From an optimization exercise on the open Yosys and OpenROAD flow, aimed at small area; shortcuts taken in it are not production practice. At most, simulation tests tie the RTL to the original design; equivalence was not proved. Some runs may be left out. An edit can pass the tests and still lose a function that they never use. Only the layout flow was run in run 2; the RTL was not checked for function there.

--- design.v ---
module Top_FFT #(parameter INTEGER_SIZE = 8, FRACT_SIZE = 8, NFFT = 128) (
    input  wire clk, rst,
    input  wire start_FFT,
    input  wire signed [INTEGER_SIZE+FRACT_SIZE-1:0] serial_in_r, serial_in_i,
    output wire signed [INTEGER_SIZE+FRACT_SIZE-1:0] serial_out_r, serial_out_i,
    output wire end_FFT, data_valid_FFT
);
reg [8:0] cnt;
always @(posedge clk or negedge rst)
    if (!rst) cnt <= 9'd0;
    else if (start_FFT) cnt <= 9'd1;
    else if (cnt == 9'd0 || cnt == 9'd261) cnt <= 9'd0;
    else cnt <= cnt + 9'd1;
assign data_valid_FFT = (cnt >= 9'd134) && (cnt <= 9'd261);
assign end_FFT = (cnt == 9'd134);
wire [15:0] s1_in_r = serial_in_r, s1_in_i = serial_in_i;
wire [6:0] s1_l = cnt[6:0] - 7'd0;
wire s1_b = s1_l[6];
wire [5:0] s1_j = s1_l[5:0];
reg [2047:0] s1_dl;
wire signed [15:0] s1_ar = s1_dl[2047:2032], s1_ai = s1_dl[2031:2016];
wire [15:0] s1_sr = s1_ar + s1_in_r, s1_si = s1_ai + s1_in_i;
wire [15:0] s1_dr = s1_ar - s1_in_r, s1_di = s1_ai - s1_in_i;
always @(posedge clk) s1_dl <= {s1_dl[2015:0], s1_b ? {s1_dr, s1_di} : {s1_in_r, s1_in_i}};
reg signed [9:0] s1_wr, s1_wi;
always @(*) case (s1_j)
    6'd0: begin s1_wr = 256; s1_wi = 0; end
    6'd1: begin s1_wr = 256; s1_wi = -13; end
    6'd2: begin s1_wr = 255; s1_wi = -25; end
    6'd3: begin s1_wr = 253; s1_wi = -38; end
    6'd4: begin s1_wr = 251; s1_wi = -50; end
    6'd5: begin s1_wr = 248; s1_wi = -62; end
    6'd6: begin s1_wr = 245; s1_wi = -74; end
    6'd7: begin s1_wr = 241; s1_wi = -86; end
    6'd8: begin s1_wr = 237; s1_wi = -98; end
    6'd9: begin s1_wr = 231; s1_wi = -109; end
    6'd10: begin s1_wr = 226; s1_wi = -121; end
    6'd11: begin s1_wr = 220; s1_wi = -132; end
    6'd12: begin s1_wr = 213; s1_wi = -142; end
    6'd13: begin s1_wr = 206; s1_wi = -152; end
    6'd14: begin s1_wr = 198; s1_wi = -162; end
    6'd15: begin s1_wr = 190; s1_wi = -172; end
    6'd16: begin s1_wr = 181; s1_wi = -181; end
    6'd17: begin s1_wr = 172; s1_wi = -190; end
    6'd18: begin s1_wr = 162; s1_wi = -198; end
    6'd19: begin s1_wr = 152; s1_wi = -206; end
    6'd20: begin s1_wr = 142; s1_wi = -213; end
    6'd21: begin s1_wr = 132; s1_wi = -220; end
    6'd22: begin s1_wr = 121; s1_wi = -226; end
    6'd23: begin s1_wr = 109; s1_wi = -231; end
    6'd24: begin s1_wr = 98; s1_wi = -237; end
    6'd25: begin s1_wr = 86; s1_wi = -241; end
    6'd26: begin s1_wr = 74; s1_wi = -245; end
    6'd27: begin s1_wr = 62; s1_wi = -248; end
    6'd28: begin s1_wr = 50; s1_wi = -251; end
    6'd29: begin s1_wr = 38; s1_wi = -253; end
    6'd30: begin s1_wr = 25; s1_wi = -255; end
    6'd31: begin s1_wr = 13; s1_wi = -256; end
    6'd32: begin s1_wr = 0; s1_wi = -256; end
    6'd33: begin s1_wr = -13; s1_wi = -256; end
    6'd34: begin s1_wr = -25; s1_wi = -255; end
    6'd35: begin s1_wr = -38; s1_wi = -253; end
    6'd36: begin s1_wr = -50; s1_wi = -251; end
    6'd37: begin s1_wr = -62; s1_wi = -248; end
    6'd38: begin s1_wr = -74; s1_wi = -245; end
    6'd39: begin s1_wr = -86; s1_wi = -241; end
    6'd40: begin s1_wr = -98; s1_wi = -237; end
    6'd41: begin s1_wr = -109; s1_wi = -231; end
    6'd42: begin s1_wr = -121; s1_wi = -226; end
    6'd43: begin s1_wr = -132; s1_wi = -220; end
    6'd44: begin s1_wr = -142; s1_wi = -213; end
    6'd45: begin s1_wr = -152; s1_wi = -206; end
    6'd46: begin s1_wr = -162; s1_wi = -198; end
    6'd47: begin s1_wr = -172; s1_wi = -190; end
    6'd48: begin s1_wr = -181; s1_wi = -181; end
    6'd49: begin s1_wr = -190; s1_wi = -172; end
    6'd50: begin s1_wr = -198; s1_wi = -162; end
    6'd51: begin s1_wr = -206; s1_wi = -152; end
    6'd52: begin s1_wr = -213; s1_wi = -142; end
    6'd53: begin s1_wr = -220; s1_wi = -132; end
    6'd54: begin s1_wr = -226; s1_wi = -121; end
    6'd55: begin s1_wr = -231; s1_wi = -109; end
    6'd56: begin s1_wr = -237; s1_wi = -98; end
    6'd57: begin s1_wr = -241; s1_wi = -86; end
    6'd58: begin s1_wr = -245; s1_wi = -74; end
    6'd59: begin s1_wr = -248; s1_wi = -62; end
    6'd60: begin s1_wr = -251; s1_wi = -50; end
    6'd61: begin s1_wr = -253; s1_wi = -38; end
    6'd62: begin s1_wr = -255; s1_wi = -25; end
    6'd63: begin s1_wr = -256; s1_wi = -13; end
    default: begin s1_wr = 10'sd0; s1_wi = 10'sd0; end
endcase
wire signed [25:0] s1_pr = s1_ar * s1_wr - s1_ai * s1_wi;
wire signed [25:0] s1_pi = s1_ar * s1_wi + s1_ai * s1_wr;
wire [15:0] s1_mr = s1_pr[23:8], s1_mi = s1_pi[23:8];
reg [15:0] s2_in_r, s2_in_i;
always @(posedge clk) begin
    s2_in_r <= s1_b ? s1_sr : s1_mr;
    s2_in_i <= s1_b ? s1_si : s1_mi;
end
wire [5:0] s2_l = cnt[5:0] - 6'd1;
wire s2_b = s2_l[5];
wire [4:0] s2_j = s2_l[4:0];
reg [1023:0] s2_dl;
wire signed [15:0] s2_ar = s2_dl[1023:1008], s2_ai = s2_dl[1007:992];
wire [15:0] s2_sr = s2_ar + s2_in_r, s2_si = s2_ai + s2_in_i;
wire [15:0] s2_dr = s2_ar - s2_in_r, s2_di = s2_ai - s2_in_i;
always @(posedge clk) s2_dl <= {s2_dl[991:0], s2_b ? {s2_dr, s2_di} : {s2_in_r, s2_in_i}};
reg signed [9:0] s2_wr, s2_wi;
always @(*) case (s2_j)
    5'd0: begin s2_wr = 256; s2_wi = 0; end
    5'd1: begin s2_wr = 255; s2_wi = -25; end
    5'd2: begin s2_wr = 251; s2_wi = -50; end
    5'd3: begin s2_wr = 245; s2_wi = -74; end
    5'd4: begin s2_wr = 237; s2_wi = -98; end
    5'd5: begin s2_wr = 226; s2_wi = -121; end
    5'd6: begin s2_wr = 213; s2_wi = -142; end
    5'd7: begin s2_wr = 198; s2_wi = -162; end
    5'd8: begin s2_wr = 181; s2_wi = -181; end
    5'd9: begin s2_wr = 162; s2_wi = -198; end
    5'd10: begin s2_wr = 142; s2_wi = -213; end
    5'd11: begin s2_wr = 121; s2_wi = -226; end
    5'd12: begin s2_wr = 98; s2_wi = -237; end
    5'd13: begin s2_wr = 74; s2_wi = -245; end
    5'd14: begin s2_wr = 50; s2_wi = -251; end
    5'd15: begin s2_wr = 25; s2_wi = -255; end
    5'd16: begin s2_wr = 0; s2_wi = -256; end
    5'd17: begin s2_wr = -25; s2_wi = -255; end
    5'd18: begin s2_wr = -50; s2_wi = -251; end
    5'd19: begin s2_wr = -74; s2_wi = -245; end
    5'd20: begin s2_wr = -98; s2_wi = -237; end
    5'd21: begin s2_wr = -121; s2_wi = -226; end
    5'd22: begin s2_wr = -142; s2_wi = -213; end
    5'd23: begin s2_wr = -162; s2_wi = -198; end
    5'd24: begin s2_wr = -181; s2_wi = -181; end
    5'd25: begin s2_wr = -198; s2_wi = -162; end
    5'd26: begin s2_wr = -213; s2_wi = -142; end
    5'd27: begin s2_wr = -226; s2_wi = -121; end
    5'd28: begin s2_wr = -237; s2_wi = -98; end
    5'd29: begin s2_wr = -245; s2_wi = -74; end
    5'd30: begin s2_wr = -251; s2_wi = -50; end
    5'd31: begin s2_wr = -255; s2_wi = -25; end
    default: begin s2_wr = 10'sd0; s2_wi = 10'sd0; end
endcase
wire signed [25:0] s2_pr = s2_ar * s2_wr - s2_ai * s2_wi;
wire signed [25:0] s2_pi = s2_ar * s2_wi + s2_ai * s2_wr;
wire [15:0] s2_mr = s2_pr[23:8], s2_mi = s2_pi[23:8];
reg [15:0] s3_in_r, s3_in_i;
always @(posedge clk) begin
    s3_in_r <= s2_b ? s2_sr : s2_mr;
    s3_in_i <= s2_b ? s2_si : s2_mi;
end
wire [4:0] s3_l = cnt[4:0] - 5'd2;
wire s3_b = s3_l[4];
wire [3:0] s3_j = s3_l[3:0];
reg [511:0] s3_dl;
wire signed [15:0] s3_ar = s3_dl[511:496], s3_ai = s3_dl[495:480];
wire [15:0] s3_sr = s3_ar + s3_in_r, s3_si = s3_ai + s3_in_i;
wire [15:0] s3_dr = s3_ar - s3_in_r, s3_di = s3_ai - s3_in_i;
always @(posedge clk) s3_dl <= {s3_dl[479:0], s3_b ? {s3_dr, s3_di} : {s3_in_r, s3_in_i}};
reg signed [9:0] s3_wr, s3_wi;
always @(*) case (s3_j)
    4'd0: begin s3_wr = 256; s3_wi = 0; end
    4'd1: begin s3_wr = 251; s3_wi = -50; end
    4'd2: begin s3_wr = 237; s3_wi = -98; end
    4'd3: begin s3_wr = 213; s3_wi = -142; end
    4'd4: begin s3_wr = 181; s3_wi = -181; end
    4'd5: begin s3_wr = 142; s3_wi = -213; end
    4'd6: begin s3_wr = 98; s3_wi = -237; end
    4'd7: begin s3_wr = 50; s3_wi = -251; end
    4'd8: begin s3_wr = 0; s3_wi = -256; end
    4'd9: begin s3_wr = -50; s3_wi = -251; end
    4'd10: begin s3_wr = -98; s3_wi = -237; end
    4'd11: begin s3_wr = -142; s3_wi = -213; end
    4'd12: begin s3_wr = -181; s3_wi = -181; end
    4'd13: begin s3_wr = -213; s3_wi = -142; end
    4'd14: begin s3_wr = -237; s3_wi = -98; end
    4'd15: begin s3_wr = -251; s3_wi = -50; end
    default: begin s3_wr = 10'sd0; s3_wi = 10'sd0; end
endcase
wire signed [25:0] s3_pr = s3_ar * s3_wr - s3_ai * s3_wi;
wire signed [25:0] s3_pi = s3_ar * s3_wi + s3_ai * s3_wr;
wire [15:0] s3_mr = s3_pr[23:8], s3_mi = s3_pi[23:8];
reg [15:0] s4_in_r, s4_in_i;
always @(posedge clk) begin
    s4_in_r <= s3_b ? s3_sr : s3_mr;
    s4_in_i <= s3_b ? s3_si : s3_mi;
end
wire [3:0] s4_l = cnt[3:0] - 4'd3;
wire s4_b = s4_l[3];
wire [2:0] s4_j = s4_l[2:0];
reg [255:0] s4_dl;
wire signed [15:0] s4_ar = s4_dl[255:240], s4_ai = s4_dl[239:224];
wire [15:0] s4_sr = s4_ar + s4_in_r, s4_si = s4_ai + s4_in_i;
wire [15:0] s4_dr = s4_ar - s4_in_r, s4_di = s4_ai - s4_in_i;
always @(posedge clk) s4_dl <= {s4_dl[223:0], s4_b ? {s4_dr, s4_di} : {s4_in_r, s4_in_i}};
reg signed [9:0] s4_wr, s4_wi;
always @(*) case (s4_j)
    3'd0: begin s4_wr = 256; s4_wi = 0; end
    3'd1: begin s4_wr = 237; s4_wi = -98; end
    3'd2: begin s4_wr = 181; s4_wi = -181; end
    3'd3: begin s4_wr = 98; s4_wi = -237; end
    3'd4: begin s4_wr = 0; s4_wi = -256; end
    3'd5: begin s4_wr = -98; s4_wi = -237; end
    3'd6: begin s4_wr = -181; s4_wi = -181; end
    3'd7: begin s4_wr = -237; s4_wi = -98; end
    default: begin s4_wr = 10'sd0; s4_wi = 10'sd0; end
endcase
wire signed [25:0] s4_pr = s4_ar * s4_wr - s4_ai * s4_wi;
wire signed [25:0] s4_pi = s4_ar * s4_wi + s4_ai * s4_wr;
wire [15:0] s4_mr = s4_pr[23:8], s4_mi = s4_pi[23:8];
reg [15:0] s5_in_r, s5_in_i;
always @(posedge clk) begin
    s5_in_r <= s4_b ? s4_sr : s4_mr;
    s5_in_i <= s4_b ? s4_si : s4_mi;
end
wire [2:0] s5_l = cnt[2:0] - 3'd4;
wire s5_b = s5_l[2];
wire [1:0] s5_j = s5_l[1:0];
reg [127:0] s5_dl;
wire signed [15:0] s5_ar = s5_dl[127:112], s5_ai = s5_dl[111:96];
wire [15:0] s5_sr = s5_ar + s5_in_r, s5_si = s5_ai + s5_in_i;
wire [15:0] s5_dr = s5_ar - s5_in_r, s5_di = s5_ai - s5_in_i;
always @(posedge clk) s5_dl <= {s5_dl[95:0], s5_b ? {s5_dr, s5_di} : {s5_in_r, s5_in_i}};
wire signed [16:0] s5_u = s5_ar + s5_ai;
wire signed [16:0] s5_v = s5_ai - s5_ar;
wire signed [25:0] s5_u181 = s5_u * 10'sd181, s5_v181 = s5_v * 10'sd181;
wire signed [25:0] s5_nu181 = -s5_u181;
reg [15:0] s5_mr, s5_mi;
always @(*) case (s5_j)
    2'd0: begin s5_mr = s5_ar; s5_mi = s5_ai; end
    2'd1: begin s5_mr = s5_u181[23:8]; s5_mi = s5_v181[23:8]; end
    2'd2: begin s5_mr = s5_ai; s5_mi = -s5_ar; end
    default: begin s5_mr = s5_v181[23:8]; s5_mi = s5_nu181[23:8]; end
endcase
reg [15:0] s6_in_r, s6_in_i;
always @(posedge clk) begin
    s6_in_r <= s5_b ? s5_sr : s5_mr;
    s6_in_i <= s5_b ? s5_si : s5_mi;
end
wire [1:0] s6_l = cnt[1:0] - 2'd1;
wire s6_b = s6_l[1];
wire [0:0] s6_j = s6_l[0:0];
reg [63:0] s6_dl;
wire signed [15:0] s6_ar = s6_dl[63:48], s6_ai = s6_dl[47:32];
wire [15:0] s6_sr = s6_ar + s6_in_r, s6_si = s6_ai + s6_in_i;
wire [15:0] s6_dr = s6_ar - s6_in_r, s6_di = s6_ai - s6_in_i;
always @(posedge clk) s6_dl <= {s6_dl[31:0], s6_b ? {s6_dr, s6_di} : {s6_in_r, s6_in_i}};
wire [15:0] s6_mr = s6_j ? s6_ai : s6_ar;
wire [15:0] s6_mi = s6_j ? -s6_ar : s6_ai;
reg [15:0] s7_in_r, s7_in_i;
always @(posedge clk) begin
    s7_in_r <= s6_b ? s6_sr : s6_mr;
    s7_in_i <= s6_b ? s6_si : s6_mi;
end
wire [0:0] s7_l = cnt[0:0] - 1'd0;
wire s7_b = s7_l[0];
reg [31:0] s7_dl;
wire signed [15:0] s7_ar = s7_dl[31:16], s7_ai = s7_dl[15:0];
wire [15:0] s7_sr = s7_ar + s7_in_r, s7_si = s7_ai + s7_in_i;
wire [15:0] s7_dr = s7_ar - s7_in_r, s7_di = s7_ai - s7_in_i;
always @(posedge clk) s7_dl <= s7_b ? {s7_dr, s7_di} : {s7_in_r, s7_in_i};
wire [15:0] s7_mr = s7_ar, s7_mi = s7_ai;
reg [15:0] s8_in_r, s8_in_i;
always @(posedge clk) begin
    s8_in_r <= s7_b ? s7_sr : s7_mr;
    s8_in_i <= s7_b ? s7_si : s7_mi;
end
assign serial_out_r = s8_in_r;
assign serial_out_i = s8_in_i;
endmodule
--- run.sh ---
#!/bin/bash
# synth_recipe.tcl (not shown) runs the flow's synth.tcl, then flattens the netlist and writes it again
# the make line also repeats each setting of config.mk as NAME=value (left out here)
make -C /OpenROAD-flow-scripts/flow DESIGN_CONFIG=/design/flow/config.mk WORK_HOME=/design/flow/orfs CLKGATE_MAP_FILE= SYNTH_SCRIPT=/design/flow/synth_recipe.tcl finish
--- config.mk ---
export PLATFORM = sky130hd
export DESIGN_NAME = Top_FFT
export DESIGN_NICKNAME = Top_FFT
export VERILOG_FILES = /design/flow/design.v
export SDC_FILE = /design/flow/constraint.sdc
export NUM_CORES = 4
export LEC_CHECK = 0
export CAP_MARGIN = 20
export CORE_MARGIN = 2
export CORE_UTILIZATION = 40
export SLEW_MARGIN = 20
--- constraint.sdc ---
create_clock -name core_clock -period 12.0 [get_ports {clk}]
set_input_delay 2.4000 -clock core_clock [delete_from_list [all_inputs] [get_ports {clk}]]
set_output_delay 2.4000 -clock core_clock [all_outputs]
set_load 0.01 [all_outputs]
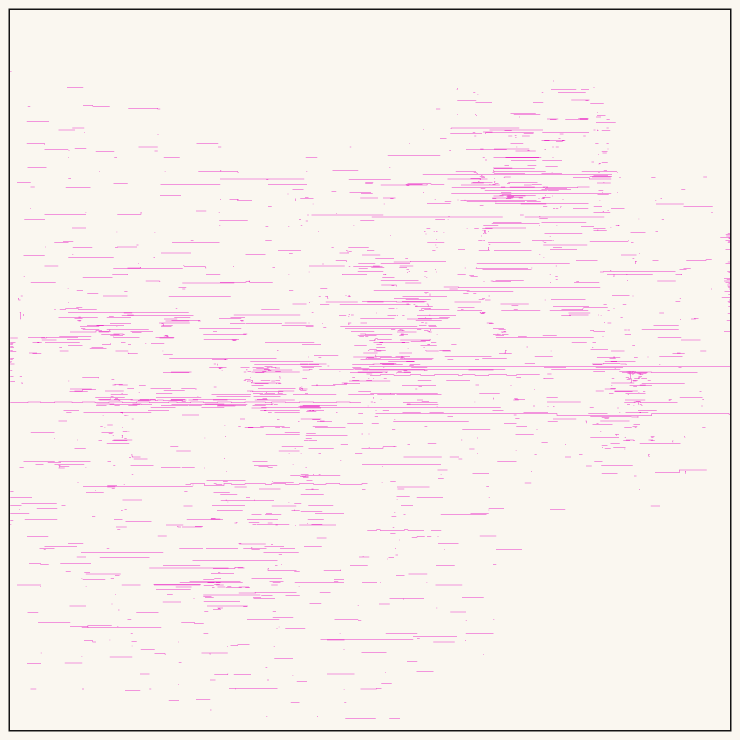
Run 1: metal 3
(1 px per µm)
main direction: horizontal
nets with wire on the layer: 745
longest straight run: 361 µm
share of all routed wire: 5.1%
wire length on this layer: 23.1 mm

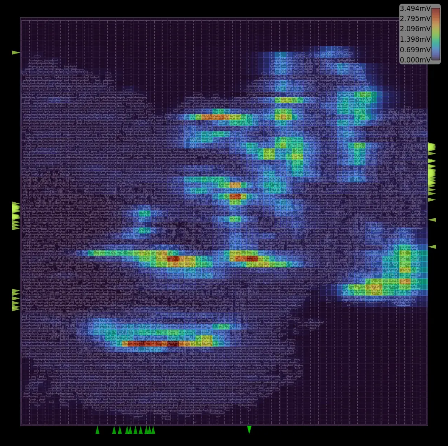
Run 1: supply voltage drop heat map

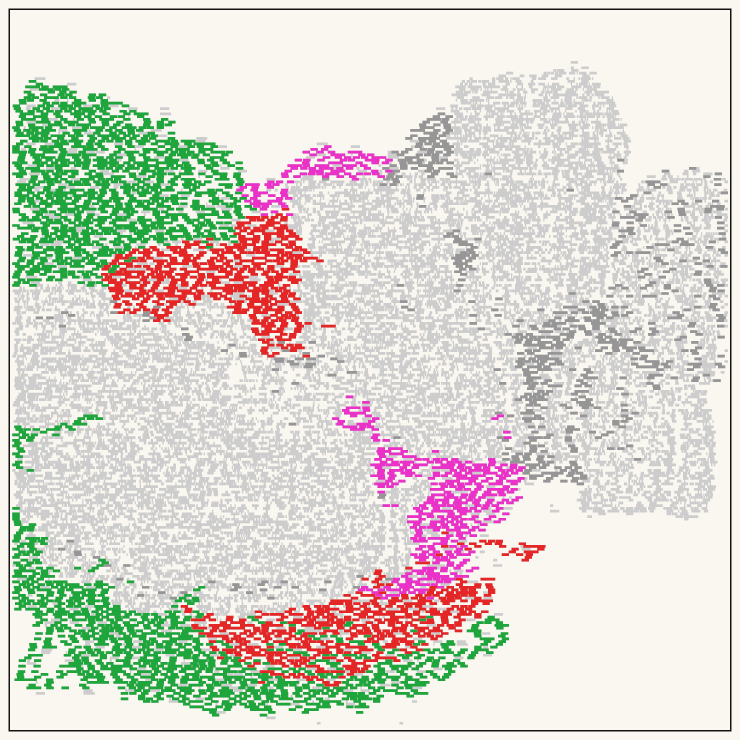
Run 1: where the registers sit
(1 px per µm) Other sequential cells in the stronger gray, the rest of the logic in the fainter gray.
| color | signal | placed flops |
|---|---|---|
| magenta | s3_dl | 512 |
| red | s2_dl | 1024 |
| green | s1_dl | 2048 |
not colored: 713

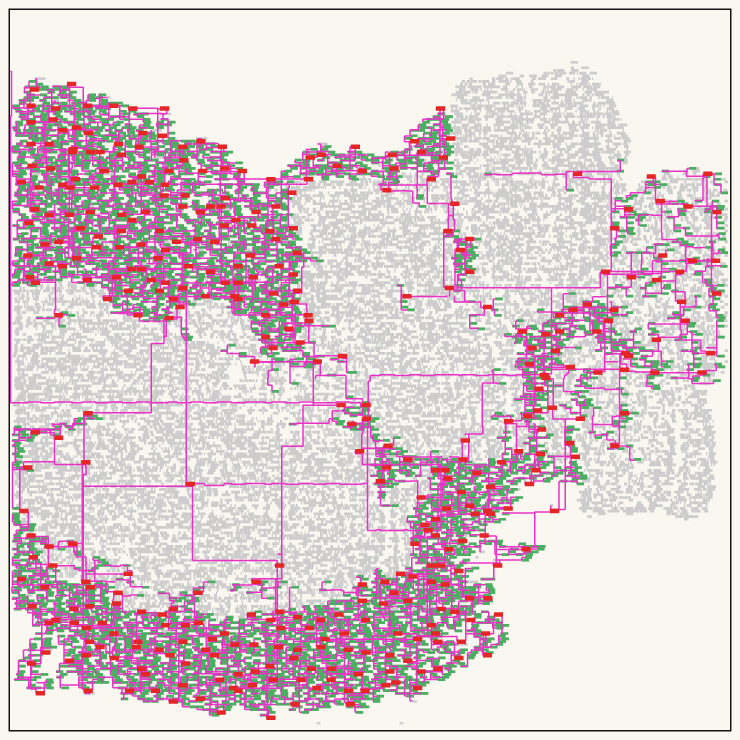
Run 1: clock distribution
(1 px per µm)
[red] clock drivers | count: 386
[magenta] clock wires | length: 44.7 mm
[green] flip-flops | count: 4297
flops lie: spread over the die

==> run notes, run 1 <==
Non-clk bufs=315; ANT cells=7; setup ws final=1.20 ns; # IOs=69; WL per Instance=17.8 µm; simple-gate share of the synthesized area=under 10%; Setup TNS=0 ns; XOR/XNOR Fraction of Synth Area=3.21%; invs w/o clock=3110; first-pass GRT wire length=726000 µm; Worst R2R End=s3_in_i[15]; Worst setup startpoint=cnt[1]; library cells used by synthesis=90; CTS tree=done; routed wl met2=216000 µm; startpoint types=register; Resize count post-CTS=0; vias in the first global route=127k; Max-slew headroom=19.2%; Initial DRC Count=6764; Fill cells=47.4k; Worst-Margin Slew=1.21 ns; Tmin final=approximately 11 ns; Slew Viols, Final=0; min-delay src=s1_dl[166]; site row count=between 200 and 300; # hold bufs at CTS=0; reg2reg start=cnt[1]; outcome=timing/DRC/antenna clean; number of setup violations in the final report=0; non-clk buf share=under 10%; slowest CP cell=dfrtp_1; Seq cells post-synth=4297; Seq/total area=37.9%; yosys warns=1; DRT antenna net count=0; Hold Slack=0.251 ns; GRT met3 Usage=2.52%; multi-input gate share of the layout cell area=46.2%; Post CTS Setup Buffer Count=0; total gr overflow=0; WP buf/inv=9; Vias=between 100k and 150k; Placed Area=between 200000 and 250000 µm²; Skew-Pair Late Insertion Delay=1.01 ns; Clock buf/inv share=5.88%; CTS root buffer=clkbuf_16; endpoint class of the critical path=register; most frequent cells in the layout=dfxtp_1 (4285), inv_1 (3099), fa_1 (2482); via/cell ratio=~4.7; dpl hpwl=340000 µm; Place WS=1.21 ns; Clock transition at path regs=0.08 ns; Syn Nets=22.5k; Levels on crit path=32; share of layout cells above drive strength 1=5.41%; clk_buf instances=roughly 530; count of non-filler cells in the finished layout=~26k; maxcap violations=0; EDFF count, synth=0; reg2reg setup slack=approximately 1.2 ns; initial antenna violation count=17; Seq cells=approximately 4.3k; critical path required time=12.85 ns; final net count=22.5k; Multi-input gate area=approximately 110000 µm²; Worst Hold Class=register to register; Placed Instances=between 20k and 25k; Core Region=510000 µm²; Total Routing Usage GR=~18%; Top class by area=multi-input gates; Syn-to-layout area delta=10.8%; worst hold stages=0; DR top layer=met5; IO Port Bufs=68; die height=720 µm; met1 Usage GRT=23.1%; Mapped Avg Cell Area=11.0 µm²; skew final=~0.15 ns; Final Hold Fails=0; Sequential Area=roughly 86000 µm²; comb_multi_in=10.5k; CP most frequent cell=fa_1; Final Util=44.5%; busiest grt layer=met2; delay-heaviest family, CP=adder cells; post-synthesis mux area share=0.365%; residual DRC count=0; CP Data Arrival Time=11.65 ns; Final Wtd Congestion=0.883; RSZ-0062 raised after global routing=false; Setup Crit Path Kind=register to register; Final period util=around nine tenths; complex-gate fraction of the synthesized area=5.29%; met3 WL=23100 µm; pin count of the biggest net entering global routing=195; cells on worst reg2reg path=32; CTS sink count=approximately 4.3k; Synth Area in Adders=32.5%; CP peak stage delay=between 0.9 and 1 ns; most common cell after layout, fill and taps aside=dfxtp_1; TritonCTS Buffers=386
run 1: cells in the mapped netlist (187+ instances only):
| library cell | instances | area (µm²) |
|---|---|---|
| dfxtp_1 | 4288 | 85800 |
| fa_1 | 2482 | 49700 |
| a21oi_1 | 523 | 2620 |
| nor2b_1 | 209 | 1310 |
| o21ai_0 | 353 | 1770 |
| clkbuf_1 | 650 | 2440 |
| nor3_1 | 197 | 986 |
| inv_1 | 3100 | 11600 |
| nand2_1 | 1574 | 5910 |
| xor2_1 | 187 | 1640 |
| ha_1 | 1358 | 17000 |
| and2_1 | 898 | 5620 |
| nor2_1 | 734 | 2760 |
| xnor2_1 | 564 | 4940 |
run 1: flip-flops by register name, summed over array words and instances, names as in the netlist, 32 cells and up:
register,count
s1_dl,2048
s7_dl,32
s6_dl,64
s4_dl,256
s3_dl,512
s5_dl,128
s2_dl,1024
## Run 2: files that changed since run 1, shown whole
==> design.v <==
module delay_unit #(parameter DATA_WIDTH=32 )
(
input clk,
input reset,
input  [DATA_WIDTH-1:0] in_data,
output reg  [DATA_WIDTH-1:0] out_data
);
always @ (posedge clk, negedge reset )begin
  if(reset!=1'b1) begin
    out_data<='b0;
  end
  else begin
    out_data <= in_data;
  end
end
endmodule
module Multiplier #(
    parameter DATA_WIDTH = 16
) (
    input wire signed [DATA_WIDTH-1:0] in1, in2,
    output wire signed [2*DATA_WIDTH-1:0] out
);
  assign out = in1*in2;
endmodule
module Complex_Multiplier #(
    parameter INTEGER_SIZE = 8,
                FRACT_SIZE = 8
) (
    input   wire                                clk, rst,
    input   wire    signed  [INTEGER_SIZE+FRACT_SIZE-1:0]    in1_r,in1_i,
    input   wire    signed  [INTEGER_SIZE+FRACT_SIZE-1:0]    in2_r,in2_i,
    output  wire    signed  [INTEGER_SIZE+FRACT_SIZE-1:0]    out_r,out_i
);
localparam DATA_WIDTH = INTEGER_SIZE+FRACT_SIZE ;
wire signed [2*DATA_WIDTH-1:0] prod1, prod2, prod3, prod4;
wire signed [2*DATA_WIDTH-1:0] prod1_seq, prod2_seq, prod3_seq, prod4_seq;
wire signed [DATA_WIDTH-1:0]   out_r_comb, out_i_comb;
assign out_r_comb = (prod1_seq - prod2_seq)>>FRACT_SIZE;
assign out_i_comb = (prod3_seq + prod4_seq)>>FRACT_SIZE;
Multiplier #(.DATA_WIDTH(DATA_WIDTH)) M0 (.in1(in1_r), .in2(in2_r), .out(prod1));
Multiplier #(.DATA_WIDTH(DATA_WIDTH)) M1 (.in1(in1_i), .in2(in2_i), .out(prod2));
Multiplier #(.DATA_WIDTH(DATA_WIDTH)) M2 (.in1(in1_r), .in2(in2_i), .out(prod3));
Multiplier #(.DATA_WIDTH(DATA_WIDTH)) M3 (.in1(in2_r), .in2(in1_i), .out(prod4));
delay_unit #(.DATA_WIDTH(2*DATA_WIDTH)) D1 (.clk(clk), .reset(rst), .in_data(prod1), .out_data(prod1_seq));
delay_unit #(.DATA_WIDTH(2*DATA_WIDTH)) D2 (.clk(clk), .reset(rst), .in_data(prod2), .out_data(prod2_seq));
delay_unit #(.DATA_WIDTH(2*DATA_WIDTH)) D3 (.clk(clk), .reset(rst), .in_data(prod3), .out_data(prod3_seq));
delay_unit #(.DATA_WIDTH(2*DATA_WIDTH)) D4 (.clk(clk), .reset(rst), .in_data(prod4), .out_data(prod4_seq));
delay_unit #(.DATA_WIDTH(DATA_WIDTH)) D5_r (.clk(clk), .reset(rst), .in_data(out_r_comb), .out_data(out_r));
delay_unit #(.DATA_WIDTH(DATA_WIDTH)) D5_i (.clk(clk), .reset(rst), .in_data(out_i_comb), .out_data(out_i));
endmodule
module Complex_MUX2x1 #(
    parameter DATA_WIDTH = 16
) (
    input       wire                          sel,
    input       wire      [DATA_WIDTH-1:0]    in0_r, in0_i,
    input       wire      [DATA_WIDTH-1:0]    in1_r, in1_i,
    output      wire      [DATA_WIDTH-1:0]    out_r, out_i
);
assign out_r = sel?in1_r:in0_r;
assign out_i = sel?in1_i:in0_i;
endmodule
module Butterfly #(
    parameter   DATA_WIDTH = 16
) (
    input   wire                                          en,  
    input   wire    signed        [DATA_WIDTH-1:0]        in1_r, in1_i,
    input   wire    signed        [DATA_WIDTH-1:0]        in2_r, in2_i,
    output  wire    signed        [DATA_WIDTH-1:0]        sum_out_r, sum_out_i,
    output  wire    signed        [DATA_WIDTH-1:0]        diff_out_r, diff_out_i
);
    assign sum_out_r = en? in1_r + in2_r:'b0;
    assign sum_out_i = en? in1_i + in2_i:'b0;
    assign diff_out_r = en? in1_r - in2_r:'b0;
    assign diff_out_i = en? in1_i - in2_i:'b0;
endmodule
module Memory_Shifter 
#(parameter MEMORY_DEPTH=8 ,DATA_WIDTH=16)
 (input    [DATA_WIDTH-1:0]    data_in_r, data_in_i,
 input      clk,
 input      rst,
 output   [DATA_WIDTH-1:0] data_out_r, data_out_i
);
    genvar i ;
wire [DATA_WIDTH-1:0] out_data_r [0:MEMORY_DEPTH-1];
wire [DATA_WIDTH-1:0] out_data_i [0:MEMORY_DEPTH-1];
    generate 
        for(i=0;i<(MEMORY_DEPTH);i=i+1)begin :for_loop
            if(i==0) begin
               delay_unit #(.DATA_WIDTH(DATA_WIDTH)) u0_r   (.clk(clk),.reset(rst), .in_data(data_in_r), .out_data(out_data_r[i]) );
               delay_unit #(.DATA_WIDTH(DATA_WIDTH)) u0_i   (.clk(clk),.reset(rst), .in_data(data_in_i), .out_data(out_data_i[i]) );
            end
            else  begin
                delay_unit #(.DATA_WIDTH(DATA_WIDTH)) u1_r  (.clk(clk),.reset(rst), .in_data(out_data_r[i-1]), .out_data(out_data_r[i]) );
                delay_unit #(.DATA_WIDTH(DATA_WIDTH)) u1_i  (.clk(clk),.reset(rst), .in_data(out_data_i[i-1]), .out_data(out_data_i[i]) );
            end
        end
    endgenerate
    assign data_out_r = out_data_r[MEMORY_DEPTH-1];
    assign data_out_i = out_data_i[MEMORY_DEPTH-1];
endmodule
module Twiddle_Factor 
#(parameter NFFT = 128,  
            DATA_WIDTH = 16
)
(
    input   wire     [$clog2(NFFT/2)-1:0]      address,
    output  wire     [DATA_WIDTH-1:0]          data_real, data_imag 
);
reg     [DATA_WIDTH-1:0]    ROM_imag    [NFFT/2 - 1:0];
reg     [DATA_WIDTH-1:0]    ROM_real    [NFFT/2 - 1:0];
initial
begin
    $readmemb("twiddle_real.mem",ROM_real);
    $readmemb("twiddle_imag.mem",ROM_imag);
end
assign data_real = ROM_real[address];
assign data_imag = ROM_imag[address];   
endmodule
module Twiddle_Address_gen #(
    parameter   STAGE_NO = 1,
                NFFT = 128
) (
    input       wire                        clk, rst,
    input       wire                        Twiddle_active,
    output      reg [$clog2(NFFT/2)-1:0]    Twiddle_address
);
localparam  IDLE = 0,
            ADDRESS_GEN = 1;
reg [$clog2(NFFT):0] counter, counter_seq;
reg current_state, next_state;
always @(posedge clk or negedge rst) begin
    if(!rst) begin
        counter_seq <= 'b0;
        current_state <= IDLE;
    end
    else begin
        counter_seq <= counter;
        current_state <= next_state;
    end
end
always @(*) begin
    next_state = IDLE;
    Twiddle_address = 'b0;
    counter = 'b0;
    case (current_state)
        IDLE:begin
            Twiddle_address = 'b0;
            counter = 'b0;
            if(Twiddle_active == 1'b1) begin
                next_state = ADDRESS_GEN;
            end
            else begin
                next_state = IDLE;
            end
        end
        ADDRESS_GEN: begin
            counter = counter_seq + 1'b1;
            if(STAGE_NO == $clog2(NFFT))
                Twiddle_address = 'b0;
            else if(counter_seq[$clog2(NFFT)-STAGE_NO] )
                Twiddle_address =  2**(STAGE_NO-1) * counter_seq[$clog2(NFFT)-STAGE_NO-1:0];
            else
                Twiddle_address = 'b0;
            if(counter_seq == NFFT-1)
                next_state = IDLE;
            else
                next_state = ADDRESS_GEN;
        end
    endcase
end
endmodule
module MUX1_Control_unit #(
    parameter   NFFT = 128,
                STAGE_NO = 1
) (
    input   wire    clk, rst,
    input   wire    start_conv,
    output  reg     sel1   
);                                      
localparam  IDLE    = 0,
            INACTIVE = 1,
            ACTIVE = 2;
reg [$clog2(NFFT)-STAGE_NO:0] counter, counter_seq;      
reg [STAGE_NO:0]  end_control_counter;                   
reg [STAGE_NO:0]  end_control_counter_seq; 
reg end_control;                                         
reg [1:0] current_state, next_state;                    
always@(posedge clk or negedge rst) begin
    if(!rst) begin
        current_state <= 'b0;
        counter_seq <= 'b0;
        end_control_counter_seq <='b0;
    end
    else begin
        current_state <= next_state;
        counter_seq <= counter;
        end_control_counter_seq <= end_control_counter;
    end
end
always @(*) begin
    sel1         = 1'b0;
    end_control = 1'b1;
    counter     = 'b0;
    end_control_counter = 'b0;
    next_state  = IDLE;
    case (current_state)
        IDLE: begin
            sel1         = 1'b0;
            end_control = 1'b1;
            counter     = 'b0;
            end_control_counter = 'b0;
            if(start_conv) begin
                next_state = INACTIVE;
                end_control_counter = end_control_counter_seq + 1'b1;
                counter     = 'b0;
            end
            else begin
                next_state = IDLE;
                end_control_counter = end_control_counter_seq;
            end
        end
        INACTIVE: begin
            sel1         = 1'b0;
            end_control = 1'b0;
            if(counter_seq == 2**($clog2(NFFT)-STAGE_NO)-1) begin
                if(end_control_counter_seq == 2**(STAGE_NO-1)+1) begin
                    next_state = IDLE;
                    counter = 'b0;
                    end_control_counter = 'b0;
                end
                else begin
                    next_state  = ACTIVE;
                    sel1         = 1'b1;
                    counter = 'b0;
                    end_control_counter = end_control_counter_seq;
                end
            end
            else begin
                counter     = counter_seq + 1'b1;
                next_state  = INACTIVE;
                end_control_counter = end_control_counter_seq;
            end
        end
        ACTIVE: begin
            sel1         = 1'b1;
            end_control = 1'b0;
            if(counter_seq == 2**($clog2(NFFT)-STAGE_NO)-1) begin
                counter = 'b0;
                next_state = INACTIVE;
                sel1         = 1'b0;
                end_control_counter = end_control_counter_seq + 1'b1;
            end
            else begin
                counter     = counter_seq + 1'b1;
                next_state = ACTIVE;
                end_control_counter = end_control_counter_seq;
            end
        end
        default: begin
            sel1         = 1'b0;
            end_control = 1'b1;
            counter     = 'b0;
            end_control_counter = 'b0;
            next_state  = IDLE;
        end
    endcase
end
endmodule
module SDF_Stage #(
    parameter   INTEGER_SIZE = 8,
                FRACT_SIZE = 8,
                STAGE_NO = 1,
                NFFT = 128
) (
    input       wire                                             clk, rst,
    input       wire                                             start_conv,
    input       wire    signed  [INTEGER_SIZE+FRACT_SIZE-1:0]    serial_in_r, serial_in_i,
    output      wire    signed  [INTEGER_SIZE+FRACT_SIZE-1:0]    serial_out_r, serial_out_i
);
localparam DATA_WIDTH = INTEGER_SIZE+FRACT_SIZE ;
wire signed [DATA_WIDTH-1:0]        BUF_in_r, BUF_in_i;      
wire signed [DATA_WIDTH-1:0]        BUF_out_r, BUF_out_i;    
wire signed [DATA_WIDTH-1:0]        BFLY_out1_r, BFLY_out1_i;    
wire signed [DATA_WIDTH-1:0]        BFLY_out2_r, BFLY_out2_i;    
wire signed [DATA_WIDTH-1:0]        MUL_r_buf_in, MUL_r_buf_out;
wire signed [DATA_WIDTH-1:0]        MUL_i_buf_in, MUL_i_buf_out;
wire signed [DATA_WIDTH-1:0]        TF_r_buf_out, TF_i_buf_out;
wire signed [DATA_WIDTH-1:0]        MUX2_in0_r, MUX2_in0_i;
wire signed [DATA_WIDTH-1:0]        MUX2_in1_r, MUX2_in1_i;
wire                                sel1, sel2  ;
wire        [$clog2(NFFT/2)-1:0]    Twiddle_address;
Complex_MUX2x1 #(.DATA_WIDTH(DATA_WIDTH)) MUX1 (
    .sel(sel1),
    .in0_r(serial_in_r), 
    .in0_i(serial_in_i),
    .in1_r(BFLY_out2_r),
    .in1_i(BFLY_out2_i),
    .out_r(BUF_in_r),
    .out_i(BUF_in_i)
    );
Memory_Shifter #(   .DATA_WIDTH(DATA_WIDTH), 
                    .MEMORY_DEPTH(2**($clog2(NFFT)-STAGE_NO))) MS1 (
    .clk(clk),
    .rst(rst),
    .data_in_r(BUF_in_r),
    .data_in_i(BUF_in_i),
    .data_out_r(BUF_out_r),
    .data_out_i(BUF_out_i)
);
Butterfly #(.DATA_WIDTH(DATA_WIDTH)) BF1 (
    .en(sel1),
    .in1_r(BUF_out_r),
    .in1_i(BUF_out_i),
    .in2_r(serial_in_r),
    .in2_i(serial_in_i),
    .sum_out_r(BFLY_out1_r),
    .sum_out_i(BFLY_out1_i),
    .diff_out_r(BFLY_out2_r),
    .diff_out_i(BFLY_out2_i)
);
delay_unit #(.DATA_WIDTH(1)) DU_SEL1_MUX2 (
    .clk(clk),
    .reset(rst),
    .in_data(sel1),
    .out_data(sel2)
);
Complex_MUX2x1 #(.DATA_WIDTH(DATA_WIDTH)) MUX2 (
    .sel(sel2),
    .in0_r(MUX2_in0_r),
    .in0_i(MUX2_in0_i),
    .in1_r(MUX2_in1_r),
    .in1_i(MUX2_in1_i),
    .out_r(MUL_r_buf_in),
    .out_i(MUL_i_buf_in)
);
delay_unit #(.DATA_WIDTH(DATA_WIDTH)) DU_MUX2_MUL_r (
    .clk(clk),
    .reset(rst),
    .in_data(MUL_r_buf_in),
    .out_data(MUL_r_buf_out)
);
delay_unit #(.DATA_WIDTH(DATA_WIDTH)) DU_MUX2_MUL_i (
    .clk(clk),
    .reset(rst),
    .in_data(MUL_i_buf_in),
    .out_data(MUL_i_buf_out)
);
MUX1_Control_unit #(.NFFT(NFFT), .STAGE_NO(STAGE_NO)) CU1 (
    .clk(clk),
    .rst(rst),
    .start_conv(start_conv),
    .sel1(sel1)
);
Twiddle_Address_gen #(.STAGE_NO(STAGE_NO), .NFFT(NFFT)) CU4 (
    .clk(clk),
    .rst(rst),
    .Twiddle_active(sel2),
    .Twiddle_address(Twiddle_address)
);
Twiddle_Factor #(.NFFT(NFFT), .DATA_WIDTH(DATA_WIDTH)) TF1 (
    .address(Twiddle_address),
    .data_real(TF_r_buf_out),
    .data_imag(TF_i_buf_out)
);
Complex_Multiplier #(.INTEGER_SIZE(INTEGER_SIZE), .FRACT_SIZE(FRACT_SIZE)) MUL1 (
    .clk(clk),
    .rst(rst),
    .in1_r(MUL_r_buf_out),
    .in1_i(MUL_i_buf_out),
    .in2_r(TF_r_buf_out),
    .in2_i(TF_i_buf_out),
    .out_r(serial_out_r),
    .out_i(serial_out_i)
);
delay_unit #(.DATA_WIDTH(DATA_WIDTH)) DU1_MS_r (
    .clk(clk),
    .reset(rst),
    .in_data(BUF_out_r),
    .out_data(MUX2_in0_r)
);
delay_unit #(.DATA_WIDTH(DATA_WIDTH)) DU1_MS_i (
    .clk(clk),
    .reset(rst),
    .in_data(BUF_out_i),
    .out_data(MUX2_in0_i)
);
delay_unit #(.DATA_WIDTH(DATA_WIDTH)) DU1_BF_r (
    .clk(clk),
    .reset(rst),
    .in_data(BFLY_out1_r),
    .out_data(MUX2_in1_r)
);
delay_unit #(.DATA_WIDTH(DATA_WIDTH)) DU1_BF_i (
    .clk(clk),
    .reset(rst),
    .in_data(BFLY_out1_i),
    .out_data(MUX2_in1_i)
);
endmodule
module Top_controller #(
    parameter   NFFT = 128
) (
    input   wire    clk, rst,
    input   wire    start_FFT,
    output  reg  [$clog2(NFFT)-1:0] start_stage,
    output  reg     end_FFT, data_valid
);
    localparam  IDLE = 0,
                STAGE_OPERATION = 1,
                DATA_VALID = 3;
reg [$clog2(NFFT)-1:0] counter1, counter1_seq;   
reg [$clog2(NFFT)-1:0] counter_limit, counter_limit_seq;  
reg [$clog2(NFFT)-1:0] start_stage_seq;
reg [1:0]              current_state, next_state;
always @(posedge clk or negedge rst) begin
    if(!rst) begin
        counter1_seq <= 'b0;
        counter_limit_seq <= 'b0;
        current_state <= 2'b0;
        start_stage_seq <= 'b0;
    end
    else begin
        counter1_seq <= counter1;
        counter_limit_seq <= counter_limit;
        current_state <= next_state;
        start_stage_seq <= start_stage;
    end
end
always @(*) begin
    counter1 = 'b0;
    counter_limit = 'b0;
    next_state = IDLE;
    start_stage = 'b0;
    end_FFT = 1'b0;
    data_valid = 1'b0;
    case (current_state)
        IDLE: begin
            if(start_FFT) begin
                next_state = STAGE_OPERATION;
                start_stage = 'b1;
                counter1 = 'b0;
                counter_limit = NFFT>>1;
            end
            else begin
                next_state = IDLE;
                start_stage = 'b0;
                counter1 = 'b0;
                counter_limit = 'b0;
            end
        end 
        STAGE_OPERATION: begin
            counter_limit = counter_limit_seq;
            start_stage = start_stage_seq;
            if(counter1_seq == counter_limit_seq+3) begin
                if(start_stage[$clog2(NFFT)-1] == 1) begin  
                    next_state = DATA_VALID;
                    start_stage = 'b0;
                    counter1 = 'b0;
                    counter_limit = NFFT-1;
                    end_FFT = 1'b1;
                    data_valid = 1'b1;
                end
                else begin  
                    next_state = STAGE_OPERATION;
                    start_stage = start_stage_seq<<1;
                    counter1 = 'b0;
                    counter_limit = counter_limit_seq>>1;
                    end_FFT = 1'b0;
                end
            end
            else begin
                next_state = STAGE_OPERATION;
                counter1 = counter1_seq + 1'b1;
            end
        end
        DATA_VALID: begin
            counter_limit = counter_limit_seq;
            data_valid = 1'b1;
            if(counter1_seq == counter_limit_seq) begin  
                next_state = IDLE;
                counter1 = 'b0;
                data_valid = 1'b0;
            end
            else begin  
                next_state = DATA_VALID;
                counter1 = counter1_seq +1'b1;
            end
        end
    endcase
end
endmodule
module Top_FFT #(
    parameter   INTEGER_SIZE = 8,
                FRACT_SIZE = 8,
                NFFT = 128
) (
    input       wire                                             clk, rst,
    input       wire                                             start_FFT,
    input       wire    signed  [INTEGER_SIZE+FRACT_SIZE-1:0]    serial_in_r, serial_in_i,
    output      wire    signed  [INTEGER_SIZE+FRACT_SIZE-1:0]    serial_out_r, serial_out_i,
    output      wire                                             end_FFT, data_valid_FFT
);
localparam DATA_WIDTH = INTEGER_SIZE+FRACT_SIZE ;
genvar i;
wire    [$clog2(NFFT)-1:0]      start_stages;
wire    [DATA_WIDTH-1:0]        stage_n_in_r      [0:$clog2(NFFT)-2];
wire    [DATA_WIDTH-1:0]        stage_n_in_i      [0:$clog2(NFFT)-2];
generate
    for (i =0 ;i< $clog2(NFFT); i=i+1) begin :for_loop
        if(i==0) begin  
            SDF_Stage #(
                .INTEGER_SIZE   (INTEGER_SIZE       ), 
                .FRACT_SIZE     (FRACT_SIZE         ), 
                .STAGE_NO       (i+1                ), 
                .NFFT           (NFFT               )
                ) ST1 (
                .clk            (clk                ),
                .rst            (rst                ),
                .start_conv     (start_stages[i]    ),
                .serial_in_r    (serial_in_r        ),
                .serial_in_i    (serial_in_i        ),
                .serial_out_r   (stage_n_in_r[i]    ),
                .serial_out_i   (stage_n_in_i[i]    )
            );
        end
        else if(i==$clog2(NFFT)-1) begin  
            SDF_Stage #(
                .INTEGER_SIZE   (INTEGER_SIZE       ), 
                .FRACT_SIZE     (FRACT_SIZE         ), 
                .STAGE_NO       (i+1                ), 
                .NFFT           (NFFT               )
                ) ST3 (
                .clk            (clk                ),
                .rst            (rst                ),
                .start_conv     (start_stages[i]    ),
                .serial_in_r    (stage_n_in_r[i-1]  ),
                .serial_in_i    (stage_n_in_i[i-1]  ),
                .serial_out_r   (serial_out_r       ),
                .serial_out_i   (serial_out_i       )
            );
        end
        else begin  
            SDF_Stage #(
                .INTEGER_SIZE   (INTEGER_SIZE       ), 
                .FRACT_SIZE     (FRACT_SIZE         ), 
                .STAGE_NO       (i+1                ), 
                .NFFT           (NFFT               )
                ) ST2 (
                .clk            (clk                ),
                .rst            (rst                ),
                .start_conv     (start_stages[i]    ),
                .serial_in_r    (stage_n_in_r[i-1]  ),
                .serial_in_i    (stage_n_in_i[i-1]  ),
                .serial_out_r   (stage_n_in_r[i]    ),
                .serial_out_i   (stage_n_in_i[i]    )
            );
        end
    end
endgenerate
Top_controller #(.NFFT(NFFT)) TOP_CONT1 (
    .clk(clk),
    .rst(rst),
    .start_FFT(start_FFT),
    .start_stage(start_stages),
    .end_FFT(end_FFT),
    .data_valid(data_valid_FFT)
);
endmodule
==> twiddle_imag.mem <==
0000000000000000
1111111111110011
1111111111100111
1111111111011010
1111111111001110
1111111111000010
1111111110110110
1111111110101010
1111111110011110
1111111110010011
1111111110000111
1111111101111100
1111111101110010
1111111101101000
1111111101011110
1111111101010100
1111111101001011
1111111101000010
1111111100111010
1111111100110010
1111111100101011
1111111100100100
1111111100011110
1111111100011001
1111111100010011
1111111100001111
1111111100001011
1111111100001000
1111111100000101
1111111100000011
1111111100000001
1111111100000000
1111111100000000
1111111100000000
1111111100000001
1111111100000011
1111111100000101
1111111100001000
1111111100001011
1111111100001111
1111111100010011
1111111100011001
1111111100011110
1111111100100100
1111111100101011
1111111100110010
1111111100111010
1111111101000010
1111111101001011
1111111101010100
1111111101011110
1111111101101000
1111111101110010
1111111101111100
1111111110000111
1111111110010011
1111111110011110
1111111110101010
1111111110110110
1111111111000010
1111111111001110
1111111111011010
1111111111100111
1111111111110011
==> twiddle_real.mem <==
0000000100000000
0000000100000000
0000000011111111
0000000011111101
0000000011111011
0000000011111000
0000000011110101
0000000011110001
0000000011101101
0000000011100111
0000000011100010
0000000011011100
0000000011010101
0000000011001110
0000000011000110
0000000010111110
0000000010110101
0000000010101100
0000000010100010
0000000010011000
0000000010001110
0000000010000100
0000000001111001
0000000001101101
0000000001100010
0000000001010110
0000000001001010
0000000000111110
0000000000110010
0000000000100110
0000000000011001
0000000000001101
0000000000000000
1111111111110011
1111111111100111
1111111111011010
1111111111001110
1111111111000010
1111111110110110
1111111110101010
1111111110011110
1111111110010011
1111111110000111
1111111101111100
1111111101110010
1111111101101000
1111111101011110
1111111101010100
1111111101001011
1111111101000010
1111111100111010
1111111100110010
1111111100101011
1111111100100100
1111111100011110
1111111100011001
1111111100010011
1111111100001111
1111111100001011
1111111100001000
1111111100000101
1111111100000011
1111111100000001
1111111100000000
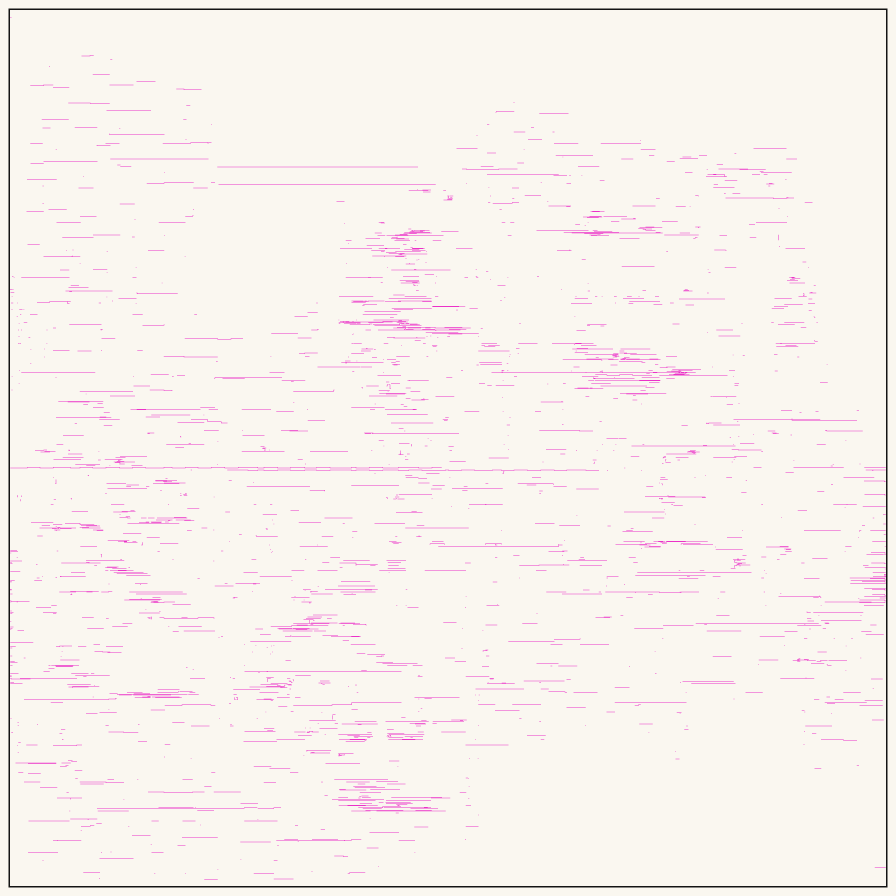
Run 2: metal 3
main direction: horizontal
nets with wire on the layer: 868
share of all routed wire: 3.6%

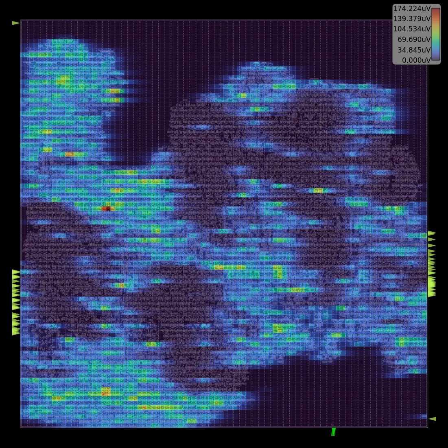
Run 2: supply voltage drop heat map

==> run notes, run 2 <==
outcome=timing/DRC/antenna clean; Post CTS Setup Buffer Count=0 (unchanged); Synth top area share=44.1% (+2.3 points); GRT met3 Usage=1.93% (-0.59 points); dpl hpwl=513000 µm (+51%); skew final=0.0901 ns (-0.0567 ns); post-synth top area cell=dfrtp_1; routed wl met2=345000 µm (+59%); Clock transition at path regs=0.06 ns (-0.02 ns); most frequent cell after synthesis=dfrtp_1; Syn Nets=33.0k (+47%); XOR/XNOR Fraction of Synth Area=3.65% (+0.44 points); reg2reg setup slack=2.10 ns (+0.90 ns); Core Region=806000 µm² (+58%); # IOs=69 (unchanged); DRT antenna net count=0 (unchanged); # hold bufs at CTS=0 (unchanged); Slew Viols, Final=0 (unchanged); residual DRC count=0 (unchanged); Worst R2R End=for_loop[0].genblk1.ST1.MUL1.D4.out_data[23]; Worst setup startpoint=for_loop[0].genblk1.ST1.CU4.current_state; critical path required time=12.93 ns (+0.08 ns); Final period util=82.5% (-7.5 points); count of non-filler cells in the finished layout=38.4k (+50%); Placed Instances=37.4k (+50%); CTS tree=done; met3 WL=25000 µm (+8.3%); Max-slew headroom=24.9% (+5.7 points); die height=903 µm (+25%); CP Data Arrival Time=10.83 ns (-0.82 ns); post-synthesis mux area share=0.866% (+0.50 points); RSZ-0062 raised after global routing=false; most frequent cells in the layout=dfrtp_1 (5691), inv_1 (5277), fa_1 (3545); met1 Usage GRT=23.3% (+0.20 points); Vias=181k (+49%); Worst-Margin Slew=1.12 ns (-0.0877 ns); yosys warns=27 (+26); total gr overflow=0 (unchanged); WL per Instance=18.0 µm (+1.1%); Tmin final=9.90 ns (-0.901 ns); top post-synthesis cells by count=dfrtp_1 (5694), inv_1 (5277), fa_1 (3545); final net count=33.3k (+48%); Resize count post-CTS=0 (unchanged); CP peak stage delay=0.80 ns (-0.11 ns); Final Util=44.4% (-0.11 points); library cells used by synthesis=95 (+5.6%); CTS root buffer=clkbuf_16; share of layout cells above drive strength 1=5.75% (+0.34 points); simple-gate share of the synthesized area=8.15% (-1.5 points); Fill cells=73.7k (+55%); startpoint types=register; number of setup violations in the final report=0 (unchanged); cells on worst reg2reg path=27 (-16%); slowest CP cell=inv_1; busiest grt layer=met2; IO Port Bufs=68 (unchanged); Seq cells post-synth=5694 (+33%); Levels on crit path=27 (-16%); Total Routing Usage GR=17.6% (-0.21 points); maxcap violations=0 (unchanged); CTS sink count=5694 (+33%); Initial DRC Count=9626 (+42%); via/cell ratio=4.71 (-0.47%); DR top layer=met4; WP buf/inv=5 (-4); reg2reg start=for_loop[0].genblk1.ST1.CU4.current_state
## run 2: changes by cell type after synthesis, moves of 490 or more
| cell | delta |
|---|---|
| xnor2_1 | +490 |
| inv_1 | +2177 |
| ha_1 | +1141 |
| dfxtp_1 | -4288 |
| dfrtp_1 | +5685 |
| fa_1 | +1063 |
## run 2: final cells by class
class	count	area (µm²)	area share (%)
tap	10800	13500	3.77
timing repair buffer	329	3020	0.843
clock inverter	254	4110	1.15
multi-input combinational	15300	158000	44.2
inverter	5285	19800	5.54
antenna	13	32.5	0.00908
sequential	5694	142000	39.8
clock buffer	814	16700	4.68
## run 2: stage by stage
step,instance area [µm²],hold slack [ns]
after floorplan,323000,0.331
after global placement,337000,0.331
after detailed placement,337000,0.335
after CTS,358000,0.254
after global routing,358000,0.256
final,358000,0.258
--- run 3: outline of the changes from run 2 ---
design.v: 568 -> 2035 lines; modules unchanged: 0
  Top_FFT: edited, 77 -> 2035 lines
  removed: delay_unit, Multiplier, Complex_Multiplier, Complex_MUX2x1, Butterfly, Memory_Shifter, Twiddle_Factor, Twiddle_Address_gen, MUX1_Control_unit, SDF_Stage, Top_controller
removed: twiddle_imag.mem
removed: twiddle_real.mem
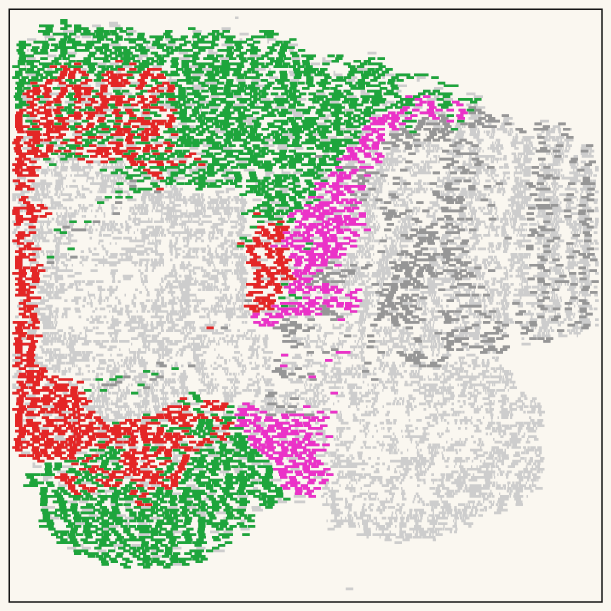
Run 3: where the registers sit
(1 px per µm) Other sequential cells in the stronger gray, the rest of the logic in the fainter gray.
| color | signal | placed flops |
|---|---|---|
| magenta | s3_dl | 512 |
| green | s1_dl | 2048 |
| red | s2_dl | 1024 |
not colored: 665

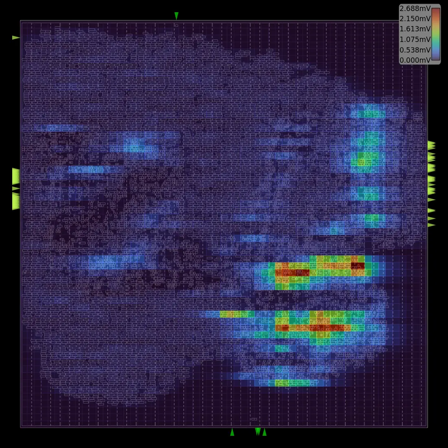
Run 3: supply voltage drop heat map

==> run notes, run 3 <==
DRT antenna net count=0 (unchanged); Final period util=88.6% (+6.1 points); # IOs=69 (unchanged); routed wl met2=140000 µm (-59%); M2 GR Usage=between 20% and 30%; Clock transition at path regs=0.06 ns (about the same); slowest CP cell=fa_1; most frequent cell after synthesis=dfxtp_1; Synth Area in Adders=15.6%; EDFF count, synth=0; Hold Slack=0.255 ns (-0.00302 ns); Resize count post-CTS=0 (unchanged); busiest grt layer=met2; Synth top area share=61.5% (+17 points); WP buf/inv=5 (unchanged); pin count of the biggest net entering global routing=126; Syn Nets=12.3k (-63%); GRT met3 Usage=2.89% (+0.96 points); CTS root buffer=clkbuf_16; residual DRC count=0 (unchanged); outcome=timing/DRC/antenna clean; yosys warns=1 (-96%); IO Port Bufs=68 (unchanged); Fill cells=30.5k (-59%); biggest regs=s1_dl x2048, s2_dl x1024, s3_dl x512; Worst-Margin Slew=1.34 ns (+0.214 ns); most common cell after layout, fill and taps aside=dfxtp_1; Slew Viols, Final=0 (unchanged); met1 Usage GRT=24.5% (+1.2 points); via/cell ratio=4.78 (+1.5%); first-pass GRT wire length=480000 µm; H-tree depth=5; post-synthesis mux area share=0.758% (-0.11 points); synth top area cells=dfxtp_1 (62%), fa_1 (12%), xnor2_1 (4.3%), ha_1 (3.3%), inv_1 (2.2%); Tmin final=10.64 ns (+0.732 ns); Seq cells post-synth=4249 (-25%); DR top layer=met5; critical path fanouts, max=3; die area=349000 µm²; post-synth top area cell=dfxtp_1; number of setup violations in the final report=0 (unchanged); maxcap violations=0 (unchanged); Mapped Avg Cell Area=12.5 µm²; dpl hpwl=216000 µm (-58%); top post-synthesis cells by count=dfxtp_1 (4240), fa_1 (850), inv_1 (825); Worst Hold Class=register to register; CP peak stage delay=0.59 ns (-0.21 ns); largest family of logic cells by synthesized area=adder cells; Skew-Pair Late Insertion Delay=0.94 ns; Setup Crit Path Kind=primary input to register; final net count=12.5k (-63%); CP most frequent cell=fa_1; total gr overflow=0 (unchanged); Total Routing Usage GR=17.8% (+0.21 points); met3 WL=18600 µm (-26%); Starting Density=about two fifths; Core Region=343000 µm² (-57%); delay-heaviest family, CP=compound AO/OA/AOI/OAI gates; Multi-input gate area=48400 µm² (-69%); WL per Instance=19.4 µm (+7.6%); critical path required time=12.82 ns (-0.11 ns); most frequent cells in the layout=dfxtp_1 (4240), fa_1 (850), inv_1 (825); startpoint types=primary input; Post CTS Setup Buffer Count=0 (unchanged); Initial DRC Count=5626 (-42%); Die W=slightly below 600 µm; simple-gate share of the synthesized area=4.76% (-3.4 points); CTS sink count=4249 (-25%); Sequential Area=85100 µm² (-40%); Gate Count Post-Synth=11.0k; XOR/XNOR Fraction of Synth Area=5.55% (+1.9 points); CTS tree=done; vias in the first global route=between 70k and 80k; library cells used by synthesis=107 (+13%); skew final=0.100 ns (+0.0102 ns); die height=591 µm (-35%); # hold bufs at CTS=0 (unchanged); CP Data Arrival Time=11.45 ns (+0.62 ns); share of layout cells above drive strength 1=8.90% (+3.2 points); Vias=76.9k (-58%); part of the Yosys area used for sequential elements=61.7%; Max-slew headroom=8.23% (-17 points); RSZ-0062 raised after global routing=false
run 3: final timing paths:
kind	from	end	slack (ns)	cells past startpoint
worst max-delay path	serial_in_r[0]	s1_dl[29]	1.36	36
worst min-delay path	s3_dl[97]	s3_dl[129]	0.26	0
worst max register to register	cnt[1]	s3_dl[28]	1.40	27
worst min register to register	s3_dl[97]	s3_dl[129]	0.26	0
max in group asynchronous	rst	cnt[5]	9.89	1
min in group asynchronous	rst	cnt[7]	1.76	1
run 3: metrics by stage:
step | cell area [µm²] | cells | setup slack, ns | utilization (%)
floorplan | 138000 | 11000 | 1.42 | -
global placement | 145000 | 15400 | 0.433 | 42.2
detailed placement | 145000 | 15400 | 0.512 | 42.2
CTS | 158000 | 16100 | 1.50 | 46.1
global route | 158000 | 16100 | 0.855 | 46.1
finish | 158000 | 16100 | 1.36 | 46.1
run 3: layout make-up:
class / instances / area share, %
Clock buffer: 542 / 7.01
Tap cell: 4557 / 3.61
Clock inverter: 154 / 1.40
Sequential cell: 4249 / 53.9
Inverter: 838 / 1.99
Multi-Input combinational cell: 5464 / 30.6
Antenna cell: 5 / 0.00792
Timing Repair Buffer: 288 / 1.50
## Run 4: large edit since run 3, in outline
design.v: 2035 -> 2054 lines; modules unchanged: 0
  Top_FFT: edited, 2035 -> 2054 lines
--- a/config.mk
+++ b/config.mk
@@ -8,4 +8,7 @@
 export CAP_MARGIN = 20
 export CORE_MARGIN = 2
-export CORE_UTILIZATION = 40
+export CORE_UTILIZATION = 60
+export CTS_CLUSTER_DIAMETER = 100
+export CTS_CLUSTER_SIZE = 25
+export PLACE_DENSITY = 0.7
 export SLEW_MARGIN = 20
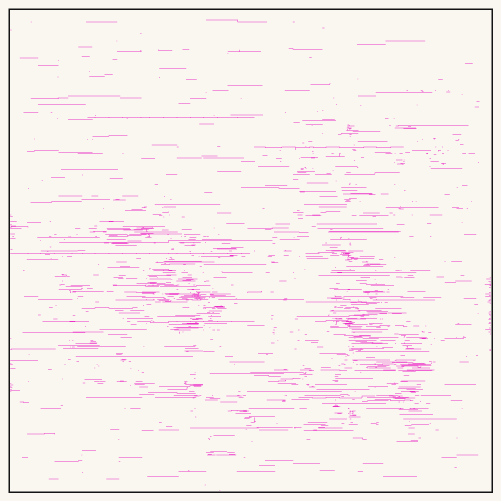
Run 4: metal 3
(1 px per µm)
share of all routed wire: 4.8%
main direction: horizontal
longest straight run: 117 µm

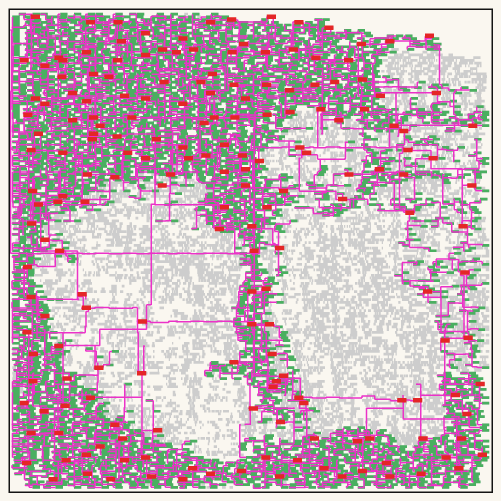
Run 4: clock distribution
(1 px per µm)
[magenta] clock wires | length: 36.3 mm
[green] flip-flops | count: 4233
[red] clock drivers | count: 192
flops lie: spread over the die

==> run notes, run 4 <==
dpl hpwl=211000 µm (-2.5%); comb_multi_in=5228 (-4.3%); slowest CP cell=dfrtp_4; yosys warns=1 (unchanged); Starting Density=60.2% (+20 points); post-synthesis mux area share=1.17% (+0.41 points); Synth top area share=61.8% (+0.27 points); final wirelength=a little under 300000 µm; most frequent cell after synthesis=dfxtp_1; # IOs=69 (unchanged); share of layout cells above drive strength 1=5.86% (-3.0 points); die area=232000 µm² (-34%); reg2reg start=cnt[0]; Placed Instances=13.6k (-11%); library cells used by synthesis=102 (-4.7%); CTS sink count=4233 (-0.38%); Multi-input gate area=47400 µm² (-1.9%); ANT cells=7 (+2); Post CTS Setup Buffer Count=0 (unchanged); Final Util=64.8% (+19 points); Total Routing Usage GR=26.2% (+8.4 points); synth top area cells=dfxtp_1 (62%), fa_1 (12%), xnor2_1 (4.2%), ha_1 (3.4%), inv_1 (2.3%); Clock transition at path regs=0.10 ns (+0.04 ns); top post-synthesis cells by count=dfxtp_1 (4224), fa_1 (852), inv_1 (841); WP buf/inv=3 (-2); CTS tree=done; worst hold stages=0 (unchanged); Tmin final=11.42 ns (+0.782 ns); setup ws final=0.583 ns (-0.782 ns); IO Port Bufs=68 (unchanged); most common cell after layout, fill and taps aside=dfxtp_1; Die W=481 µm (-19%); Syn Nets=12.0k (-1.8%); Mapped Avg Cell Area=12.7 µm² (+1.4%); Sequential Area=84800 µm² (-0.38%); Slew Viols, Final=0 (unchanged); reg2reg setup slack=1.49 ns (+0.09 ns); number of setup violations in the final report=0 (unchanged); part of the Yosys area used for sequential elements=62.0% (+0.27 points); Hold Slack=0.279 ns (+0.0242 ns); largest family of logic cells by synthesized area=adder cells; Vias=73.6k (-4.3%); most frequent cells in the layout=dfxtp_1 (4224), fa_1 (852), inv_1 (841); maxcap violations=0 (unchanged); Gate Count Post-Synth=10.8k (-2.2%); CP peak stage delay=0.70 ns (+0.11 ns); delay-heaviest family, CP=adder cells; Setup Crit Path Kind=register to output pin; total gr overflow=0 (unchanged); die height=481 µm (-19%); critical path fanouts, max=45 (+42); WL per Instance=21.5 µm (+11%); EDFF count, synth=0 (unchanged); cells on worst reg2reg path=30 (+11%); via/cell ratio=5.31 (+11%); RSZ-0062 raised after global routing=false; Clock buf/inv share=3.67% (-4.7 points); Initial DRC Count=5072 (-9.8%); Fill cells=16.8k (-45%); Tap Count=3009 (-34%); design area=147000 µm² (-6.9%); Place WS=0.404 ns (-0.108 ns); pin count of the biggest net entering global routing=84 (-33%); invs w/o clock=855 (+2.0%); Skew-Pair Late Insertion Delay=0.92 ns (-0.02 ns); outcome=timing/DRC/antenna clean; simple-gate share of the synthesized area=4.50% (-0.25 points); Worst R2R End=s3_dl[30]; Top class by area=flip-flops and latches; skew final=0.0926 ns (-0.00765 ns); Resize count post-CTS=0 (unchanged); XOR/XNOR Fraction of Synth Area=5.48% (-0.062 points); Worst Hold End=s1_dl[1614]; # hold bufs at CTS=0 (unchanged); Worst-Margin Slew=1.24 ns (-0.0985 ns); residual DRC count=0 (unchanged); Seq cells post-synth=4233 (-0.38%); DRT antenna net count=0 (unchanged)
## run 4: cell count changes in the layout (fill, tap and decap cells not counted), sizes merged, moves of 21 or more
| cell | change |
|---|---|
| clkbuf | -347 |
| nand2 | -100 |
| a21oi | -90 |
| clkinv | -66 |
| mux2i | +58 |
| o21ai | -52 |
| bufinv | -35 |
| a21o | -30 |
| a22oi | +25 |
| o221ai | -24 |
| buf | +21 |
## run 4: how the worst max path moves through the flow
stage / cells past startpoint / endpoint / from
final: 21 / serial_out_r[15] / cnt[0]
after global routing: 21 / serial_out_i[15] / cnt[0]
after CTS: 21 / serial_out_r[15] / cnt[0]
after detailed placement: 38 / s3_in_r[15] / serial_in_r[0]
after global placement: 38 / s3_in_r[15] / serial_in_r[0]
after floorplan: 28 / serial_out_i[15] / cnt[0]
## run 4: routing by layer
layer,vias to the layer above,track usage (%),part of all wire [%]
li1,34600,-,-
met1,36200,33.9,42
met2,2061,43.2,47
met3,679,3.89,4.8
met4,8,12.9,5.5
met5,-,0,0.021
==> run 5, diff against run 4 <==
--- a/config.mk
+++ b/config.mk
@@ -8,7 +8,7 @@
 export CAP_MARGIN = 20
 export CORE_MARGIN = 2
 export CORE_UTILIZATION = 60
-export CTS_CLUSTER_DIAMETER = 100
-export CTS_CLUSTER_SIZE = 25
+export CTS_CLUSTER_DIAMETER = 80
+export CTS_CLUSTER_SIZE = 30
 export PLACE_DENSITY = 0.7
 export SLEW_MARGIN = 20
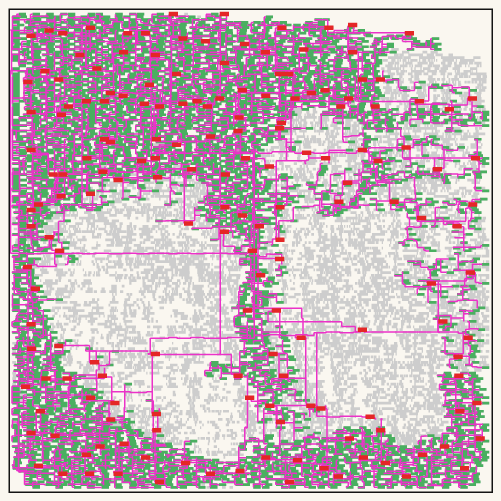
Run 5: clock distribution
(1 px per µm)
[magenta] clock wires | length: 35.9 mm
[green] flip-flops | count: 4233
[red] clock drivers | count: 174
routed clock nets: 175
flops lie: spread over the die

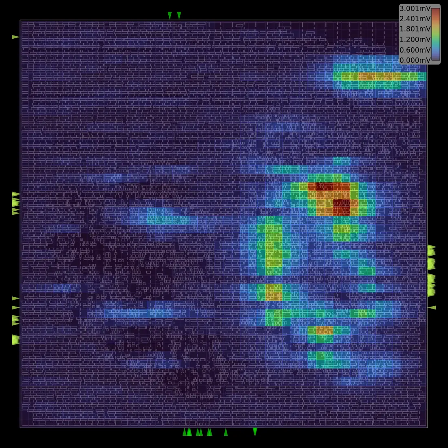
Run 5: supply voltage drop heat map

==> run notes, run 5 <==
outcome=timing/DRC/antenna clean; Seq cells post-synth=4233 (unchanged); CTS sink count=4233 (unchanged); Post CTS Setup Buffer Count=0 (unchanged); dpl hpwl=211000 µm (unchanged); final wirelength=296000 µm (-0.71%); invs w/o clock=855 (unchanged); die area=232000 µm² (unchanged); Vias=73.5k (-0.046%); delay-heaviest family, CP=adder cells; library cells used by synthesis=102 (unchanged); Worst R2R End=s3_dl[30]; critical path fanouts, max=45 (unchanged); # hold bufs at CTS=0 (unchanged); CP Data Arrival Time=8.99 ns; Clock buf/inv share=3.69% (+0.019 points); DRT antenna net count=0 (unchanged); most common cell after layout, fill and taps aside=dfxtp_1; WL per Instance=21.3 µm (-0.76%); RSZ-0062 raised after global routing=false; design area=147000 µm² (about the same); Placed Instances=13.6k (unchanged); Final Util=64.8% (about the same); skew final=0.0796 ns (-0.0130 ns); CP peak stage delay=0.71 ns (about the same); met1 Usage GRT=33.9% (-0.045 points); endpoint class of the critical path=output pin; Hold Slack=0.270 ns (-0.00961 ns); Sequential Area=84800 µm² (unchanged); Top class by area=flip-flops and latches; Resize count post-CTS=0 (unchanged); total gr overflow=0 (unchanged); most frequent cells in the layout=dfxtp_1 (4224), fa_1 (852), inv_1 (841); reg2reg setup slack=1.50 ns (about the same); worst hold stages=0 (unchanged); residual DRC count=0 (unchanged); Worst-Margin Slew=1.20 ns (-0.0437 ns); busiest grt layer=met2; Total Routing Usage GR=26.0% (-0.22 points); die height=481 µm (unchanged); top post-synthesis cells by count=dfxtp_1 (4224), fa_1 (852), inv_1 (841); Syn Nets=12.0k (unchanged); part of the Yosys area used for sequential elements=62.0% (unchanged); Setup Crit Path Kind=register to output pin; Slew Viols, Final=0 (unchanged); Tmin final=11.39 ns (-0.0228 ns); Worst Hold End=s4_dl[172]; Fill cells=16.8k (+0.083%); Synth top area share=61.8% (unchanged); Place WS=0.404 ns (unchanged); Tap Count=3009 (unchanged); Initial DRC Count=5155 (+1.6%); reg2reg start=cnt[0]; Gate Count Post-Synth=10.8k (unchanged); via/cell ratio=5.30 (about the same); Multi-input gate area=47400 µm² (unchanged); comb_multi_in=5228 (unchanged); IO Port Bufs=68 (unchanged); yosys warns=1 (unchanged); CTS tree=done; GRT met3 Usage=3.77% (-0.12 points); maxcap violations=0 (unchanged); Die W=481 µm (unchanged); synth top area cells=dfxtp_1 (62%), fa_1 (12%), xnor2_1 (4.2%), ha_1 (3.4%), inv_1 (2.3%); EDFF count, synth=0 (unchanged); # IOs=69 (unchanged); WP buf/inv=3 (unchanged)
==> run 5: cell counts after synthesis <==
Identical to the previous run, type by type.
==> run 5: cells by family (layout without fill, tap and decap cells) <==
logic type	Yosys count	after routing	synth area share [%]
flops	4233	4233	62.0
compound gates	1597	1597	7.30
simple gates	1403	1403	4.50
buf+inv	1307	1390	3.71
fa+ha+maj	1222	1222	15.9
xor+xnor	848	848	5.48
mux	158	158	1.17
other cells	0	10	0
==> run 5: routing by layer <==
layer / part of all wire, % / wire [µm] / vias to the layer above
met1: 42 / 125000 / 36200
met4: 5.1 / 15100 / 6
li1: - / - / 34600
met2: 47 / 140000 / 2120
met5: 0.016 / 46 / -
met3: 5.0 / 14900 / 615
==> run 5: worst max path at each step <==
| stage | start | end | slack [ns] | cells past startpoint |
|---|---|---|---|---|
| after floorplan | cnt[0] | serial_out_i[15] | 1.21 | 28 |
| after global placement | serial_in_r[0] | s3_in_r[15] | 0.53 | 38 |
| after detailed placement | serial_in_r[0] | s3_in_r[15] | 0.40 | 38 |
| after CTS | cnt[0] | serial_out_r[15] | 0.47 | 21 |
| after global routing | cnt[0] | serial_out_i[15] | 0.19 | 21 |
| final | cnt[0] | serial_out_r[15] | 0.61 | 21 |

## what the ideal ports hide
Ports are ideal in the flow. The routed layouts listed here were re-timed in OpenROAD.
Step 1 sets driving cells, clkbuf_16 on the clock port and buf_2 on the other inputs (assumed; they add their load-dependent delay and slew).
Step 2 moves the port delays by t, midway between the first and last clock arrival at a register: inputs arrive t later, outputs are due t later. That takes back most of the time a late clock gives input paths.
Slacks: no drivers / after step 1 / after step 2; pairs: no drivers / after step 1.
run | t, ns | slack for setup (ns) | worst hold slack (ns) | worst setup path at the end | worst slew at a driven data input, ns
run 1 | 1.098 | 1.196 / 1.196 / 1.196 | 0.251 / 0.251 / 0.251 | register to register | 0.33
run 2 | 1.254 | 2.097 / 2.097 / 2.097 | 0.258 / 0.258 / 0.258 | register to register | 0.29
run 3 | 1.000 | 1.365 / 1.398 / 0.411 | 0.255 / 0.255 / 0.255 | input to register | 0.22
run 4 | 0.968 | 0.583 / 0.488 / 0.201 | 0.279 / 0.279 / 0.279 | input to register | 0.24
run 5 | 0.963 | 0.606 / 0.512 / 0.217 | 0.270 / 0.270 / 0.270 | input to register | 0.21
After both steps every run listed still meets setup and hold. The setup slack of run 3, which loses most, moves by +0.033 ns with the drivers and by -0.954 ns with both steps.
